Source: an optimization exercise on an open RTL-to-GDS flow (aim: small area). Production flows keep margins and buffers that such runs may drop.
RTL that was checked went through simulation tests only; none was proved equivalent to the original.
The series may have gaps, and a smaller design here may also do less where the tests do not look.
For run 8, only the layout was checked, not whether the RTL still works.
Power figures rest on the tool's default switching activity, not on a simulated workload.

==> design/flow/config.mk <==
export PLATFORM = sky130hd
export DESIGN_NAME = riscv_final
export DESIGN_NICKNAME = riscv_final
export VERILOG_FILES = /design/flow/design.v
export SDC_FILE = /design/flow/constraint.sdc
export NUM_CORES = 4
export LEC_CHECK = 0
export CAP_MARGIN = 20
export CORE_MARGIN = 2
export CORE_UTILIZATION = 40
export SLEW_MARGIN = 20
==> design/flow/constraint.sdc <==
create_clock -name core_clock -period 11.0 [get_ports {clk}]
set_input_delay 2.2000 -clock core_clock [delete_from_list [all_inputs] [get_ports {clk}]]
set_output_delay 2.2000 -clock core_clock [all_outputs]
set_load 0.01 [all_outputs]
==> design/flow/design.v <==
`timescale 1 ns / 1 ps
module alu(op1, op2, sub, lt, sh, shl, sra, lg, lg_op, sum, result);
    input wire logic [31:0] op1, op2;
    input wire logic sub, lt, sh, shl, sra, lg;
    input wire logic [1:0] lg_op;
    output logic [31:0] sum;
    output logic [31:0] result;
    logic [31:0] b;
    logic less;
    logic [31:0] sin, sout, rev_in, rev_out;
    logic [31:0] logic_r;
    assign b = sub ? ~op2 : op2;
    assign sum = op1 + b + {31'd0, sub};
    assign less = (op1[31] ^ op2[31]) ? op1[31] : sum[31];
    always_comb
        for (int i = 0; i < 32; i++) rev_in[i] = op1[31-i];
    assign sin = shl ? rev_in : op1;
    assign sout = $unsigned($signed({sra & op1[31], sin}) >>> op2[4:0]);
    always_comb
        for (int i = 0; i < 32; i++) rev_out[i] = sout[31-i];
    always_comb
        case (lg_op)
            2'b00: logic_r = op1 & op2;
            2'b01: logic_r = op1 | op2;
            default: logic_r = op1 ^ op2;
        endcase
    always_comb begin
        if (lt) result = {31'd0, less};
        else if (sh) result = shl ? rev_out : sout;
        else if (lg) result = logic_r;
        else result = sum;
    end
endmodule
`timescale 1ns / 1ps
module regfile(clk, readReg1, readReg2, writeReg, writeData, write, readData1, readData2);
    input wire logic clk;
    input wire logic [4:0] readReg1, readReg2, writeReg;
    input wire logic [31:0] writeData;
    input wire logic write;
    output logic [31:0] readData1, readData2;
    logic [31:0] register[31:1];
    always_ff @(posedge clk)
        if (write && writeReg != 0)
            register[writeReg] <= writeData;
    always_comb begin
        readData1 = 0;
        readData2 = 0;
        for (int i = 1; i < 32; i++) begin
            if (readReg1 == i) readData1 = register[i];
            if (readReg2 == i) readData2 = register[i];
        end
    end
endmodule
`timescale 1 ns / 1 ps
module riscv_final(clk, rst, instruction, ALUResult, dReadData, PC, dAddress,
    dWriteData, MemRead, MemWrite, WriteBackData, iMemRead);
    parameter INITIAL_PC = 32'h00400000;
    input wire logic clk;
    input wire logic rst;
    input wire logic [31:0] instruction;
    input wire logic [31:0] dReadData;
    output logic [31:0] PC;
    output logic [31:0] ALUResult;
    output logic [31:0] dAddress;
    output logic [31:0] dWriteData;
    output logic [31:0] WriteBackData;
    output logic MemRead;
    output logic MemWrite;
    output logic iMemRead;
    localparam [3:0] C_OTHER = 4'd0;
    localparam [3:0] C_LOAD  = 4'd1;
    localparam [3:0] C_I     = 4'd2;
    localparam [3:0] C_R     = 4'd3;
    localparam [3:0] C_U     = 4'd4;
    localparam [3:0] C_S     = 4'd5;
    localparam [3:0] C_SB    = 4'd6;
    localparam [3:0] C_JAL   = 4'd7;
    localparam [3:0] C_JALR  = 4'd8;
    function automatic [3:0] op_class(input [6:0] op);
        case (op)
            7'b0000011: op_class = C_LOAD;
            7'b0010011: op_class = C_I;
            7'b0110011: op_class = C_R;
            7'b0110111: op_class = C_U;
            7'b0100011: op_class = C_S;
            7'b1100011: op_class = C_SB;
            7'b1101111: op_class = C_JAL;
            7'b1100111: op_class = C_JALR;
            default:    op_class = C_OTHER;
        endcase
    endfunction
    function automatic reads_rs1(input [3:0] c);
        reads_rs1 = (c == C_LOAD || c == C_I || c == C_R || c == C_S || c == C_SB || c == C_JALR);
    endfunction
    function automatic reads_rs2(input [3:0] c);
        reads_rs2 = (c == C_R || c == C_S || c == C_SB || c == C_U);
    endfunction
    logic [31:0] if_PC;
    logic [31:7] d_ins;       
    logic [3:0]  d_cls;       
    logic        d_rst;       
    logic        d_v;         
    logic [31:0] id_PC;
    logic [31:0] ex_PC_WD;    
    logic [31:0] ex_btgt;     
    logic [31:0] ex_ALUResult;
    logic        ex_RegWrite, ex_MemRead, ex_MemWrite, ex_Branch;
    logic        ex_jump, ex_jalr;
    logic [4:0]  ex_writeReg;
    logic        ex_Zero;
    logic        mem_LESS_THAN;
    logic        ex_f3_v;     
    logic [2:0]  mem_funct_3;
    logic        mem_RegWrite, mem_MemToReg;
    logic [4:0]  mem_writeReg;
    logic [31:0] mem_ALUResult;
    logic        mem_jump, wb_jump, wbwb_jump, wb_PCSrc;
    logic [3:0] cls;
    logic [4:0] readReg1, readReg2;
    assign cls = op_class(instruction[6:0]);
    assign readReg1 = reads_rs1(cls) ? instruction[19:15] : 5'd0;
    assign readReg2 = reads_rs2(cls) ? instruction[24:20] : 5'd0;
    logic id_MemRead, id_MemWrite, id_RegWrite, id_Branch, id_jump, id_jalr;
    logic [4:0] id_writeReg, id_rs1, id_rs2, rf_rs1, rf_rs2;
    assign id_MemRead  = d_v && d_cls == C_LOAD;
    assign id_MemWrite = d_v && d_cls == C_S;
    assign id_Branch   = d_v && d_cls == C_SB;
    assign id_jump     = d_v && (d_cls == C_JAL || d_cls == C_JALR);
    assign id_jalr     = d_v && d_cls == C_JALR;
    assign id_RegWrite = d_v && (d_cls == C_LOAD || d_cls == C_I || d_cls == C_R ||
                                 d_cls == C_U || d_cls == C_JAL || d_cls == C_JALR);
    assign id_writeReg = d_ins[11:7];
    assign rf_rs1 = reads_rs1(d_cls) ? d_ins[19:15] : 5'd0;
    assign rf_rs2 = reads_rs2(d_cls) ? d_ins[24:20] : 5'd0;
    assign id_rs1 = d_v ? rf_rs1 : 5'd0;
    assign id_rs2 = d_v ? rf_rs2 : 5'd0;
    logic branch_mem_taken, mem_PCSrc, lu_hazard, load_use_hazard, kill_id, squash_ex;
    assign branch_mem_taken = ex_Branch && (
        (mem_funct_3 == 3'b001 && !ex_Zero) ||
        (mem_funct_3 == 3'b100 && !ex_Zero && mem_LESS_THAN) ||
        (mem_funct_3 == 3'b101 && !mem_LESS_THAN) ||
        (mem_funct_3 == 3'b000 && ex_Zero));
    assign mem_PCSrc = branch_mem_taken && !wbwb_jump;
    assign lu_hazard = id_MemRead && (id_writeReg == readReg1 || id_writeReg == readReg2)
                       && !ex_jump && !wb_jump;
    assign load_use_hazard = lu_hazard && !branch_mem_taken && !wb_PCSrc;
    assign iMemRead = !load_use_hazard;
    assign kill_id = lu_hazard || branch_mem_taken || wb_PCSrc || wb_jump || wbwb_jump;
    assign squash_ex = wb_PCSrc || branch_mem_taken || mem_jump;
    logic [31:0] mem_branchTarget;
    assign PC = if_PC;
    assign mem_branchTarget = ex_jalr ? ex_ALUResult : ex_btgt;
    always_ff @(posedge clk) begin
        if (rst)
            if_PC <= INITIAL_PC;
        else if (mem_PCSrc || wb_jump)
            if_PC <= mem_branchTarget;
        else if (!load_use_hazard)
            if_PC <= {if_PC[31:2] + 30'd1, if_PC[1:0]};
    end
    always_ff @(posedge clk) begin
        d_ins <= instruction[31:7];
        d_cls <= cls;
        d_rst <= rst;
        d_v <= !rst && !kill_id;
        if (!load_use_hazard)
            id_PC <= if_PC;
    end
    logic [2:0] f3;
    logic [6:0] f7;
    logic a_sub, a_lt, a_sh, a_shl, a_sra, a_lg;
    logic [1:0] a_lg_op;
    assign f3 = d_ins[14:12];
    assign f7 = d_ins[31:25];
    always_comb begin
        a_sub = 0; a_lt = 0; a_sh = 0; a_shl = 0; a_sra = 0; a_lg = 0; a_lg_op = 2'b00;
        if (d_rst) begin
            a_lg = 1;                        
        end else if (d_cls == C_SB) begin
            a_sub = 1;
        end else if (d_cls == C_I || d_cls == C_R) begin
            case (f3)
                3'b000: a_sub = (d_cls == C_R && f7 == 7'b0100000);
                3'b010: begin a_sub = 1; a_lt = 1; end
                3'b110: begin a_lg = 1; a_lg_op = 2'b01; end
                3'b100: begin a_lg = 1; a_lg_op = 2'b10; end
                3'b001: begin a_sh = 1; a_shl = 1; end
                3'b101:
                    if (f7 == 7'b0000000) a_sh = 1;
                    else if (f7 == 7'b0100000) begin a_sh = 1; a_sra = 1; end
                    else a_lg = 1;
                default: a_lg = 1;           
            endcase
        end
    end
    logic [31:0] imm;
    logic isImmed;
    always_comb begin
        case (d_cls)
            C_I, C_LOAD, C_JALR: imm = {{20{d_ins[31]}}, d_ins[31:20]};
            C_JAL: imm = {{12{d_ins[31]}}, d_ins[19:12], d_ins[20], d_ins[30:21], 1'b0};
            C_S:   imm = {{20{d_ins[31]}}, d_ins[31:25], d_ins[11:7]};
            C_SB:  imm = {{20{d_ins[31]}}, d_ins[7], d_ins[30:25], d_ins[11:8], 1'b0};
            C_U:   imm = {d_ins[31:12], 12'd0};
            default: imm = 32'd0;
        endcase
    end
    assign isImmed = !d_rst && (d_cls == C_I || d_cls == C_LOAD || d_cls == C_JALR ||
                                d_cls == C_JAL || d_cls == C_S || d_cls == C_U);
    logic [31:0] rd1, rd2;
    regfile myRegister(.clk(clk), .readReg1(rf_rs1), .readReg2(rf_rs2),
        .writeReg(mem_writeReg), .writeData(WriteBackData), .write(mem_RegWrite),
        .readData1(rd1), .readData2(rd2));
    logic [31:0] op1, op2, fwd2;
    logic ex_fwd1, mem_fwd1, ld_fwd1, ex_fwd2, mem_fwd2, ld_fwd2;
    assign ex_fwd1  = ex_RegWrite && id_rs1 == ex_writeReg && id_rs1 != 0;
    assign mem_fwd1 = mem_RegWrite && !mem_MemToReg && id_rs1 == mem_writeReg && id_rs1 != 0 && !mem_jump;
    assign ld_fwd1  = mem_MemToReg && id_rs1 == mem_writeReg && id_rs1 != 0 && !wb_jump;
    assign ex_fwd2  = ex_RegWrite && id_rs2 == ex_writeReg && id_rs2 != 0;
    assign mem_fwd2 = mem_RegWrite && !mem_MemToReg && id_rs2 == mem_writeReg && id_rs2 != 0;
    assign ld_fwd2  = mem_MemToReg && id_rs2 == mem_writeReg && id_rs2 != 0;
    always_comb begin
        if (ex_fwd1) op1 = ex_ALUResult;
        else if (mem_fwd1) op1 = mem_ALUResult;
        else if (ld_fwd1) op1 = dReadData;
        else op1 = rd1;
        if (ex_fwd2) fwd2 = ex_ALUResult;
        else if (mem_fwd2) fwd2 = mem_ALUResult;
        else if (ld_fwd2) fwd2 = dReadData;
        else fwd2 = rd2;
        op2 = isImmed ? imm : fwd2;
    end
    logic [31:0] sum;
    alu myAlu(.op1(op1), .op2(op2), .sub(a_sub), .lt(a_lt), .sh(a_sh), .shl(a_shl),
        .sra(a_sra), .lg(a_lg), .lg_op(a_lg_op), .sum(sum), .result(ALUResult));
    logic ex_load;
    assign ex_load = !rst && !squash_ex;
    always_ff @(posedge clk) begin
        ex_RegWrite  <= ex_load && id_RegWrite;
        ex_MemRead   <= ex_load && id_MemRead;
        ex_MemWrite  <= ex_load && id_MemWrite;
        ex_Branch    <= ex_load && id_Branch;
        ex_jump      <= ex_load && id_jump;
        ex_jalr      <= ex_load && id_jalr;
        ex_ALUResult <= ex_load ? ALUResult : 32'd0;
        ex_writeReg  <= id_writeReg;
        ex_PC_WD     <= (ex_load && id_MemWrite) ? fwd2 : id_PC;
        ex_btgt      <= id_PC + imm - 32'd4;
        ex_Zero      <= (sum == 32'd0);
        mem_LESS_THAN <= sum[31];
        ex_f3_v      <= ex_load;
        mem_funct_3  <= ex_f3_v ? f3 : 3'd0;
    end
    assign dAddress = ex_ALUResult;
    assign dWriteData = ex_PC_WD;
    assign MemRead = ex_MemRead && !mem_jump;
    assign MemWrite = ex_MemWrite;
    always_ff @(posedge clk) begin
        mem_RegWrite <= !rst && !mem_jump && ex_RegWrite;
        mem_MemToReg <= !rst && !mem_jump && ex_MemRead;
        mem_writeReg <= ex_writeReg;
        if (!mem_jump)
            mem_ALUResult <= ex_jump ? ex_PC_WD : ex_ALUResult;
        wb_jump   <= !rst && id_jump && !wb_jump && !mem_jump && !mem_PCSrc;
        wb_PCSrc  <= !rst && mem_PCSrc;
        mem_jump  <= !rst && ex_jump;
        wbwb_jump <= !rst && wb_jump;
    end
    assign WriteBackData = mem_MemToReg ? dReadData : mem_ALUResult;
endmodule
==> design/flow/run.sh <==
#!/bin/bash
# synth_recipe.tcl (not shown) runs the flow's synth.tcl, then flattens the netlist and writes it again
# the make line also repeats each setting of config.mk as NAME=value (left out here)
make -C /OpenROAD-flow-scripts/flow DESIGN_CONFIG=/design/flow/config.mk WORK_HOME=/design/flow/orfs CLKGATE_MAP_FILE= SYNTH_SCRIPT=/design/flow/synth_recipe.tcl finish
run_1/clk_routes.png
The bar under the picture is 100 um long.
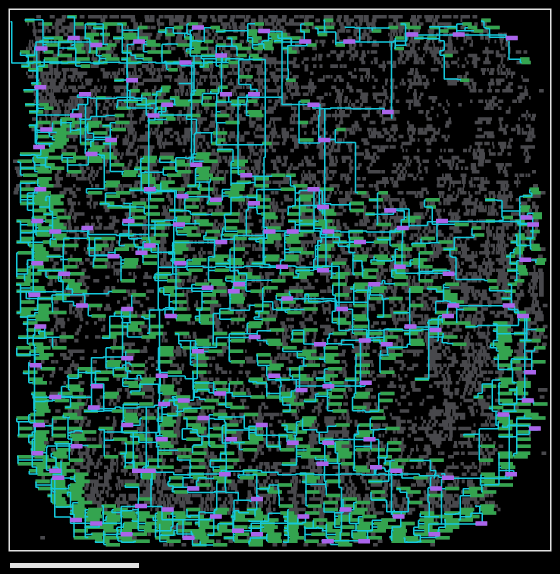
[cyan] clock wires | length: 17400 um
[green] flip-flops | count: 1243
[purple] clock drivers | count: 142
routed clock nets	143

run_1/chip.png
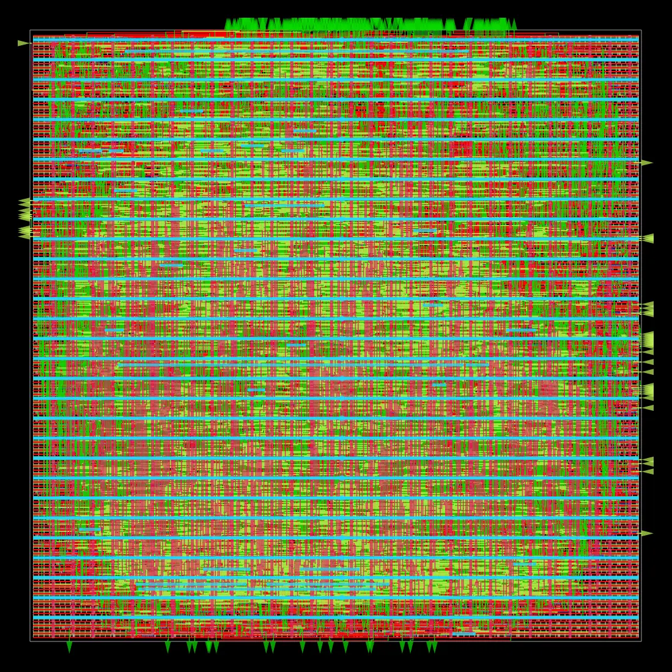
final non-filler cell total: 9372
placement row count: 151

==> run summary, run 1 <==
pre-CTS setup slack=-228 ps; setup violators final=14; vias per inst=between 7 and 8; worst rel slew slack=between 10% and 20%; final wirelength=about 450000 um; status=finished with violations; Worst Path Arrival=roughly 8900 ps; Root Driver=clkbuf_16; synth unique cells=around 110; TritonCTS clock tree=built; Net Sw Frac=between 20% and 30%; Internal=0.00836 W; FF+latch area=35500 um2; syn_area_per_cell=10.6 um2; H-tree levels=4; CTS max path bufs=3; vias=just over 70000; Critical Path End Type=output port; RSZ-0062 raised after global routing=true; asr flop ratio synth=0%; Final WS setup=-89.9 ps; DRC=0; die height=~420 um; Routed Antenna Nets=0; die footprint=174000 um2; 1st-pass router iterations=15; Worst Hold Class=reg2reg; P&R area growth vs syn=21.1%; share of power burned in registers=45.8%; Post-Syn Instances=around 6500; core area=approximately 170000 um2; TritonCTS Buffers=142; Tmin final=11090 ps; clk_skew=slightly below 60 ps; I/O Buffers=about 230; first-pass GRT wire length=around 600000 um; register area share after synthesis=between 50% and 60%; Routability Congestion=~1.1; Critical Path RT=8800 ps; leakage power=approximately 29 nW; fmax=90.2 MHz; share of cells above drive strength 1=between 10% and 20%; max incr delay on CP=between 1000 and 1500 ps; total grt overflow=0; crit-path cells=buf_4 -> buf_4 -> nand2b_1 -> nor3_4 -> a221o_1 -> a221oi_1 -> o211ai_1 -> o21ai_0 -> and2_1 -> inv_1 -> ha_1 -> inv_1 -> nand2_1 -> o41ai_2 -> o31ai_1 -> o211ai_1 -> nand2b_1 -> a21boi_0 -> xor2_1 -> o221a_2 -> nor4_1 -> clkdlybuf4s50_1; Comb pwr share=approximately a tenth; PwrDens=about 140 nW/um2; total track usage=roughly half; Clock Power Share=43.8%; Peak VDD IR=roughly 180 uV; Ports=~230; Clock Latency Late Sink=860 ps; Final Net Count=a little over 7000; initial core utilization=between 40% and 50%; Fillers=approximately 16000; Pwr Total=between 0.01 and 0.015 W; setup tns final=-615 ps; Final Hold Fails=0; commonest non-fill, non-tap cell in the layout=edfxtp_1; Final Cycle Share=101%; Max-Cap Viols=0; most frequent cells in the layout=edfxtp_1 (1056), buf_4 (586), nand2_1 (488); clk sink count=around 1200; Setup CP Type=reg2out; dpl hpwl=around 320000 um; Max Slew Vio Count=0; CP Max Fanout=29; Multi-input gate area=about 31000 um2; chip width=between 400 and 500 um; prevailing post-synth register cell=edfxtp_1; CP startpoint kind=register; Reg2Reg Depth=24; SO Viols=setup timing; Top delay family on crit path=compound AO/OA/AOI/OAI gates; Buffers & Inverters on Critical Path=5; number of synthesized register bits=approximately 1200; number of DRC markers in iteration 0=15864; Slew @ Worst Pin=about 1300 ps; Ys Warns=3; synthesized area=68400 um2; clock slew at reported path FFs=approximately 60 ps; largest net degree at the start of global routing=87; critical path depth in cells=22; vias in the first global route=~64000; slowest CP cell=nor3_4; initial antenna violation count=61; EDFF count, synth=approximately 1100; hold depth=0; wire per inst=around 48 um; sw power=approximately 0.003 W
run_1/flops_by_reg.png
The bar under the picture is 100 um long. Other sequential cells in the stronger grey, the rest of the logic in the fainter grey.
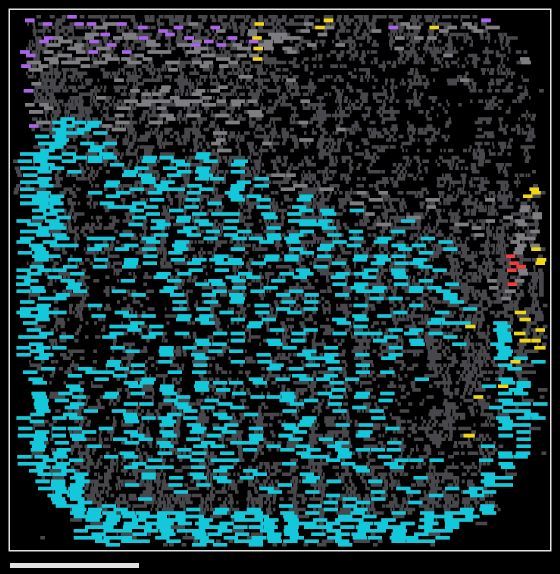
colour	name in the netlist	placed flops
yellow	`d_ins`	25
red	`ex_writeReg`	5
cyan	`myRegister.register`	992
purple	`if_PC`	32
register fraction of the total cell area: 42.9%
seq pwr: 0.00522 W

## run 1: power by group through the flow
stage	Combinational, W	Sequential [W]	Clock, W
2_1_floorplan	0.000543	0.00527	0
3_3_place_gp	0.00109	0.00531	0
3_5_place_dp	0.00108	0.00531	0
4_1_cts	0.00109	0.00521	0.00495
5_1_grt	0.00118	0.00521	0.00513
6_report	0.00118	0.00522	0.00499
## run 1: layout make-up
| cell class | instances | area share (%) |
|---|---|---|
| sequential | 1243 | 42.9 |
| multi-input combinational | 4488 | 37.5 |
| timing repair buffer | 865 | 9.26 |
| clock buffer | 178 | 4.64 |
| tap | 2218 | 3.35 |
| clock inverter | 83 | 1.08 |
| inverter | 237 | 1.08 |
| antenna | 60 | 0.181 |
## run 1: metal layers
layer  wire, um  up-vias  global-route usage [%]
li1           -    26502                       -
met1     159000    34828                    62.4
met2     173000     7612                    66.4
met3      73300     2110                    22.7
met4      39900       58                    34.3
met5       1170        -                    2.42
## run 1: per-stage QoR
stage	instance area (um2)	hold slack, ps	cells	utilization (%)
floorplan	68400	329	6459	-
global placement	77300	383	9032	45.6
detailed placement	77300	385	9032	45.6
CTS	82200	394	9297	48.4
global route	82600	399	9315	48.7
finish	82800	392	9372	48.8
## run 1: flip-flops by register name (all words and copies together) (netlist names), 3 cells and up
| register | flops |
|---|---|
| myRegister.register | 992 |
| ex_ALUResult | 32 |
| ex_PC_WD | 32 |
| ex_btgt | 32 |
| id_PC | 32 |
| if_PC | 32 |
| mem_ALUResult | 32 |
| d_ins | 25 |
| ex_writeReg | 5 |
| mem_writeReg | 5 |
| d_cls | 4 |
| mem_funct_3 | 3 |
## run 1: cells in the mapped netlist (all sizes together), types with 72 or more instances
| master | instances | area share [%] |
|---|---|---|
| edfxtp | 1056 | 46 |
| nand2 | 494 | 2.7 |
| nor2 | 443 | 2.4 |
| o21ai | 397 | 2.9 |
| a21oi | 342 | 2.5 |
| clkbuf | 319 | 1.8 |
| inv | 233 | 1.3 |
| nand3 | 222 | 1.6 |
| a22oi | 204 | 2.2 |
| dfxtp | 187 | 5.5 |
| nor3 | 177 | 1.3 |
| buf | 173 | 1.3 |
| ha | 156 | 2.9 |
| mux2i | 146 | 2.1 |
| a221oi | 132 | 1.7 |
| mux2 | 113 | 1.9 |
| nand4 | 99 | 0.91 |
| a211oi | 94 | 1.0 |
| a22o | 91 | 1.2 |
| xnor2 | 90 | 1.2 |
| a31oi | 83 | 0.76 |
| a222oi | 82 | 1.2 |
| o22ai | 73 | 0.67 |
| and3 | 72 | 0.66 |
## run 1: cell families (layout without fill, tap and decap cells)
| logic type | Yosys count | in the layout | synth area share [%] |
|---|---|---|---|
| adder cells (fa/ha/maj) | 158 | 158 | 2.91 |
| other | 0 | 60 | 0 |
| AND/OR/NAND/NOR | 1849 | 1850 | 13.3 |
| AO/OA/AOI/OAI | 2098 | 2098 | 21.9 |
| multiplexers | 268 | 268 | 4.30 |
| XOR/XNOR | 114 | 114 | 1.46 |
| flip-flops | 1243 | 1243 | 51.9 |
| buffers and inverters | 729 | 1363 | 4.31 |
## run 1: path summary, 6_finish.rpt
check / start / end / slack [ps]
hold reg to reg: ex_writeReg[0] / mem_writeReg[0] / 390
setup reg to reg: d_cls[0] / ex_Zero / 2260
hold / removal: ex_writeReg[0] / mem_writeReg[0] / 390
setup / recovery: d_ins[18] / ALUResult[19] / -90
## run 1: worst reg2reg max path: cells and delay by family (launching register included)
| kind | cells | cell delay (ps) |
|---|---|---|
| flip-flops | 1 | 360 |
| buffers and inverters | 5 | 1540 |
| adder cells (fa/ha/maj) | 1 | 440 |
| AND/OR/NAND/NOR | 13 | 3460 |
| AO/OA/AOI/OAI | 5 | 2820 |
## run 1: what timing repair did
item                       4_1_cts  5_1_grt
setup endpoints to repair       14       15
pin swaps                        2       14
buffers inserted                 4       12
resized for setup               12       69
hold buffers                     0        0
cloned                           0        1
run_1/layer_met2.png
The bar under the picture is 100 um long.
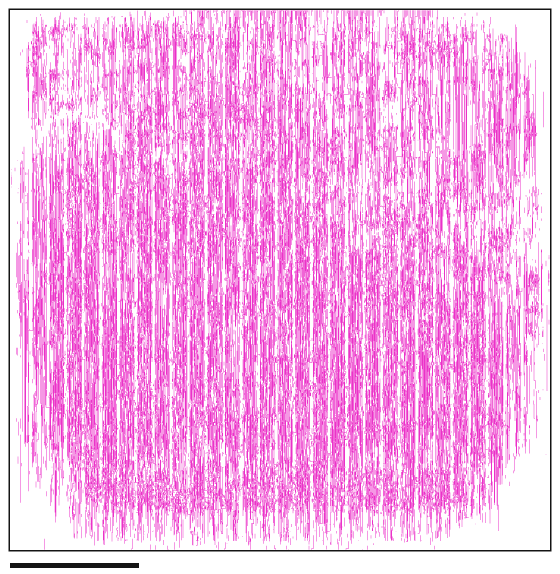

--- run 2 (diff from run 1) ---
--- a/design/flow/design.v
+++ b/design/flow/design.v
@@ -42,14 +42,22 @@
     always_ff @(posedge clk)
         if (write && writeReg != 0)
             register[writeReg] <= writeData;
-    always_comb begin
-        readData1 = 0;
-        readData2 = 0;
-        for (int i = 1; i < 32; i++) begin
-            if (readReg1 == i) readData1 = register[i];
-            if (readReg2 == i) readData2 = register[i];
-        end
-    end
+    function automatic [31:0] read_port(input [4:0] a, input [33*32-1:0] r);
+        logic [32:0] s;
+        logic [31:0] t [0:10];
+        for (int i = 0; i < 33; i++) s[i] = (i != 0) && (i < 32) && a == i;
+        for (int k = 0; k < 11; k++)
+            t[k] = ({32{s[3*k]}} & r[32*(3*k) +: 32]) | ({32{s[3*k+1]}} & r[32*(3*k+1) +: 32]) |
+                   ({32{s[3*k+2]}} & r[32*(3*k+2) +: 32]);
+        read_port = ((t[0] | t[1] | t[2] | t[3]) | (t[4] | t[5] | t[6] | t[7])) | (t[8] | t[9] | t[10]);
+    endfunction
+    logic [33*32-1:0] rr;
+    always_comb begin
+        rr = 0;
+        for (int i = 1; i < 32; i++) rr[32*i +: 32] = register[i];
+    end
+    assign readData1 = read_port(readReg1, rr);
+    assign readData2 = read_port(readReg2, rr);
 endmodule
 `timescale 1 ns / 1 ps
 module riscv_final(clk, rst, instruction, ALUResult, dReadData, PC, dAddress,
@@ -98,9 +106,10 @@
     logic [31:0] if_PC;
     logic [31:7] d_ins;       
     logic [3:0]  d_cls;       
+    logic        d_r1, d_r2;  
     logic        d_rst;       
     logic        d_v;         
-    logic [31:0] id_PC;
+    logic [31:0] id_PC;       
     logic [31:0] ex_PC_WD;    
     logic [31:0] ex_btgt;     
     logic [31:0] ex_ALUResult;
@@ -130,8 +139,8 @@
     assign id_RegWrite = d_v && (d_cls == C_LOAD || d_cls == C_I || d_cls == C_R ||
                                  d_cls == C_U || d_cls == C_JAL || d_cls == C_JALR);
     assign id_writeReg = d_ins[11:7];
-    assign rf_rs1 = reads_rs1(d_cls) ? d_ins[19:15] : 5'd0;
-    assign rf_rs2 = reads_rs2(d_cls) ? d_ins[24:20] : 5'd0;
+    assign rf_rs1 = d_r1 ? d_ins[19:15] : 5'd0;
+    assign rf_rs2 = d_r2 ? d_ins[24:20] : 5'd0;
     assign id_rs1 = d_v ? rf_rs1 : 5'd0;
     assign id_rs2 = d_v ? rf_rs2 : 5'd0;
     logic branch_mem_taken, mem_PCSrc, lu_hazard, load_use_hazard, kill_id, squash_ex;
@@ -161,10 +170,10 @@
     always_ff @(posedge clk) begin
         d_ins <= instruction[31:7];
         d_cls <= cls;
+        d_r1 <= reads_rs1(cls);
+        d_r2 <= reads_rs2(cls);
         d_rst <= rst;
         d_v <= !rst && !kill_id;
-        if (!load_use_hazard)
-            id_PC <= if_PC;
     end
     logic [2:0] f3;
     logic [6:0] f7;
@@ -207,6 +216,23 @@
     end
     assign isImmed = !d_rst && (d_cls == C_I || d_cls == C_LOAD || d_cls == C_JALR ||
                                 d_cls == C_JAL || d_cls == C_S || d_cls == C_U);
+    logic [32:0] pc_bw;
+    always_comb begin
+        pc_bw[2] = 1'b1;
+        for (int i = 2; i < 32; i++) begin
+            id_PC[i] = if_PC[i] ^ pc_bw[i];
+            pc_bw[i+1] = pc_bw[i] & !if_PC[i];
+        end
+        id_PC[1:0] = if_PC[1:0];
+    end
+    localparam [31:0] MINUS8 = 32'hFFFFFFF8;
+    logic [31:0] bt_s, bt_c, btgt;
+    always_comb
+        for (int i = 0; i < 32; i++) begin
+            bt_s[i] = if_PC[i] ^ imm[i] ^ MINUS8[i];
+            bt_c[i] = MINUS8[i] ? (if_PC[i] | imm[i]) : (if_PC[i] & imm[i]);
+        end
+    assign btgt = bt_s + {bt_c[30:0], 1'b0};
     logic [31:0] rd1, rd2;
     regfile myRegister(.clk(clk), .readReg1(rf_rs1), .readReg2(rf_rs2),
         .writeReg(mem_writeReg), .writeData(WriteBackData), .write(mem_RegWrite),
@@ -245,7 +271,7 @@
         ex_ALUResult <= ex_load ? ALUResult : 32'd0;
         ex_writeReg  <= id_writeReg;
         ex_PC_WD     <= (ex_load && id_MemWrite) ? fwd2 : id_PC;
-        ex_btgt      <= id_PC + imm - 32'd4;
+        ex_btgt      <= btgt;
         ex_Zero      <= (sum == 32'd0);
         mem_LESS_THAN <= sum[31];
         ex_f3_v      <= ex_load;
==> design/flow/flow/run.sh (new file) <==
#!/bin/bash
# Layout flow: the standard flow, with synthesis mapped by an area
# oriented ABC script (flow/abc_area.script) instead of ORFS's speed script.
set -euo pipefail
W=$(pwd)
{ head -n 1 synth_recipe.tcl; cat flow/synth_hook.tcl; tail -n +2 synth_recipe.tcl; } > my_synth.tcl
sed "s#SYNTH_SCRIPT=[^ ]*#SYNTH_SCRIPT=$W/my_synth.tcl#" standard.sh > my_standard.sh
export MY_ABC_SCRIPT=$W/flow/abc_area.script
bash my_standard.sh synth > synth.log 2>&1
bash standard.sh > layout.log 2>&1
==> design/flow/flow/abc_area.script (new file) <==
strash
&get -n
&st
&dch
&nf
&put
==> design/flow/flow/synth_hook.tcl (new file) <==
# Inserted after the first line of the standard flow's synthesis script: once ORFS's
# synthesis preamble has set up the ABC arguments, swap the ABC script for
# the one in MY_ABC_SCRIPT. Everything else (registers, their names and
# cell types, flattening, renaming) is the standard synthesis.
rename source _bench_source
proc source {args} {
  set r [uplevel 1 [list _bench_source {*}$args]]
  if {[string match *synth_preamble.tcl [lindex $args end]] && [info exists ::env(MY_ABC_SCRIPT)]} {
    set i [lsearch -exact $::abc_args -script]
    lset ::abc_args [expr {$i + 1}] $::env(MY_ABC_SCRIPT)
    puts "abc script replaced: $::abc_args"
  }
  return $r
}
==> design/flow/standard.sh (new file) <==
#!/bin/bash
# synth_recipe.tcl (not shown) runs the flow's synth.tcl, then flattens the netlist and writes it again
# the make line also repeats each setting of config.mk as NAME=value (left out here)
make -C /OpenROAD-flow-scripts/flow DESIGN_CONFIG=/design/flow/config.mk WORK_HOME=/design/flow/orfs CLKGATE_MAP_FILE= SYNTH_SCRIPT=/design/flow/synth_recipe.tcl "${@:-finish}"
removed: design/flow/run.sh
run_2/layer_met2.png
The bar under the picture is 100 um long.
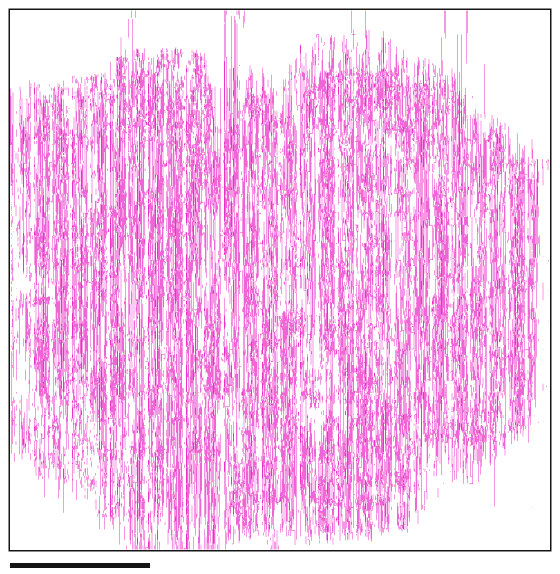
longest straight run	138 um
share of all routed wire	45%
main direction	vertical

==> run 2 against run 1 <==
Now clean on timing, DRC and antenna. Sequential power is 2% lower. Clock power down 6.6%. Cell area is 15% lower. Combinational power down 44%. Synthesized cell count shrank 28%. Worst setup slack better by 380 ps. Hold slack gained 14 ps. Flip-flop and latch count shrank 30. Die area decreased by 15%. Wire length decreased by 42%. Critical endpoint is now ALUResult[27].
==> run summary, run 2 <==
most frequent cells in the layout=edfxtp_1 (1024), a222oi_1 (543), a21oi_1 (314); chip width=386 um (-7.6%); syn_area_per_cell=12.5 um2 (+18%); setup tns final=0 ps (+615 ps); hold depth=0 (unchanged); leakage power=24.0 nW (-19%); Largest Register=myRegister.register; Root Driver=clkbuf_16; vias in the first global route=48038 (-25%); initial antenna violation count=14 (-77%); critical path depth in cells=24 (+9.1%); Routed Antenna Nets=0 (unchanged); Final Net Count=5595 (-22%); wire per inst=35.4 um (-26%); dpl hpwl=188000 um (-42%); CP Max Fanout=20 (-31%); Post-Syn Instances=4676 (-28%); CTS max path bufs=3 (unchanged); EDFF count, synth=1024 (-3.0%); Worst Path Arrival=8510 ps (-380 ps); worst rel slew slack=17.8% (+7.4 points); Cell Count Post-Placement=7120 (-21%); Reg2Reg Depth=25 (+4.2%); CP startpoint kind=register; crit-path cells=nand3b_1 -> buf_4 -> nor3_2 -> buf_4 -> buf_4 -> a222oi_1 -> nand4_1 -> nor3_1 -> a21oi_1 -> a21oi_1 -> a21oi_1 -> o21ai_0 -> xnor2_1 -> ha_1 -> nand2_1 -> o21ai_0 -> a21oi_1 -> o21ai_0 -> a21oi_1 -> o21ai_0 -> xnor2_1 -> o211ai_1 -> o211a_1 -> clkdlybuf4s50_1; Post-synth top cells=edfxtp_1 (1024), a222oi_1 (543), a21oi_1 (315), nor2_1 (284), o21ai_0 (250); prevailing post-synth register cell=edfxtp_1; Max Slew Vio Count=0 (unchanged); register area share after synthesis=59.3% (+7.4 points); vias per inst=6.98 (-8.1%); clock slew at reported path FFs=60 ps (about the same); Synth area leader=edfxtp_1; Final Hold Fails=0 (unchanged); DR top layer=met5; Final WS setup=294 ps (+384 ps); Ports=229 (unchanged); commonest non-fill, non-tap cell in the layout=edfxtp_1; DRC=0 (unchanged); 1st-pass router iterations=14 (-1); Hold WS=406 ps (+14.3 ps); initial core utilization=40.1% (-0.16 points); Synth top area share=52.8% (+6.4 points); TritonCTS Buffers=135 (-4.9%); number of synthesized register bits=1213 (-2.4%); Routed met2 length=117000 um (-32%); Ys Warns=5 (+2); pre-CTS setup slack=718 ps (+946 ps); slowest CP cell=o21ai_0; status=complete, no violations; fmax=93.4 MHz (+3.6%); Max-Cap Viols=0 (unchanged); count leader, synth=edfxtp_1; RSZ-0062 raised after global routing=false; Critical Path RT=8800 ps (about the same); Routability Congestion=1.04 (-5.4%); total grt overflow=0 (unchanged); WL met3=31600 um (-57%); synthesized area=58300 um2 (-15%); Buffers & Inverters on Critical Path=4 (-1); clk sink count=1213 (-2.4%); Hold-fix buffers, CTS=0 (unchanged); Critical Path End Type=output port; clk_skew=60.4 ps (+2.38 ps); Synth area leaders=edfxtp_1 (53%), a222oi_1 (9.3%), dfxtp_1 (6.5%), ha_1 (4.0%), a21oi_1 (2.7%); Setup CP Type=reg2out; Tmin final=10710 ps (-384 ps)
run_2/chip.png
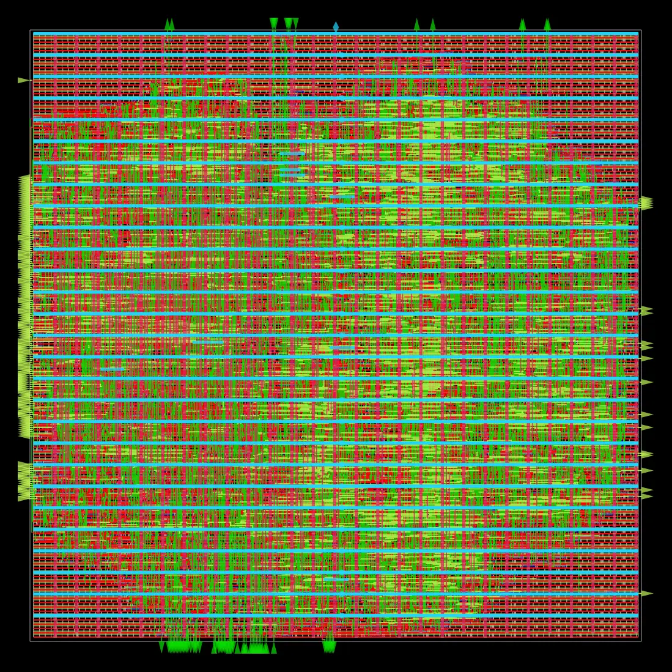
placement row count: 140
final wirelength: 261000 um
cell area after layout: 70500 um2
final non-filler cell total: 7372
die height: 386 um

run 2: per-layer routing:
metal / vias to the layer above / GRT usage (%)
met5: - / 0
met4: 16 / 16.6
met3: 590 / 8.08
met2: 3986 / 53.5
met1: 25324 / 44.7
li1: 21507 / -
run 2: repair_timing:
item                                    4_1_cts  5_1_grt
buffers inserted                              0        2
pin swaps                                     0        2
gates cloned                                  0        0
resized for setup                             1       23
endpoints found under the setup margin        2        4
hold endpoints to repair                      0        0
run 2: area by class of cell:
cell class	count	area (um2)
clock buffers	163	3530
well taps	1917	2400
inverters	167	627
repair buffers	530	4590
multi-input cells	3296	23800
diodes	3	7.51
fillers	12828	74700
flip-flops and latches	1213	34500
clock inverters	83	1000
run 2: kinds of logic (layout without fill, tap and decap cells):
logic type / after synthesis / count (layout) / share of synthesized area, %
AOI/OAI and AO/OA: 1585 / 1585 / 20.3
and+or+nand+nor: 1274 / 1274 / 11.2
DFF: 1213 / 1213 / 59.3
adders and majority gates: 186 / 186 / 4.02
buffers and inverters: 167 / 943 / 1.08
xor gates and xnor gates: 144 / 144 / 2.16
muxes: 107 / 107 / 1.99
other: 0 / 3 / 0
run 2: path summary, 6_finish.rpt:
| path | end | start | slack (ps) |
|---|---|---|---|
| min reg2reg | mem_writeReg[0] | ex_writeReg[0] | 410 |
| max | ALUResult[27] | d_ins[21] | 290 |
| max reg2reg | ex_Zero | d_r1 | 2600 |
| min | mem_writeReg[0] | ex_writeReg[0] | 410 |
run 2: power by group:
| group | internal, W | switching, W |
|---|---|---|
| clock network | 0.00266 | 0.00200 |
| registers | 0.00502 | 0.0000626 |
| logic | 0.000241 | 0.000424 |
run 2: stage by stage:
stage	instance area, um2	total power, W	utilization, %
floorplan	58300	0.00548	-
global placement	65800	0.00582	45.3
detailed placement	65800	0.00582	45.3
CTS	70300	0.0104	48.4
global route	70500	0.0107	48.5
finish	70500	0.0104	48.5
run_2/flops_by_reg.png
The bar under the picture is 100 um long. Other sequential cells in the stronger grey, the rest of the logic in the fainter grey.
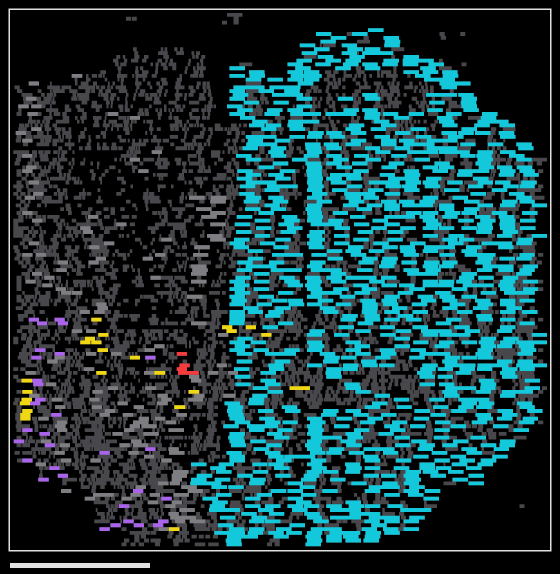

--- run 3 (diff from run 2) ---
==> design/flow/flow/run.sh (replaced) <==
#!/bin/bash
# Layout flow: the standard flow, with synthesis mapped by an area
# oriented ABC script (flow/abc_area.script) instead of ORFS's speed script.
# Ports are buffered with the smallest buffer.
set -euo pipefail
W=$(pwd)
{ head -n 1 synth_recipe.tcl; cat flow/synth_hook.tcl; tail -n +2 synth_recipe.tcl; } > my_synth.tcl
sed "s#SYNTH_SCRIPT=[^ ]*#SYNTH_SCRIPT=$W/my_synth.tcl#" standard.sh > my_standard.sh
export MY_ABC_SCRIPT=$W/flow/abc_area.script
bash my_standard.sh synth > synth.log 2>&1
bash standard.sh BUFFER_PORTS_ARGS="-buffer_cell sky130_fd_sc_hd__buf_1" finish > layout.log 2>&1
--- a/design/flow/config.mk
+++ b/design/flow/config.mk
@@ -5,7 +5,10 @@
 export SDC_FILE = /design/flow/constraint.sdc
 export NUM_CORES = 4
 export LEC_CHECK = 0
-export CAP_MARGIN = 20
+export CAP_MARGIN = 5
 export CORE_MARGIN = 2
 export CORE_UTILIZATION = 40
-export SLEW_MARGIN = 20
+export CTS_BUF_LIST = sky130_fd_sc_hd__clkbuf_8
+export CTS_CLUSTER_DIAMETER = 60
+export CTS_CLUSTER_SIZE = 14
+export SLEW_MARGIN = 5
run_3/flops_by_reg.png
The bar under the picture is 100 um long. Other sequential cells in the stronger grey, the rest of the logic in the fainter grey.
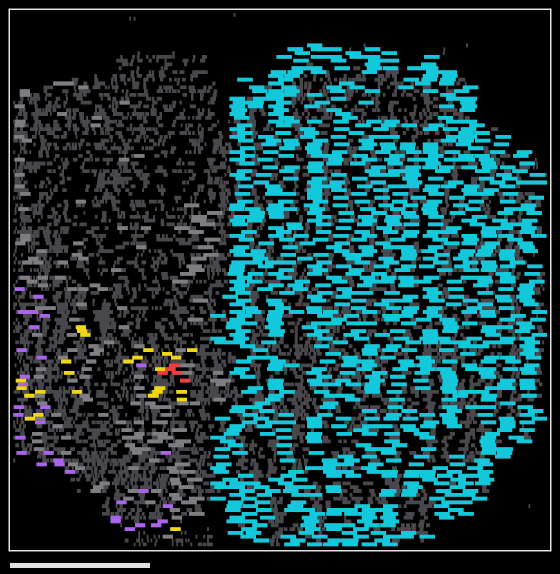
colour	name in the netlist	placed flops
red	`ex_writeReg`	5
cyan	`myRegister.register`	992
yellow	`d_ins`	25
purple	`if_PC`	32
not coloured	159

==> run 3 against run 2 <==
Sequential power is essentially flat. Area after synthesis stayed put. Count of clock-buffer cells in the layout decreased by 47. Largest power group unchanged. Core utilization down 2.9 points. Critical path depth grew 1. Largest cell class unchanged. Worst setup slack gained 57 ps. Still clean on timing, DRC and antenna. Synthesized cell count is the same.
==> run summary, run 3 <==
status=complete, no violations; Net Sw Frac=25.8% (+2.0 points); Post-synth top cells=edfxtp_1 (1024), a222oi_1 (543), a21oi_1 (315), nor2_1 (284), o21ai_0 (250); Fillers=13318 (+3.8%); 1st-pass router iterations=15 (+1); R2R Setup Slk=2630 ps (+30 ps); Post-Syn Instances=4676 (unchanged); CP Capture Point=ALUResult[30]; setup tns final=0 ps (unchanged); largest family of logic cells by synthesized area=compound AO/OA/AOI/OAI gates; synthesized area=58300 um2 (unchanged); critical path depth in cells=25 (+4.2%); dpl hpwl=186000 um (-0.94%); Largest Register=myRegister.register; Synth top area share=52.8% (unchanged); fmax=93.9 MHz (+0.53%); Critical Path RT=8800 ps (about the same); Synth Area in Adders=4.02% (unchanged); WL met3=30400 um (-3.8%); Critical Path End Type=output port; CP startpoint kind=register; vias per inst=7.01 (+0.43%); sw power=0.00220 W (-11%); Setup CP Type=reg2out; Final Hold Fails=0 (unchanged); total grt overflow=0 (unchanged); Final Net Count=5523 (-1.3%); Buffers & Inverters on Critical Path=2 (-2); Multi-input gate area=23800 um2 (+0.15%); Max Slew Vio Count=0 (unchanged); Ys Warns=5 (unchanged); Comb pwr share=7.0% (+0.6 points); placement row count=140 (unchanged); share of power burned in registers=59.7% (+11 points); CTS max path bufs=3 (unchanged); clock slew at reported path FFs=100 ps (+40 ps); CP Max Fanout=34 (+70%); Synth area leaders=edfxtp_1 (53%), a222oi_1 (9.3%), dfxtp_1 (6.5%), ha_1 (4.0%), a21oi_1 (2.7%); EDFF count, synth=1024 (unchanged); Ports=229 (unchanged); DR top layer=met5; clk_skew=107 ps (+46.5 ps); commonest non-fill, non-tap cell in the layout=edfxtp_1; Routed met2 length=115000 um (-1.8%); Synth area leader=edfxtp_1; Reg2Reg Depth=23 (-8.0%); Max-Cap Viols=0 (unchanged); worst rel slew slack=20.5% (+2.7 points); Hold-fix buffers, CTS=0 (unchanged); Routed Antenna Nets=0 (unchanged)
run_3/placement_by_type.png
The bar under the picture is 100 um long. Fill, decap, tap and diode cells in grey.
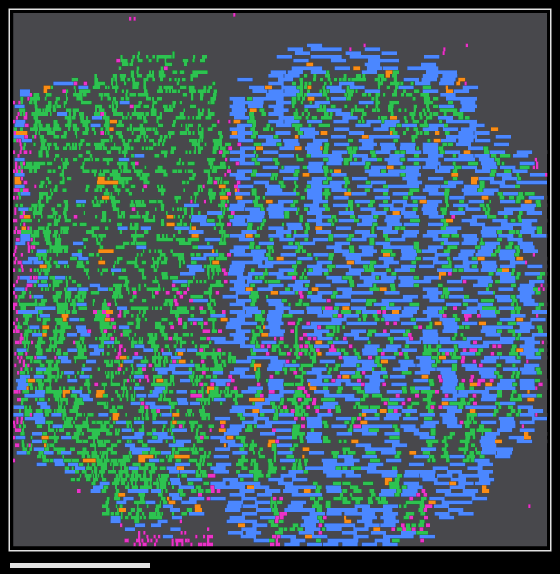
colour	class	cells	share of their area
magenta	remaining buffers and delay cells	478	4.3%
orange	clock drivers and dummy loads	173	3.4%
green	combinational and other logic	3463	38%
blue	sequential cells	1213	54%
core area: 145000 um2
cell area after layout: 66300 um2
Core Util, Final: 45.6%
register fraction of the total cell area: 52.1%

-- run 3: per-layer routing --
metal | global-route usage, % | up-vias
met5 | 0 | -
li1 | - | 21304
met3 | 7.70 | 572
met1 | 43.8 | 25038
met4 | 15.5 | 26
met2 | 52.3 | 3912
-- run 3: worst reg2reg max path: stages, from the launching register on --
cell	delay [ps]
dfxtp_1	630
and3b_1	240
buf_4	240
and3_1	480
a222oi_1	450
nand4_1	290
nor4b_1	870
o21a_1	360
nor2_1	130
ha_1	410
a21oi_1	190
o221ai_1	170
a21o_1	220
a21oi_1	280
o21ai_1	190
a31oi_1	400
o31ai_2	160
a21oi_1	270
xor2_1	390
or4b_1	470
or4_1	440
nor3b_1	300
nor4bb_1	290
and4_1	380
-- run 3: worst min-delay path by stage --
stage,depth (start not counted),slack [ps],end,start
6_report,0,400,mem_writeReg[0],ex_writeReg[0]
4_1_cts,0,410,mem_writeReg[4],ex_writeReg[4]
2_1_floorplan,0,370,mem_writeReg[1],ex_writeReg[1]
5_1_grt,0,420,mem_writeReg[4],ex_writeReg[4]
3_3_place_gp,0,410,mem_writeReg[1],ex_writeReg[1]
3_5_place_dp,0,410,mem_writeReg[1],ex_writeReg[1]
-- run 3: cell type report --
type	instances	share of cell area (%)
clock inverter	57	0.842
antenna	15	0.0566
sequential	1213	52.1
timing repair buffer	478	4.12
multi-input combinational	3296	35.9
clock buffer	116	2.41
inverter	167	0.946
tap	1917	3.62
-- run 3: metrics by stage --
| stage | instance area, um2 | worst slack [ps] | cells | power [W] | utilization [%] |
|---|---|---|---|---|---|
| 6_report | 66300 | 351 | 7259 | 0.00852 | 45.6 |
| 5_1_grt | 66300 | 47.1 | 7247 | 0.00874 | 45.6 |
| 4_1_cts | 66200 | 30.7 | 7244 | 0.00852 | 45.6 |
| 3_5_place_dp | 63900 | 862 | 7061 | 0.00576 | 44.0 |
| 3_3_place_gp | 63900 | 938 | 7061 | 0.00576 | 44.0 |
| 2_1_floorplan | 58300 | 137 | 4676 | 0.00548 | - |
-- run 3: power by group through the flow --
stage,registers (W),logic [W],clock network [W]
2_1_floorplan,0.00516,0.000314,0
5_1_grt,0.00509,0.000636,0.00302
6_report,0.00508,0.000598,0.00284
3_3_place_gp,0.00518,0.000574,0
4_1_cts,0.00508,0.000582,0.00286
3_5_place_dp,0.00518,0.000575,0
-- run 3: cell families after synthesis --
logic type / after synthesis
AO/OA/AOI/OAI: 1585
XOR/XNOR: 144
adder cells (fa/ha/maj): 186
buffers and inverters: 167
flip-flops: 1213
multiplexers: 107
AND/OR/NAND/NOR: 1274
-- run 3: repair_timing --
item,4_1_cts,5_1_grt
resized for setup,16,15
pin swaps,4,0
endpoints found under the setup margin,2,6
buffers inserted,10,0
run_3/clk_routes.png
The bar under the picture is 100 um long.
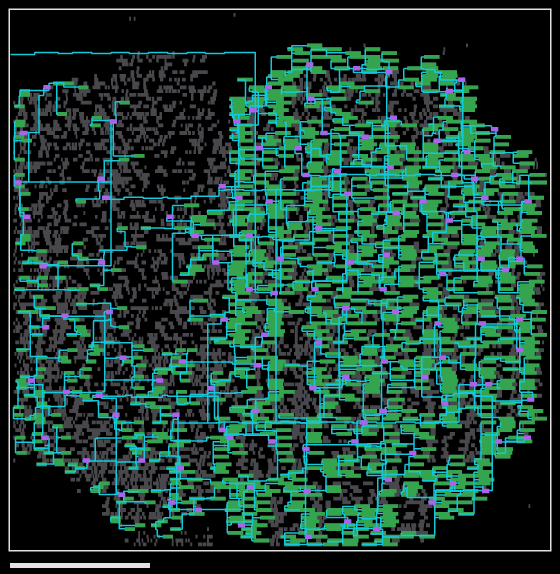

--- run 4 (diff from run 3) ---
--- a/design/flow/design.v
+++ b/design/flow/design.v
@@ -18,11 +18,14 @@
     assign sout = $unsigned($signed({sra & op1[31], sin}) >>> op2[4:0]);
     always_comb
         for (int i = 0; i < 32; i++) rev_out[i] = sout[31-i];
+    logic [31:0] l_and, l_xor;
+    assign l_and = op1 & b;
+    assign l_xor = op1 ^ b;
     always_comb
         case (lg_op)
-            2'b00: logic_r = op1 & op2;
-            2'b01: logic_r = op1 | op2;
-            default: logic_r = op1 ^ op2;
+            2'b00: logic_r = l_and;
+            2'b01: logic_r = l_and | l_xor;
+            default: logic_r = l_xor;
         endcase
     always_comb begin
         if (lt) result = {31'd0, less};
--- a/design/flow/config.mk
+++ b/design/flow/config.mk
@@ -9,6 +9,6 @@
 export CORE_MARGIN = 2
 export CORE_UTILIZATION = 40
 export CTS_BUF_LIST = sky130_fd_sc_hd__clkbuf_8
-export CTS_CLUSTER_DIAMETER = 60
-export CTS_CLUSTER_SIZE = 14
+export CTS_CLUSTER_DIAMETER = 50
+export CTS_CLUSTER_SIZE = 12
 export SLEW_MARGIN = 5
run_4/clk_routes.png
The bar under the picture is 100 um long.
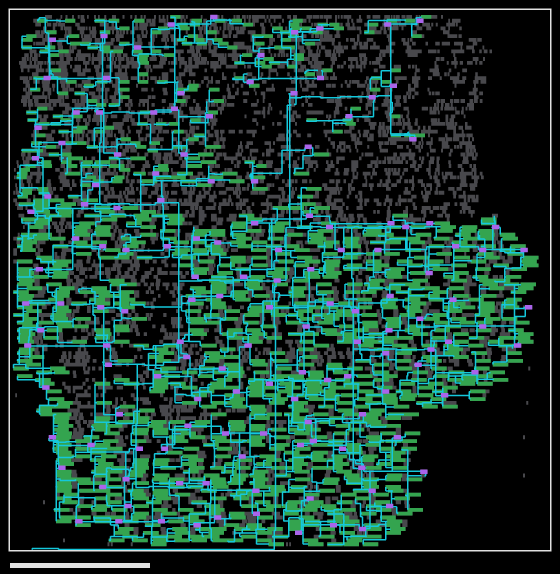
[green] flip-flops | count: 1213
[cyan] clock wires | length: 15400 um
[purple] clock drivers | count: 143
routed clock nets	144
flops lie	widely spread

==> run 4 against run 3 <==
Still clean. Total power up 6.3%. Critical path depth down 7. Non-clock buffer count up 19. Via count up 2.9%. Hold slack worse by 1.9 ps. Register-to-register slack worse by 340 ps. Area after synthesis down 0.69%. Maximum frequency down 0.96%. Count of clock-buffer cells in the layout up 36. Largest power group unchanged.
==> run summary, run 4 <==
status=complete, no violations; Peak VDD IR=approximately 120 uV; worst rel slew slack=15.1% (-5.4 points); Synth area leaders=edfxtp_1 (53%), a222oi_1 (9.3%), dfxtp_1 (6.5%), ha_1 (3.3%), a21oi_1 (2.6%); most frequent cells in the layout=edfxtp_1 (1024), a222oi_1 (536), a21oi_1 (300); Worst Hold End=mem_writeReg[4]; core area=144000 um2 (-1.1%); Final Cycle Share=between 90 and 100%; Final Net Count=5479 (-0.80%); hold path startpoint=ex_writeReg[4]; Worst Hold Class=reg2reg; prevailing post-synth register cell=edfxtp_1; PwrDens=136 nW/um2; Multi-input gate area=23200 um2 (-2.4%); Routability Congestion=between 1 and 1.5; Synth Area in Adders=3.40% (-0.62 points); Fillers=13283 (-0.26%); Slew @ Worst Pin=approximately 1300 ps; number of DRC markers in iteration 0=between 10000 and 15000; clk_skew=74.3 ps (-32.6 ps); Setup CP Type=reg2out; TritonCTS clock tree=built; asr flop ratio synth=0%; R2R Setup Slk=2290 ps (-340 ps); P&R area growth vs syn=14.7%; total grt overflow=0 (unchanged); Ports=229 (unchanged); vias per inst=7.22 (+3.0%); wire per inst=38.6 um; synth unique cells=62; commonest non-fill, non-tap cell in the layout=edfxtp_1; Reg2Reg Depth=22 (-4.3%); H-tree levels=4; placement row count=139 (-0.71%); die height=between 300 and 400 um; fmax=93.0 MHz (-0.96%); XOR/XNOR share of the synthesized area=under 10%; count leader, synth=edfxtp_1; CP startpoint kind=register; leakage power=between 20 and 25 nW; final non-filler cell total=7253 (-0.083%); synthesized area=57900 um2 (-0.69%); TritonCTS Buffers=between 100 and 150; Routed Antenna Nets=0 (unchanged); Cell Count Post-Placement=7015 (-0.65%); RSZ-0062 raised after global routing=false; setup violators final=0; Post-synth top cells=edfxtp_1 (1024), a222oi_1 (536), a21oi_1 (301), o21ai_0 (278), nor2_1 (245); Post-Synth Simple-Gate Area=a little over a tenth; clock slew at reported path FFs=90 ps (about the same); Max Slew Vio Count=0 (unchanged); Post-Syn Instances=4615 (-1.3%); Final Hold Fails=0 (unchanged); vias in the first global route=~48000; chip width=384 um; Synth top area share=53.1% (+0.37 points); dpl hpwl=201000 um (+8.0%); final wirelength=280000 um; 1st-pass router iterations=22 (+7); CTS max path bufs=3 (unchanged); initial core utilization=40.3%; Clock Latency Late Sink=950 ps; register area share after synthesis=between 50% and 60%; Critical Path RT=8800 ps (about the same); R2R Path End=ex_Zero; largest family of logic cells by synthesized area=compound AO/OA/AOI/OAI gates; syn_area_per_cell=about 13 um2; setup tns final=0 ps (unchanged); DRC=0; Largest Register=myRegister.register; CP Max Fanout=16 (-53%); Synth Area in Compound Gates=between 20% and 30%; FF+latch area=between 30000 and 40000 um2; Tmin final=about 11000 ps; initial antenna violation count=32; Ys Warns=5 (unchanged); hold depth=0 (unchanged); Critical Path End Type=output port; share of cells above drive strength 1=10.7%; Synth area leader=edfxtp_1; mux share of post-synthesis cell area=under 10%; number of synthesized register bits=between 1000 and 1500; Max-Cap Viols=0 (unchanged); clk sink count=1213; Worst Path Arrival=about 8600 ps; EDFF count, synth=1024 (unchanged); max FFs per register=approximately 990; total track usage=between 30% and 40%; I/O Buffers=228
run_4/flops_by_reg.png
The bar under the picture is 100 um long. Other sequential cells in the stronger grey, the rest of the logic in the fainter grey.
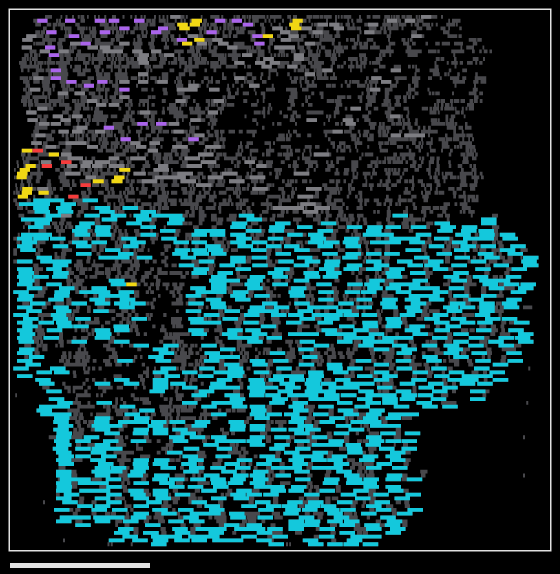
colour	name in the netlist	placed flops
red	`ex_writeReg`	5
yellow	`d_ins`	25
cyan	`myRegister.register`	992
purple	`if_PC`	32
not coloured	159

## run 4: cell families (layout without fill, tap and decap cells)
family	count (synthesis)	after routing
AO/OA/AOI/OAI	1602	1602
AND/OR/NAND/NOR	1222	1222
flip-flops	1213	1213
buffers and inverters	163	889
adder cells (fa/ha/maj)	156	156
XOR/XNOR	144	144
multiplexers	115	115
other	0	9
## run 4: per-layer routing
metal	track usage (%)	part of all wire, %	vias up
met5	0.292	0.063	-
met4	17.6	5.7	24
met3	13.4	16	673
met2	49.8	40	4564
met1	51.8	39	25927
li1	-	-	21157
## run 4: what timing repair did
item	CTS	global route
gates resized for setup	6	20
hold buffers	0	0
buffers inserted	0	0
setup endpoints to repair	5	7
pin swaps	0	0
## run 4: power by group
group / internal (W) / switching, W
Combinational: 0.000213 / 0.000514
Clock: 0.00145 / 0.00179
Sequential: 0.00503 / 0.0000689
## run 4: worst max-delay path: stages (launching register included)
cell and delay, ps:
dfxtp_1 750, and3b_1 410, and2_1 660, buf_4 370, buf_4 190, a222oi_1 550, nand4_1 540, or4_1 720
a31oi_1 650, nor3_1 140, o21ai_0 530, nand3_1 250, a21oi_1 240, o31ai_1 110, a21oi_1 240, nor2_1 110
a211oi_1 770, nor3_1 150, buf_1 180
## run 4: final cells by class
type	count	share of cell area, %
Sequential cell	1213	52.0
Multi-Input combinational cell	3239	35.0
Timing Repair Buffer	497	4.33
Tap cell	1903	3.59
Clock buffer	152	3.15
Clock inverter	77	0.958
Inverter	163	0.922
Antenna cell	9	0.0339
## run 4: worst max path at each step
stage,cells past startpoint,end,startpoint,slack [ps]
finish,18,ALUResult[16],d_ins[17],250
global route,26,ALUResult[28],d_ins[20],100
CTS,24,ALUResult[28],d_ins[20],80
detailed placement,26,ALUResult[30],d_r2,570
global placement,26,ALUResult[28],d_r2,480
floorplan,14,ALUResult[18],d_r2,1070
## run 4: through the flow
stage | instance area, um2 | power (W) | utilization, % | hold WS, ps | worst slack (ps)
after floorplan | 57900 | 0.00553 | - | 374 | 1070
after global placement | 63600 | 0.00589 | 44.2 | 399 | 482
after detailed placement | 63600 | 0.00589 | 44.2 | 391 | 566
after CTS | 66300 | 0.00903 | 46.2 | 402 | 75.8
after global routing | 66400 | 0.00928 | 46.2 | 412 | 97.1
final | 66400 | 0.00906 | 46.2 | 402 | 247
run_4/layer_met2.png
The bar under the picture is 100 um long.
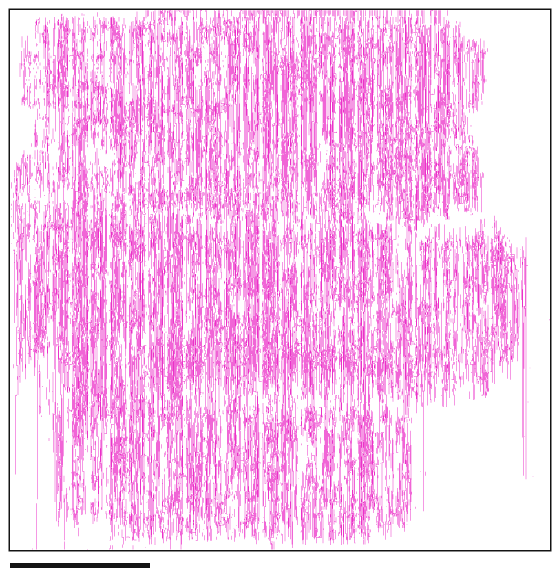

--- run 5 (diff from run 4) ---
--- a/design/flow/config.mk
+++ b/design/flow/config.mk
@@ -9,6 +9,7 @@
 export CORE_MARGIN = 2
 export CORE_UTILIZATION = 40
 export CTS_BUF_LIST = sky130_fd_sc_hd__clkbuf_8
-export CTS_CLUSTER_DIAMETER = 50
-export CTS_CLUSTER_SIZE = 12
+export CTS_CLUSTER_DIAMETER = 70
+export CTS_CLUSTER_SIZE = 16
+export SETUP_SLACK_MARGIN = 0.15
 export SLEW_MARGIN = 5
run_5/layer_met2.png
The bar under the picture is 100 um long.
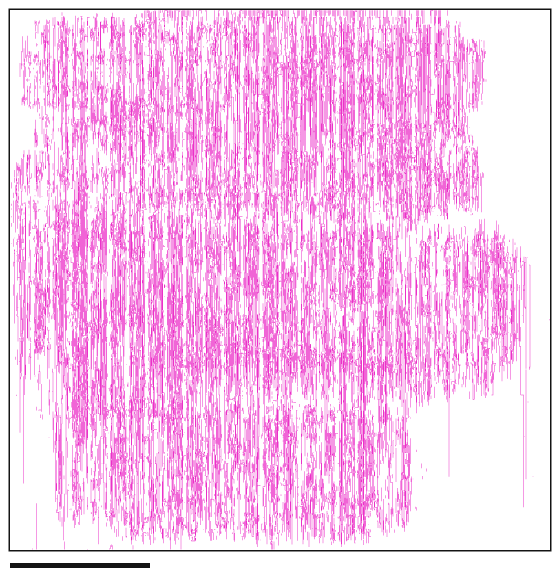
main direction	vertical
longest straight run	137 um
wire length on this layer	113 mm
share of all routed wire	40%

run_5/placement_by_type.png
The bar under the picture is 100 um long. Fill, decap, tap and diode cells in grey.
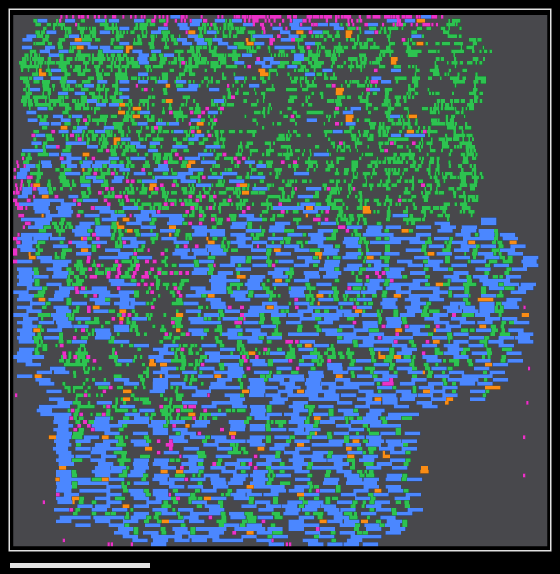
colour	class	cells	share of their area
blue	sequential cells	1213	55%
green	combinational and other logic	3402	38%
magenta	remaining buffers and delay cells	497	4.6%
orange	clock drivers and dummy loads	149	2.9%
register fraction of the total cell area: 52.7%
Core Util, Final: 45.6%
cell area after layout: 65500 um2
placement row count: 139

==> run 5 against run 4 <==
Global-route usage fell by 0.28 points. Sequential power barely moved. Highest routed layer unchanged. Synthesized cell count did not move. Hold slack improved by 6.7 ps. Largest cell class unchanged.
==> run summary, run 5 <==
status=complete, no violations; initial core utilization=40.3% (unchanged); slowest CP cell=a222oi_1; Routed Antenna Nets=0 (unchanged); Worst Hold Class=reg2reg; P&R area growth vs syn=13.2%; setup tns final=0 ps (unchanged); die height=384 um (unchanged); TritonCTS clock tree=built; prevailing post-synth register cell=edfxtp_1; max FFs per register=992 (unchanged); synthesized area=57900 um2 (unchanged); core area=144000 um2 (unchanged); vias per inst=7.26 (+0.63%); Slew @ Worst Pin=1270 ps (+4.61 ps); Synth area leaders=edfxtp_1 (53%), a222oi_1 (9.3%), dfxtp_1 (6.5%), ha_1 (3.3%), a21oi_1 (2.6%); Tmin final=10850 ps (+99.5 ps); EDFF count, synth=1024 (unchanged); Reg2Reg Depth=22 (unchanged); worst rel slew slack=14.8% (-0.36 points); max incr delay on CP=680 ps (-90 ps); crit-path cells=and2_0 -> and3_2 -> buf_4 -> a222oi_1 -> nand4_1 -> nor4_1 -> o21a_1 -> nor2_1 -> ha_1 -> nand2_1 -> o21ai_1 -> nand3_1 -> nand2_1 -> a31oi_1 -> o31ai_2 -> a31oi_1 -> o21ai_0 -> xor2_1 -> a21oi_1 -> nor3b_1 -> buf_1; clock slew at reported path FFs=110 ps (+20 ps); leakage power=21.5 nW (-2.2%); hold path startpoint=ex_writeReg[1]; register area share after synthesis=59.7% (unchanged); Final WS setup=148 ps (-99.5 ps); H-tree levels=3 (-1); Post-Syn Instances=4615 (unchanged); most frequent cells in the layout=edfxtp_1 (1024), a222oi_1 (536), a21oi_1 (300); total track usage=36.6% (-0.28 points); Synth top area share=53.1% (unchanged); 1st-pass router iterations=22 (unchanged); Synth area leader=edfxtp_1; Max Slew Vio Count=0 (unchanged); I/O Buffers=228 (unchanged); Final Hold Fails=0 (unchanged); Routability Congestion=1.07 (unchanged); Peak VDD IR=98.9 uV (-15%); DRC=0 (unchanged); number of synthesized register bits=1213 (unchanged); Post-CTS Setup Repair Bufs=0 (unchanged); syn_area_per_cell=12.5 um2 (unchanged); Post-synth top cells=edfxtp_1 (1024), a222oi_1 (536), a21oi_1 (301), o21ai_0 (278), nor2_1 (245); Final Cycle Share=98.7% (+0.90 points); Buffers & Inverters on Critical Path=2 (-1); pre-CTS setup slack=566 ps (unchanged); FF+latch area=34500 um2 (about the same); vias in the first global route=47159 (-1.2%); PwrDens=129 nW/um2 (-5.6%); Setup CP Type=reg2out; chip width=384 um (unchanged); synth unique cells=62 (unchanged); Worst Path Arrival=8650 ps (+100 ps); number of DRC markers in iteration 0=12422 (+3.8%); Clock Latency Late Sink=930 ps (-20 ps); Largest Register=myRegister.register; commonest non-fill, non-tap cell in the layout=edfxtp_1; clk_skew=87.9 ps (+13.6 ps); Final Net Count=5434 (-0.82%); CP Max Fanout=18 (+2); count leader, synth=edfxtp_1; TritonCTS Buffers=98 (-31%); vias=~52000; Critical Path RT=8800 ps (about the same); CP startpoint kind=register; Ports=229 (unchanged); asr flop ratio synth=0% (unchanged); final wirelength=280000 um (-0.15%); initial antenna violation count=37 (+16%); Multi-input gate area=23200 um2 (about the same); Worst Hold End=mem_writeReg[1]; share of cells above drive strength 1=9.54% (-1.1 points); Max-Cap Viols=0 (unchanged); R2R Setup Slk=1990 ps (-300 ps); Critical Path End Type=output port; dpl hpwl=201000 um (unchanged); RSZ-0062 raised after global routing=false; hold depth=0 (unchanged); Fillers=13327 (+0.33%)
[run 5: cell types whose count changed in the layout (fill, tap and decap cells not counted), moves of 2 or more]
| cell | before | now |
|---|---|---|
| clkbuf_8 | 152 | 101 |
| clkinvlp_4 | 8 | 2 |
| inv_6 | 10 | 6 |
| inv_8 | 7 | 5 |
| clkinv_8 | 1 | 5 |
| inv_1 | 22 | 11 |
| clkinv_4 | 6 | 3 |
| bufinv_16 | 6 | 2 |
| inv_12 | 0 | 4 |
| diode_2 | 9 | 20 |
| clkinv_2 | 11 | 4 |
[run 5: final cells by class]
cell class / count / share of cell area (%)
clock inverter: 48 / 0.676
antenna: 20 / 0.0764
sequential: 1213 / 52.7
multi-input combinational: 3239 / 35.4
tap: 1903 / 3.63
inverter: 163 / 0.934
clock buffer: 101 / 2.12
timing repair buffer: 497 / 4.39
[run 5: cell families after synthesis]
family	count (synthesis)	share of synthesized area [%]
buffers and inverters	163	1.06
AND/OR/NAND/NOR	1222	10.9
adder cells (fa/ha/maj)	156	3.40
multiplexers	115	2.14
XOR/XNOR	144	2.18
AO/OA/AOI/OAI	1602	20.6
flip-flops	1213	59.7
[run 5: worst max path at each step]
stage,startpoint,to,cells after the start
finish,d_r1,ALUResult[26],21
global route,d_ins[23],ALUResult[28],24
CTS,d_ins[15],ALUResult[28],23
detailed placement,d_r2,ALUResult[30],26
global placement,d_r2,ALUResult[28],26
floorplan,d_r2,ALUResult[18],14
[run 5: power breakdown]
group | internal (W) | switching (W) | total [W] | leakage [nW]
clock network | 0.000939 | 0.00168 | 0.00261 | 0.975
registers | 0.00503 | 0.0000693 | 0.00510 | 11.0
logic | 0.000212 | 0.000514 | 0.000727 | 9.56
[run 5: through the flow]
stage	instance area (um2)	hold WS, ps	cells	power (W)	util [%]
floorplan	57900	374	4615	0.00553	-
CTS	65400	405	7164	0.00840	45.5
detailed placement	63600	391	7015	0.00589	44.2
finish	65500	409	7184	0.00844	45.6
global placement	63600	399	7014	0.00589	44.2
global route	65500	418	7172	0.00862	45.6
[run 5: routing by layer]
layer  track usage (%)  wire length (um)
met1              52.2            108000
met2              50.2            113000
met3              11.8             44100
met4              16.0             14500
met5              1.59               115
[run 5: repair_timing]
item / CTS / global route
gates cloned: 0 / 0
hold buffers: 0 / 0
endpoints found under the setup margin: 11 / 7
resized for setup: 7 / 17
run_5/congestion.png
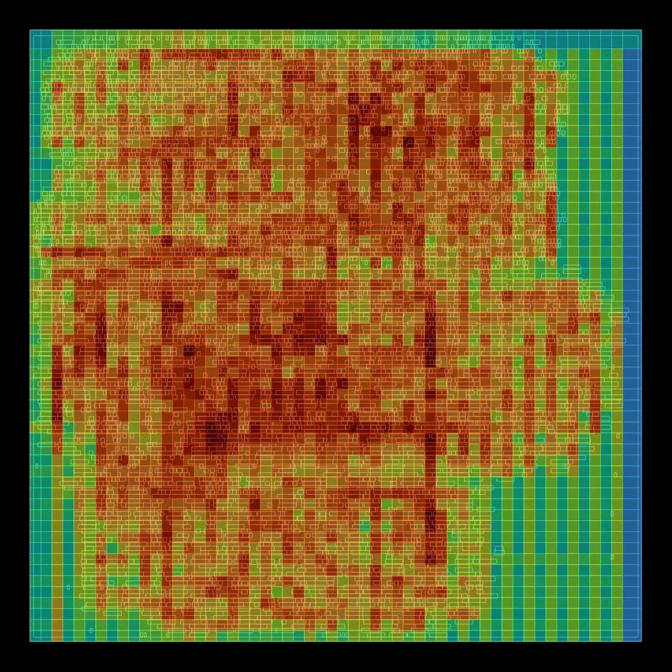

--- run 6 (diff from run 5) ---
--- a/design/flow/config.mk
+++ b/design/flow/config.mk
@@ -11,5 +11,5 @@
 export CTS_BUF_LIST = sky130_fd_sc_hd__clkbuf_8
 export CTS_CLUSTER_DIAMETER = 70
 export CTS_CLUSTER_SIZE = 16
-export SETUP_SLACK_MARGIN = 0.15
+export SETUP_SLACK_MARGIN = 0.3
 export SLEW_MARGIN = 5
run_6/congestion.png
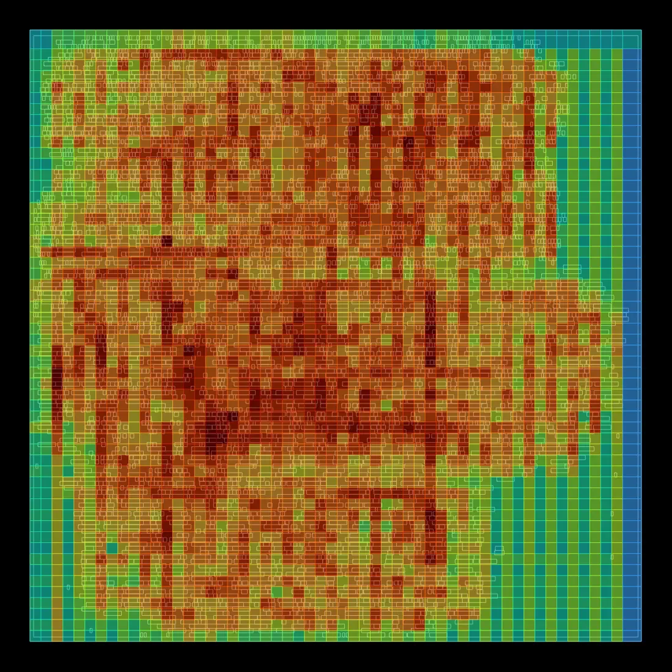
wire per inst: 38.9 um
GR Util met2: 50.1%

run_6/chip.png
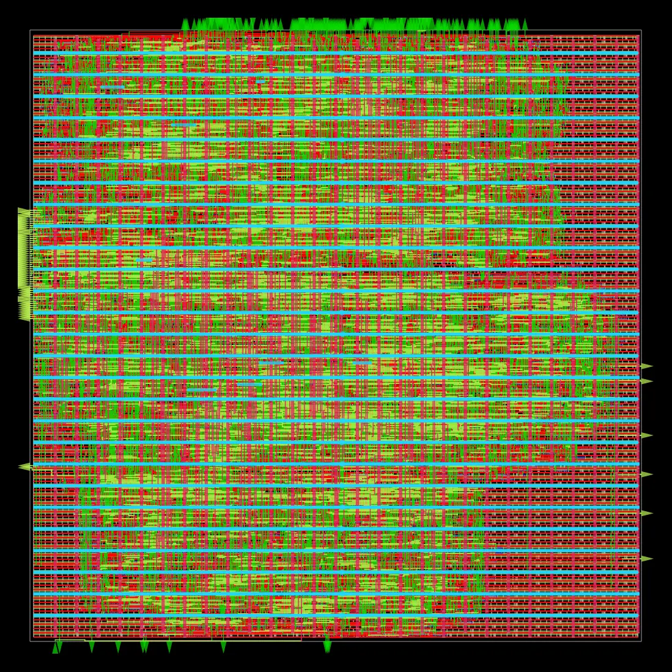
final non-filler cell total: 7181
cell area after layout: 65500 um2

==> run 6 against run 5 <==
Critical path depth unchanged. Wire length down 0.17%. Combinational power about the same. Clock power about the same. Core utilization about the same. Area after synthesis unchanged. Hold slack worse by 1.4 ps. Maximum frequency up 2.7%. Sequential share of layout area about the same. Die area unchanged. Via count down 0.35%. Critical endpoint is now ALUResult[31]. Largest cell class unchanged. Highest routed layer unchanged.
==> run summary, run 6 <==
Largest Register=myRegister.register; Internal=0.00618 W (about the same); Clock Latency Late Sink=920 ps (about the same); Final Hold Fails=0 (unchanged); CP startpoint kind=register; initial antenna violation count=38 (+2.7%); vias in the first global route=47247 (+0.19%); R2R Setup Slk=2520 ps (+530 ps); Ports=229 (unchanged); hold depth=0 (unchanged); Worst Hold Class=reg2reg; Worst Path Arrival=8370 ps (-280 ps); Peak VDD IR=98.9 uV (about the same); FF+latch area=34500 um2 (about the same); Max Slew Vio Count=0 (unchanged); max incr delay on CP=1070 ps (+390 ps); share of power burned in registers=60.5% (about the same); syn_area_per_cell=12.5 um2 (unchanged); status=complete, no violations; core area=144000 um2 (unchanged); TritonCTS Buffers=98 (unchanged); Post-synth top cells=edfxtp_1 (1024), a222oi_1 (536), a21oi_1 (301), o21ai_0 (278), nor2_1 (245); share of cells above drive strength 1=9.69% (+0.15 points); 1st-pass router iterations=22 (unchanged); leakage power=21.6 nW (about the same); RSZ-0062 raised after global routing=false; PwrDens=129 nW/um2 (-0.18%); worst rel slew slack=13.2% (-1.6 points); Synth top area share=53.1% (unchanged); placement row count=139 (unchanged); Routed Antenna Nets=0 (unchanged); Multi-input gate area=23200 um2 (+0.14%); commonest non-fill, non-tap cell in the layout=edfxtp_1; EDFF count, synth=1024 (unchanged); Reg2Reg Depth=28 (+27%); number of synthesized register bits=1213 (unchanged); asr flop ratio synth=0% (unchanged); dpl hpwl=201000 um (unchanged); Synth area leaders=edfxtp_1 (53%), a222oi_1 (9.3%), dfxtp_1 (6.5%), ha_1 (3.3%), a21oi_1 (2.6%); Post-Syn Instances=4615 (unchanged); hold path startpoint=ex_writeReg[1]; clk_skew=86.1 ps (-1.80 ps)
-- run 6: layout make-up --
class / count / share of cell area, %
multi-input combinational: 3239 / 35.5
timing repair buffer: 497 / 4.39
sequential: 1213 / 52.7
clock inverter: 48 / 0.676
tap: 1903 / 3.63
antenna: 17 / 0.0649
inverter: 163 / 0.934
clock buffer: 101 / 2.12
-- run 6: logic make-up (layout without fill, tap and decap cells) --
kind of cell             Yosys count  count (layout)  share of synthesized area (%)
AO/OA/AOI/OAI                   1602            1602                           20.6
XOR/XNOR                         144             144                           2.18
adder cells (fa/ha/maj)          156             156                           3.40
buffers and inverters            163             809                           1.06
flip-flops                      1213            1213                           59.7
multiplexers                     115             115                           2.14
other                              0              17                              0
AND/OR/NAND/NOR                 1222            1222                           10.9
-- run 6: metal layers --
layer	wire, um	GRT usage [%]
met5	92	1.40
met4	14800	16.1
met2	112000	50.1
met1	108000	52.1
met3	44800	12.0
-- run 6: worst max path at each step --
| stage | depth (start not counted) | end | from |
|---|---|---|---|
| after global placement | 26 | ALUResult[28] | d_r2 |
| after detailed placement | 26 | ALUResult[30] | d_r2 |
| after floorplan | 14 | ALUResult[18] | d_r2 |
| after CTS | 24 | ALUResult[28] | d_ins[15] |
| final | 21 | ALUResult[31] | d_r2 |
| after global routing | 22 | ALUResult[31] | d_ins[20] |
-- run 6: metrics by stage --
step | util [%] | setup WS [ps] | instances
finish | 45.6 | 431 | 7181
global route | 45.6 | 340 | 7172
CTS | 45.5 | 323 | 7164
detailed placement | 44.2 | 566 | 7015
global placement | 44.2 | 482 | 7014
floorplan | - | 1070 | 4615
-- run 6: power by group through the flow --
stage / clock network [W] / registers, W / logic (W)
floorplan: 0 / 0.00517 / 0.000353
global route: 0.00277 / 0.00510 / 0.000757
CTS: 0.00261 / 0.00509 / 0.000692
detailed placement: 0 / 0.00520 / 0.000689
finish: 0.00260 / 0.00510 / 0.000726
global placement: 0 / 0.00520 / 0.000689
-- run 6: repair_timing --
action | 4_1_cts | 5_1_grt
hold endpoints to repair | 0 | 0
resized for setup | 12 | 22
setup endpoints to repair | 17 | 12
hold buffers | 0 | 0
run_6/layer_met2.png
The bar under the picture is 100 um long.
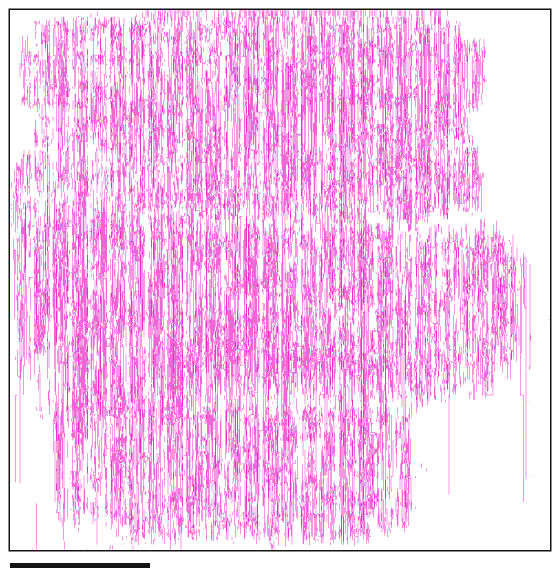

--- run 7 (diff from run 6) ---
--- a/design/flow/config.mk
+++ b/design/flow/config.mk
@@ -9,7 +9,7 @@
 export CORE_MARGIN = 2
 export CORE_UTILIZATION = 40
 export CTS_BUF_LIST = sky130_fd_sc_hd__clkbuf_8
-export CTS_CLUSTER_DIAMETER = 70
-export CTS_CLUSTER_SIZE = 16
-export SETUP_SLACK_MARGIN = 0.3
+export CTS_CLUSTER_DIAMETER = 60
+export CTS_CLUSTER_SIZE = 14
+export SETUP_SLACK_MARGIN = 0.1
 export SLEW_MARGIN = 5
run_7/layer_met2.png
The bar under the picture is 100 um long.
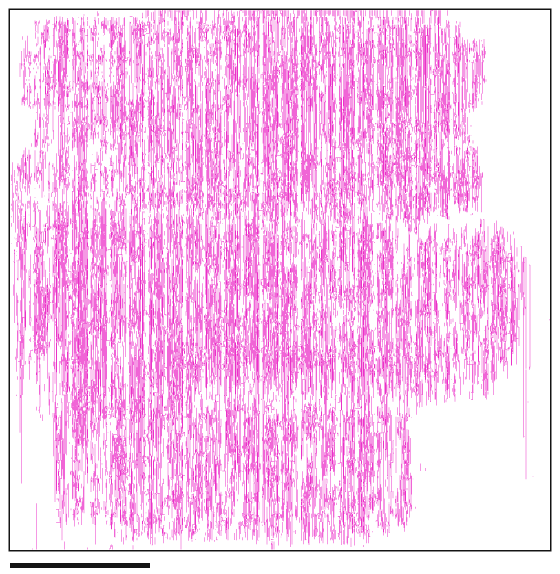
main direction	vertical
nets with wire on the layer	4816

run_7/chip.png
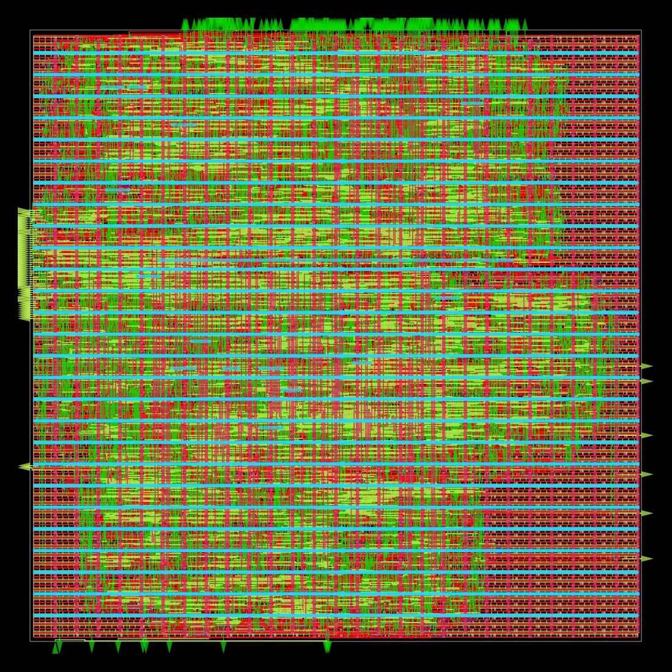
die footprint: 148000 um2
chip width: 384 um

==> run 7 against run 6 <==
Area after synthesis stayed put. Maximum frequency is 2.2% lower. Flip-flop and latch count unchanged. Cell area rose by 0.41%. Die area unchanged. Combinational power barely moved. Hold slack improved by 0.57 ps.
==> run summary, run 7 <==
CP Max Fanout=16; leakage power=21.7 nW (+0.83%); Largest Register=myRegister.register; CTS max path bufs=3; total grt overflow=0; Slew @ Worst Pin=1250 ps; Synth area leader=edfxtp_1; register area share after synthesis=approximately 60%; most frequent CP cell=a21oi_1; RSZ-0062 raised after global routing=false; initial core utilization=40.3%; Critical Path RT=8800 ps; H-tree levels=3; Final WS setup=195 ps (-236 ps); EDFF count, synth=1024 (unchanged); Fillers=13328; number of DRC markers in iteration 0=about 12000; Max-Cap Viols=0; setup violators final=0; Synth area leaders=edfxtp_1 (53%), a222oi_1 (9.3%), dfxtp_1 (6.5%), ha_1 (3.3%), a21oi_1 (2.6%); worst rel slew slack=16.0% (+2.8 points); Routability Congestion=about 1.1; synthesized area=a little under 60000 um2; status=complete, no violations; vias in the first global route=47249 (+0.0042%); core area=144000 um2 (unchanged); dpl hpwl=201000 um (unchanged); pre-CTS setup slack=566 ps (unchanged); clk_skew=46.2 ps (-39.8 ps); wire per inst=38.8 um (-0.25%); clk sink count=~1200; Setup CP Type=reg2out; Critical Path End Type=output port; Final Hold Fails=0 (unchanged); Clock Latency Late Sink=900 ps (-20 ps); total track usage=around 37%; placement row count=139 (unchanged); Post-Syn Instances=4615 (unchanged); Final Net Count=5453; commonest non-fill, non-tap cell in the layout=edfxtp_1; CP startpoint kind=register; syn_area_per_cell=12.5 um2 (unchanged); setup tns final=0 ps; DRC=0; Synth top area share=53.1% (unchanged); Ports=229 (unchanged); Max Slew Vio Count=0 (unchanged); Hold-fix buffers, CTS=0 (unchanged); most frequent cells in the layout=edfxtp_1 (1024), a222oi_1 (536), a21oi_1 (300); clock slew at reported path FFs=90 ps; count leader, synth=edfxtp_1; Tmin final=approximately 11000 ps; Worst Path Arrival=8610 ps (+240 ps); Peak VDD IR=136 uV (+37%); TritonCTS Buffers=113 (+15%); Ys Warns=5; PwrDens=131 nW/um2 (+1.9%); initial antenna violation count=44 (+16%); asr flop ratio synth=0% (unchanged); slowest CP cell=nor4_1; max incr delay on CP=1130 ps (+60 ps); Worst Hold Class=reg2reg; 1st-pass router iterations=22 (unchanged); prevailing post-synth register cell=edfxtp_1; max FFs per register=slightly below 1000; I/O Buffers=between 200 and 250; number of synthesized register bits=1213 (unchanged); share of cells above drive strength 1=10.0% (+0.31 points); synth unique cells=62; crit-path cells=and3b_1 -> and2_1 -> buf_4 -> a222oi_1 -> nand4_1 -> nor4_1 -> o21a_1 -> nor2_1 -> ha_1 -> a21oi_1 -> o21ai_0 -> a21oi_1 -> nand4_1 -> a31oi_1 -> xnor2_1 -> a21oi_1 -> nor3_1 -> buf_1; fmax=just over 90 MHz; Routed Antenna Nets=0 (unchanged); vias=about 52000; TritonCTS clock tree=built; Post-synth top cells=edfxtp_1 (1024), a222oi_1 (536), a21oi_1 (301), o21ai_0 (278), nor2_1 (245); Final Cycle Share=98.2%; largest net degree at the start of global routing=66; first-pass GRT wire length=between 300000 and 400000 um; final wirelength=approximately 280000 um; Root Driver=clkbuf_8; P&R area growth vs syn=13.7%; vias per inst=~7.2
run 7: cell counts after synthesis:
Identical to the previous run, type by type.
run 7: path summary, 6_finish.rpt:
kind	startpoint	to	slack [ps]	depth (start not counted)
setup / recovery	d_ins[17]	ALUResult[31]	190	18
hold / removal	ex_writeReg[1]	mem_writeReg[1]	410	0
setup reg to reg	d_r1	ex_Zero	2200	22
hold reg to reg	ex_writeReg[1]	mem_writeReg[1]	410	0
run 7: routing by layer:
layer | vias up | part of all wire [%] | track usage [%]
li1 | 21100 | - | -
met1 | 25842 | 39 | 52.5
met2 | 4609 | 40 | 50.0
met3 | 616 | 16 | 11.9
met4 | 30 | 5.4 | 16.2
met5 | - | 0.14 | 0
run 7: cell type report:
class	instances	area (um2)	area share, %
antenna	12	30.0	0.0456
clock buffer	116	1600	2.43
clock inverter	65	514	0.781
inverter	163	612	0.930
multi-input combinational	3239	23200	35.3
sequential	1213	34500	52.5
tap	1903	2380	3.62
timing repair buffer	501	2900	4.41
run 7: timing repair:
item                                    4_1_cts  5_1_grt
pin swaps                                     0        1
gates resized for setup                       6       22
buffers inserted                              0        4
endpoints found under the setup margin       10        7
run 7: worst max-delay path: cells and delay by family, from the launching register on:
| family | cells | cell delay (ps) |
|---|---|---|
| buffers and inverters | 2 | 550 |
| adders and majority gates | 1 | 480 |
| and+or+nand+nor | 7 | 3200 |
| xor gates and xnor gates | 1 | 350 |
| AOI/OAI and AO/OA | 7 | 2330 |
| DFF | 1 | 770 |
run 7: metrics by stage:
step / utilization (%) / hold slack [ps] / cells / power (W) / area (um2)
3_3_place_gp: 44.2 / 399 / 7014 / 0.00589 / 63600
6_report: 45.8 / 408 / 7212 / 0.00862 / 65800
2_1_floorplan: - / 374 / 4615 / 0.00553 / 57900
5_1_grt: 45.8 / 417 / 7203 / 0.00882 / 65800
4_1_cts: 45.7 / 404 / 7196 / 0.00858 / 65700
3_5_place_dp: 44.2 / 391 / 7015 / 0.00589 / 63600
run 7: cells by family (layout without fill, tap and decap cells):
family / count (synthesis) / in the layout / share of synthesized area (%)
compound gates: 1602 / 1602 / 20.6
flops: 1213 / 1213 / 59.7
mux: 115 / 115 / 2.14
buf+inv: 163 / 845 / 1.06
fa+ha+maj: 156 / 156 / 3.40
simple gates: 1222 / 1222 / 10.9
other cells: 0 / 12 / 0
xor+xnor: 144 / 144 / 2.18
run 7: power breakdown:
part / total [W] / internal (W) / switching, W / leakage, nW
sequential: 0.00510 / 0.00503 / 0.0000689 / 11.0
clock: 0.00280 / 0.00110 / 0.00170 / 1.15
combinational: 0.000727 / 0.000213 / 0.000515 / 9.58
run_7/congestion.png
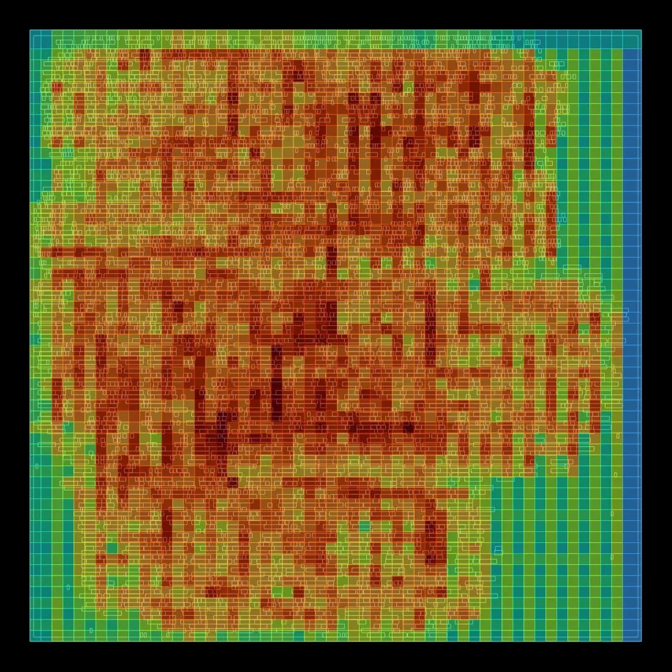

## Run 8: large edit since run 7, in outline
design/flow/design.v: 299 -> 545 lines; modules unchanged: 0
  alu: edited, 35 -> 29 lines
  regfile: edited, 27 -> 19 lines
  riscv_final: edited, 234 -> 494 lines
==> module alu as of run 8 <==
module alu(op1, op2, alu_op, zero, result);
    input wire logic [31:0] op1, op2;
    input wire logic [3:0] alu_op;
    output logic zero;
    output logic [31:0] result;
localparam[3:0] ALUOP_AND = 4'b0000;
localparam[3:0] ALUOP_OR = 4'b0001;
localparam[3:0] ALUOP_ADD = 4'b0010;
localparam[3:0] ALUOP_SUB = 4'b0110;
localparam[3:0] ALUOP_LESS = 4'b0111;
localparam[3:0] ALUOP_SRL = 4'b1000;
localparam[3:0] ALUOP_SLL = 4'b1001;
localparam[3:0] ALUOP_SRA = 4'b1010;
localparam[3:0] ALUOP_XOR = 4'b1101;
    assign zero = (result == 0);
    always_comb
        case(alu_op)
            ALUOP_AND: result = op1 & op2;
            ALUOP_OR: result = op1 | op2;
            ALUOP_ADD: result = op1 + op2;
            ALUOP_SUB: result = op1 - op2;
            ALUOP_LESS: result = $signed(op1) < $signed(op2);
            ALUOP_SRL: result = op1 >> op2[4:0];
            ALUOP_SLL: result = op1 << op2[4:0];
            ALUOP_SRA: result = $unsigned($signed(op1) >>> op2[4:0]);
            ALUOP_XOR: result = op1 ^ op2; 
            default: result = op1 + op2;
        endcase
endmodule
==> module regfile as of run 8 <==
module regfile(clk, readReg1, readReg2, writeReg, writeData, write, readData1, readData2);
    input wire logic clk;
    input wire logic [4:0] readReg1, readReg2, writeReg;
    input wire logic [31:0] writeData;
    input wire logic write;
    output logic [31:0] readData1, readData2;
    logic [31:0] register[31:0];
    always_ff@(posedge clk) begin
        readData1 <= (readReg1 == 0) ? 32'd0 : register[readReg1];
        readData2 <= (readReg2 == 0) ? 32'd0 : register[readReg2];
        if (write && (writeReg!=0)) begin
          register[writeReg] <= writeData;
          if (readReg1 == writeReg)
              readData1 <= writeData;
          if (readReg2 == writeReg)
              readData2 <= writeData;
       end
     end
endmodule
==> design/flow/run.sh (new file) <==
#!/bin/bash
# synth_recipe.tcl (not shown) runs the flow's synth.tcl, then flattens the netlist and writes it again
# the make line also repeats each setting of config.mk as NAME=value (left out here)
make -C /OpenROAD-flow-scripts/flow DESIGN_CONFIG=/design/flow/config.mk WORK_HOME=/design/flow/orfs CLKGATE_MAP_FILE= SYNTH_SCRIPT=/design/flow/synth_recipe.tcl finish
==> design/flow/config.mk (replaced) <==
export PLATFORM = sky130hd
export DESIGN_NAME = riscv_final
export DESIGN_NICKNAME = riscv_final
export VERILOG_FILES = /design/flow/design.v
export SDC_FILE = /design/flow/constraint.sdc
export NUM_CORES = 4
export LEC_CHECK = 0
export CAP_MARGIN = 20
export CORE_MARGIN = 2
export CORE_UTILIZATION = 40
export SLEW_MARGIN = 20
removed: design/flow/flow/run.sh
removed: design/flow/flow/abc_area.script
removed: design/flow/flow/synth_hook.tcl
removed: design/flow/standard.sh
run_8/congestion.png
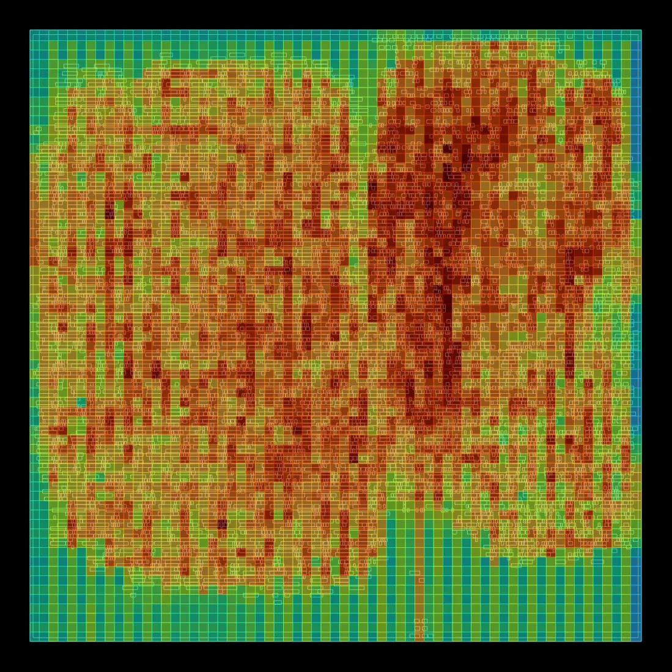
gr busiest metal: met2
Core Util, Final: 45.6%
GR Util met2: 50.1%

==> run 8 against run 7 <==
Worst setup slack better by 260 ps. Register-to-register slack improved by 860 ps. Synthesized cell count grew 78%. Count of clock-buffer cells in the layout increased by 100. Flip-flop and latch count is 229 higher. Final cell count increased by 52%. Via count is 34% higher. Area after synthesis up 37%. Sequential power is 15% higher. Wire length up 25%. Critical endpoint is now ALUResult[28]. Largest cell class unchanged.
==> run summary, run 8 <==
status=complete, no violations; chip width=449 um (+17%); Clock Latency Late Sink=840 ps (-60 ps); XOR/XNOR share of the synthesized area=1.07% (-1.1 points); Final Net Count=8470 (+55%); Synth area leaders=edfxtp_1 (40%), dfxtp_1 (9.6%), nand2_1 (6.7%), mux2i_1 (6.4%), ha_1 (3.0%); initial core utilization=40.2% (about the same); slowest CP cell=o21ai_0; worst rel slew slack=19.4% (+3.3 points); Final Hold Fails=0 (unchanged); mux share of post-synthesis cell area=6.85% (+4.7 points); hold depth=2 (+2); number of synthesized register bits=1442 (+19%); vias in the first global route=65810 (+39%); Routed Antenna Nets=0 (unchanged); Max-Cap Viols=0 (unchanged); number of DRC markers in iteration 0=9030 (-26%); leakage power=33.0 nW (+52%); Synth Area in Adders=3.10% (-0.30 points); Hold-fix buffers, CTS=0 (unchanged); max incr delay on CP=730 ps (-400 ps); Critical Path RT=8800 ps (about the same); Final Cycle Share=95.9% (-2.4 points); TritonCTS clock tree=built; most frequent cells in the layout=nand2_1 (1403), edfxtp_1 (1062), mux2i_1 (506); fmax=94.8 MHz (+2.5%); EDFF count, synth=1062 (+3.7%); wire per inst=31.8 um (-18%); setup violators final=0 (unchanged); Fillers=18512 (+39%); PwrDens=135 nW/um2 (+2.8%); CTS max path bufs=3 (unchanged); largest net degree at the start of global routing=173 (+160%); I/O Buffers=228 (unchanged); commonest non-fill, non-tap cell in the layout=nand2_1; synth unique cells=109 (+76%); Setup CP Type=reg2out; Post-Syn Instances=8207 (+78%); Top delay family on crit path=compound AO/OA/AOI/OAI gates; Routability Congestion=1.03 (-3.2%); setup tns final=0 ps (unchanged); CP Max Fanout=29 (+13); DRC=0 (unchanged); vias per inst=6.37 (-12%); Post-Synth Simple-Gate Area=17.3% (+6.4 points); max FFs per register=1024 (+3.2%); Reg2Reg Depth=24 (+9.1%); critical path depth in cells=23 (+5); CP startpoint kind=register; Critical Path End Type=output port; Root Driver=clkbuf_16; Ys Warns=3 (-2); die footprint=202000 um2 (+37%); die height=449 um; Buffers & Inverters on Critical Path=3 (+1); H-tree levels=4 (+1); clk_skew=40.3 ps (-5.91 ps); prevailing post-synth register cell=edfxtp_1; most frequent CP cell=a21oi_1; final wirelength=349000 um (+25%); largest family of logic cells by synthesized area=simple AND/OR/NAND/NOR gates; asr flop ratio synth=0% (unchanged); synthesized area=79400 um2 (+37%); share of cells above drive strength 1=7.75% (-2.3 points); syn_area_per_cell=9.67 um2 (-23%); RSZ-0062 raised after global routing=false; crit-path cells=xnor2_1 -> nand4_1 -> nor2_4 -> buf_4 -> o21ai_0 -> o21ai_0 -> mux2i_1 -> ha_1 -> inv_1 -> o21bai_1 -> a21oi_1 -> nand3b_1 -> o211ai_1 -> a21oi_1 -> o41a_1 -> a31oi_1 -> o21bai_1 -> a21o_1 -> nor2b_1 -> a21oi_1 -> o22ai_1 -> a21oi_1 -> clkdlybuf4s50_1; count leader, synth=nand2_1; Ports=229 (unchanged); Worst Path Arrival=8340 ps (-270 ps); Tmin final=10540 ps (-261 ps); Slew @ Worst Pin=1210 ps (-43.4 ps); Peak VDD IR=178 uV (+31%); Largest Register=myRegister.register; register area share after synthesis=49.8% (-9.9 points); TritonCTS Buffers=158 (+40%); vias=69968 (+34%); first-pass GRT wire length=488000 um (+29%); Post-synth top cells=nand2_1 (1412), edfxtp_1 (1062), clkbuf_1 (540), nor2_1 (520), mux2i_1 (507); clock slew at reported path FFs=60 ps (-30 ps); Max Slew Vio Count=0 (unchanged); Synth Area in Compound Gates=17.2% (-3.4 points); P&R area growth vs syn=13.2%; Synth area leader=edfxtp_1; clk sink count=1442 (+19%); dpl hpwl=224000 um (+12%); total grt overflow=0 (unchanged); Worst Hold Class=reg2reg; initial antenna violation count=25 (-43%); 1st-pass router iterations=9 (-59%)
run_8/placement_by_type.png
The bar under the picture is 100 um long. Fill, decap, tap and diode cells in grey.
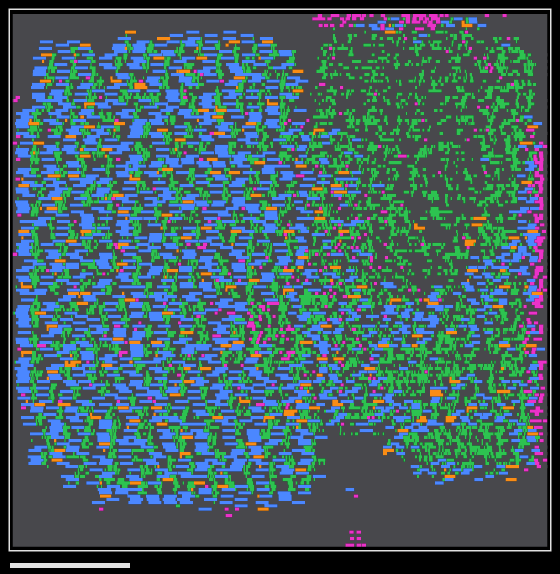
colour	class	cells	share of their area
magenta	remaining buffers and delay cells	470	4.9%
green	combinational and other logic	6138	44%
blue	sequential cells	1442	46%
orange	clock drivers and dummy loads	283	5.8%
register fraction of the total cell area: 43.9%
core area: 197000 um2
placement row count: 163

==> run 8: cell types whose count changed after synthesis, moves of 133 or more <==
cell / change
nand2_1: +1197
clkbuf_1: +540
a222oi_1: -535
mux2i_1: +460
inv_1: +284
nor2_1: +275
nand3_1: +228
a221oi_1: +206
dfxtp_1: +191
a311oi_1: +189
clkinv_1: -163
nand4_1: -151
a21oi_1: +133
==> run 8: path summary, 6_finish.rpt <==
kind                                       to             from  slack (ps)
worst max-delay path            ALUResult[28]  mem_writeReg[3]         460
worst min-delay path                  wb_jump     id_opcode[0]         450
worst max register to register        ex_Zero   ex_writeReg[1]        3060
worst min register to register        wb_jump     id_opcode[0]         450
==> run 8: layer usage <==
layer | vias to the layer above | share of wire [%] | GRT usage [%]
met5 | - | 0.031 | 0
met4 | 16 | 6.6 | 19.0
met3 | 906 | 11 | 8.33
met2 | 4340 | 43 | 50.1
met1 | 34374 | 39 | 43.3
li1 | 30332 | - | -
==> run 8: where the power goes <==
group / total, W / internal, W / leakage (nW) / switching [W]
Sequential: 0.00586 / 0.00582 / 13.0 / 0.0000391
Clock: 0.00526 / 0.00294 / 2.43 / 0.00232
Combinational: 0.000979 / 0.000311 / 17.6 / 0.000668
Total: 0.0121 / 0.00907 / 33.0 / 0.00303
==> run 8: cell families after synthesis <==
logic type	count (synthesis)
AOI/OAI and AO/OA	1947
xor gates and xnor gates	97
adders and majority gates	194
buffers and inverters	946
DFF	1442
muxes	531
other	1
and+or+nand+nor	3049
==> run 8: area by class of cell <==
cell class	count	area, um2	area share (%)
Antenna cell	6	15.0	0.0167
Clock buffer	216	4330	4.81
Clock inverter	67	688	0.766
Inverter	288	1080	1.20
Multi-Input combinational cell	5850	36700	40.8
Sequential cell	1442	39500	43.9
Tap cell	2640	3300	3.67
Timing Repair Buffer	470	4280	4.76
==> run 8: worst register-to-register path, stage by stage, from the launching register on <==
cell and delay (ps):
dfxtp_1 350, or4_4 570, o211ai_4 160, buf_4 330, or2_2 550, nand2b_1 250
buf_4 300, o221ai_1 420, inv_1 160, ha_1 420, or2_2 360, a221o_1 390
a211o_1 300, a311oi_1 480, nor2_1 80, o21bai_1 170, xor2_1 160, o22ai_1 100
a211oi_1 550, o211ai_1 280, nor4_1 330, nand4_1 380, nor4_1 440, nand3b_1 150
nor3_2 180
==> run 8: what timing repair did <==
action / in CTS / in global routing
resized for setup: 0 / 2
buffers inserted: 0 / 2
setup endpoints to repair: 0 / 1
==> run 8: metrics by stage <==
| step | total power, W | hold WS (ps) | cell area (um2) | cells | setup WS [ps] |
|---|---|---|---|---|---|
| 4_1_cts | 0.0121 | 446 | 89800 | 10969 | 469 |
| 5_1_grt | 0.0124 | 461 | 89900 | 10974 | 112 |
| 3_3_place_gp | 0.00692 | 416 | 84800 | 10686 | 612 |
| 3_5_place_dp | 0.00692 | 412 | 84800 | 10686 | 625 |
| 2_1_floorplan | 0.00650 | 406 | 79500 | 8238 | 1770 |
| 6_report | 0.0121 | 447 | 89900 | 10979 | 455 |

==> layout pictures side by side <==
Clock distribution.
The bar under the picture is 100 um long.
shot_01.png
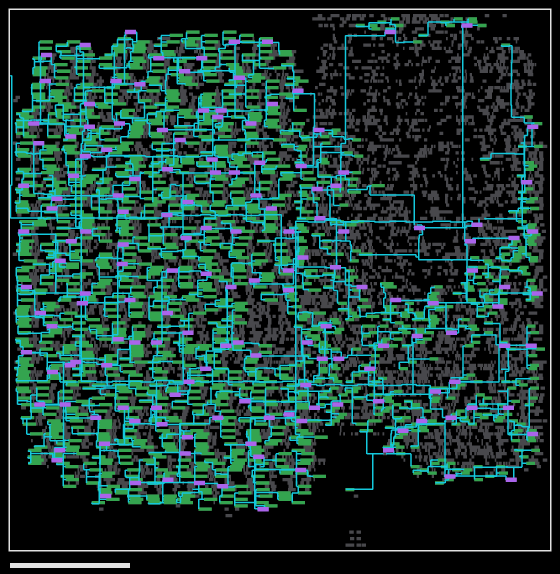
shot_02.png
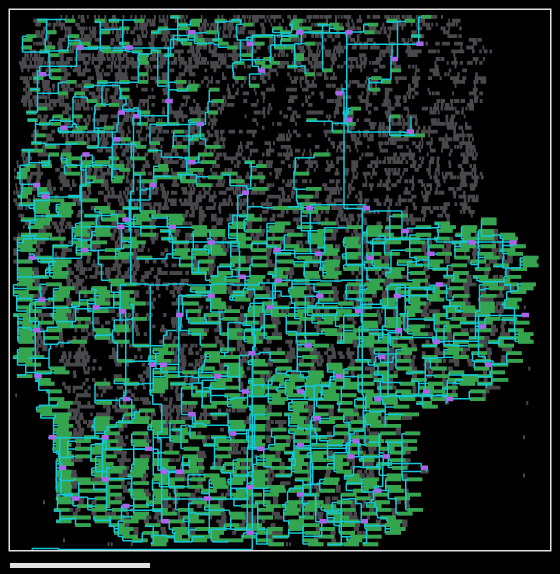
shot_03.png
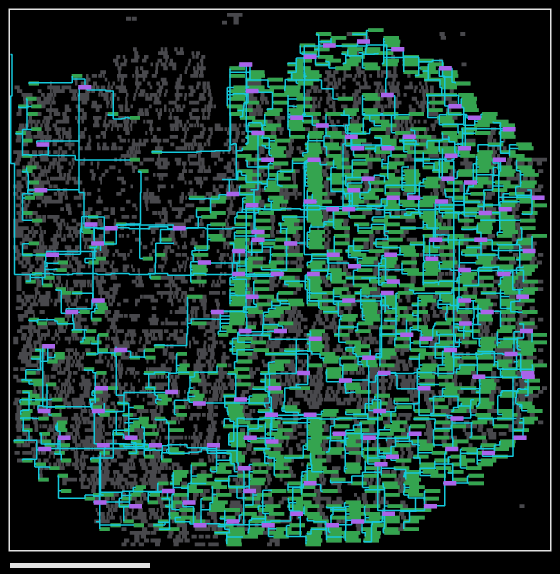
shot_03.png comes from run 2.
shot_02.png comes from run 5.
shot_01.png comes from run 8.

Key to shot_01.png:
[green] flip-flops | count: 1442
[cyan] clock wires | length: 19000 um
[purple] clock drivers | count: 158
routed clock nets	159


==> gallery <==
Placed cells, one colour a class.
The bar under the picture is 100 um long. Fill, decap, tap and diode cells in grey.
Plate I
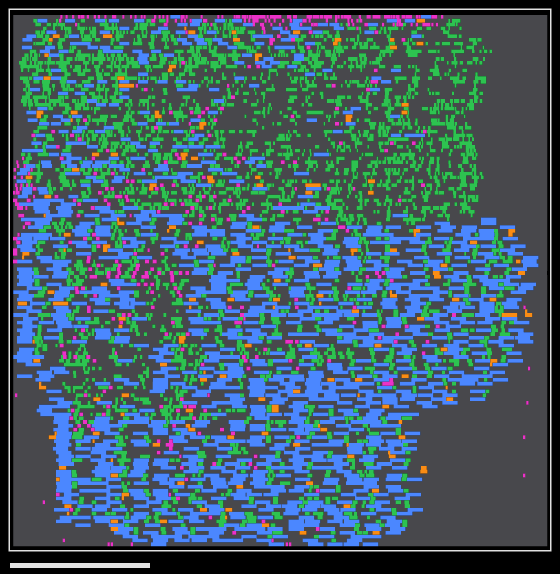
Plate II
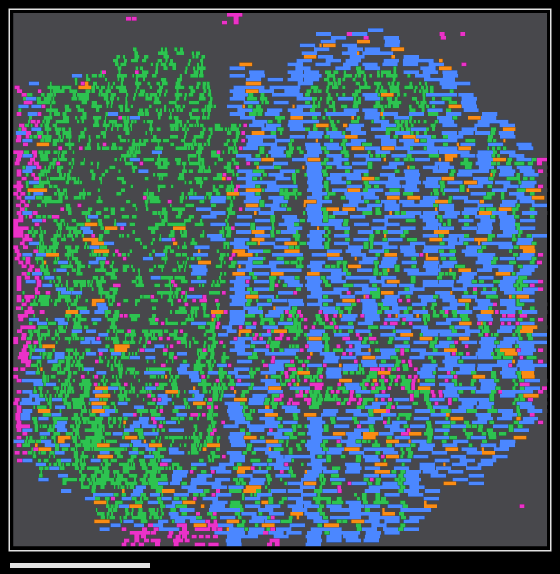
Plate III
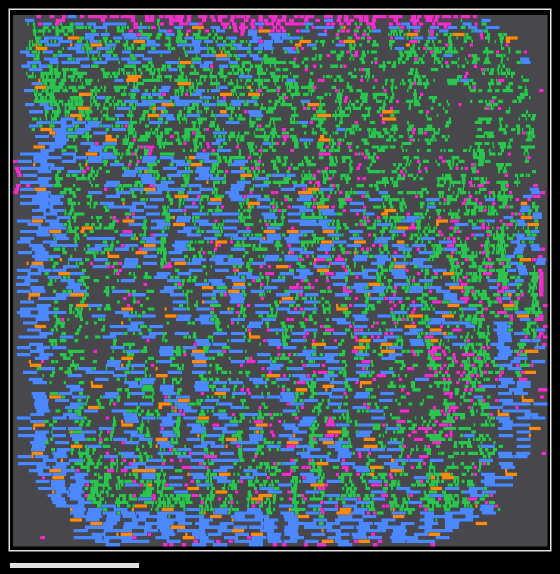
The one with the most cells is Plate III.
The one with the largest die is Plate III.
Plate II: run 2
Plate III: run 1
Plate I: run 7

[what the ideal ports hide]
Ports are ideal in the flow. The routed layouts listed here were re-timed in OpenROAD.
Step 1, drivers: a clkbuf_16 drives clk and a buf_2 each remaining input, both assumed.
Step 2, shift: input delay + t, output delay - t, t = (earliest + latest rising clock arrival at the registers) / 2. This alone moves slack from input paths to output paths.
Three values: ideal ports, drivers, drivers and shift; two values: the first two.
run | t (ns) | slack for setup (ns) | worst setup path at the end
run 1 | 0.920 | -0.090 / -0.182 / 0.574 | input to output
run 2 | 0.869 | 0.294 / 0.209 / 0.718 | input to output
run 3 | 0.984 | 0.351 / 0.272 / 1.256 | register to output
run 4 | 0.983 | 0.247 / 0.173 / 1.156 | register to output
run 5 | 0.956 | 0.148 / 0.074 / 1.030 | register to output
run 6 | 0.952 | 0.431 / 0.356 / 1.307 | register to output
run 7 | 0.950 | 0.195 / 0.119 / 1.068 | register to output
run 8 | 0.903 | 0.455 / 0.364 / 0.505 | input to output
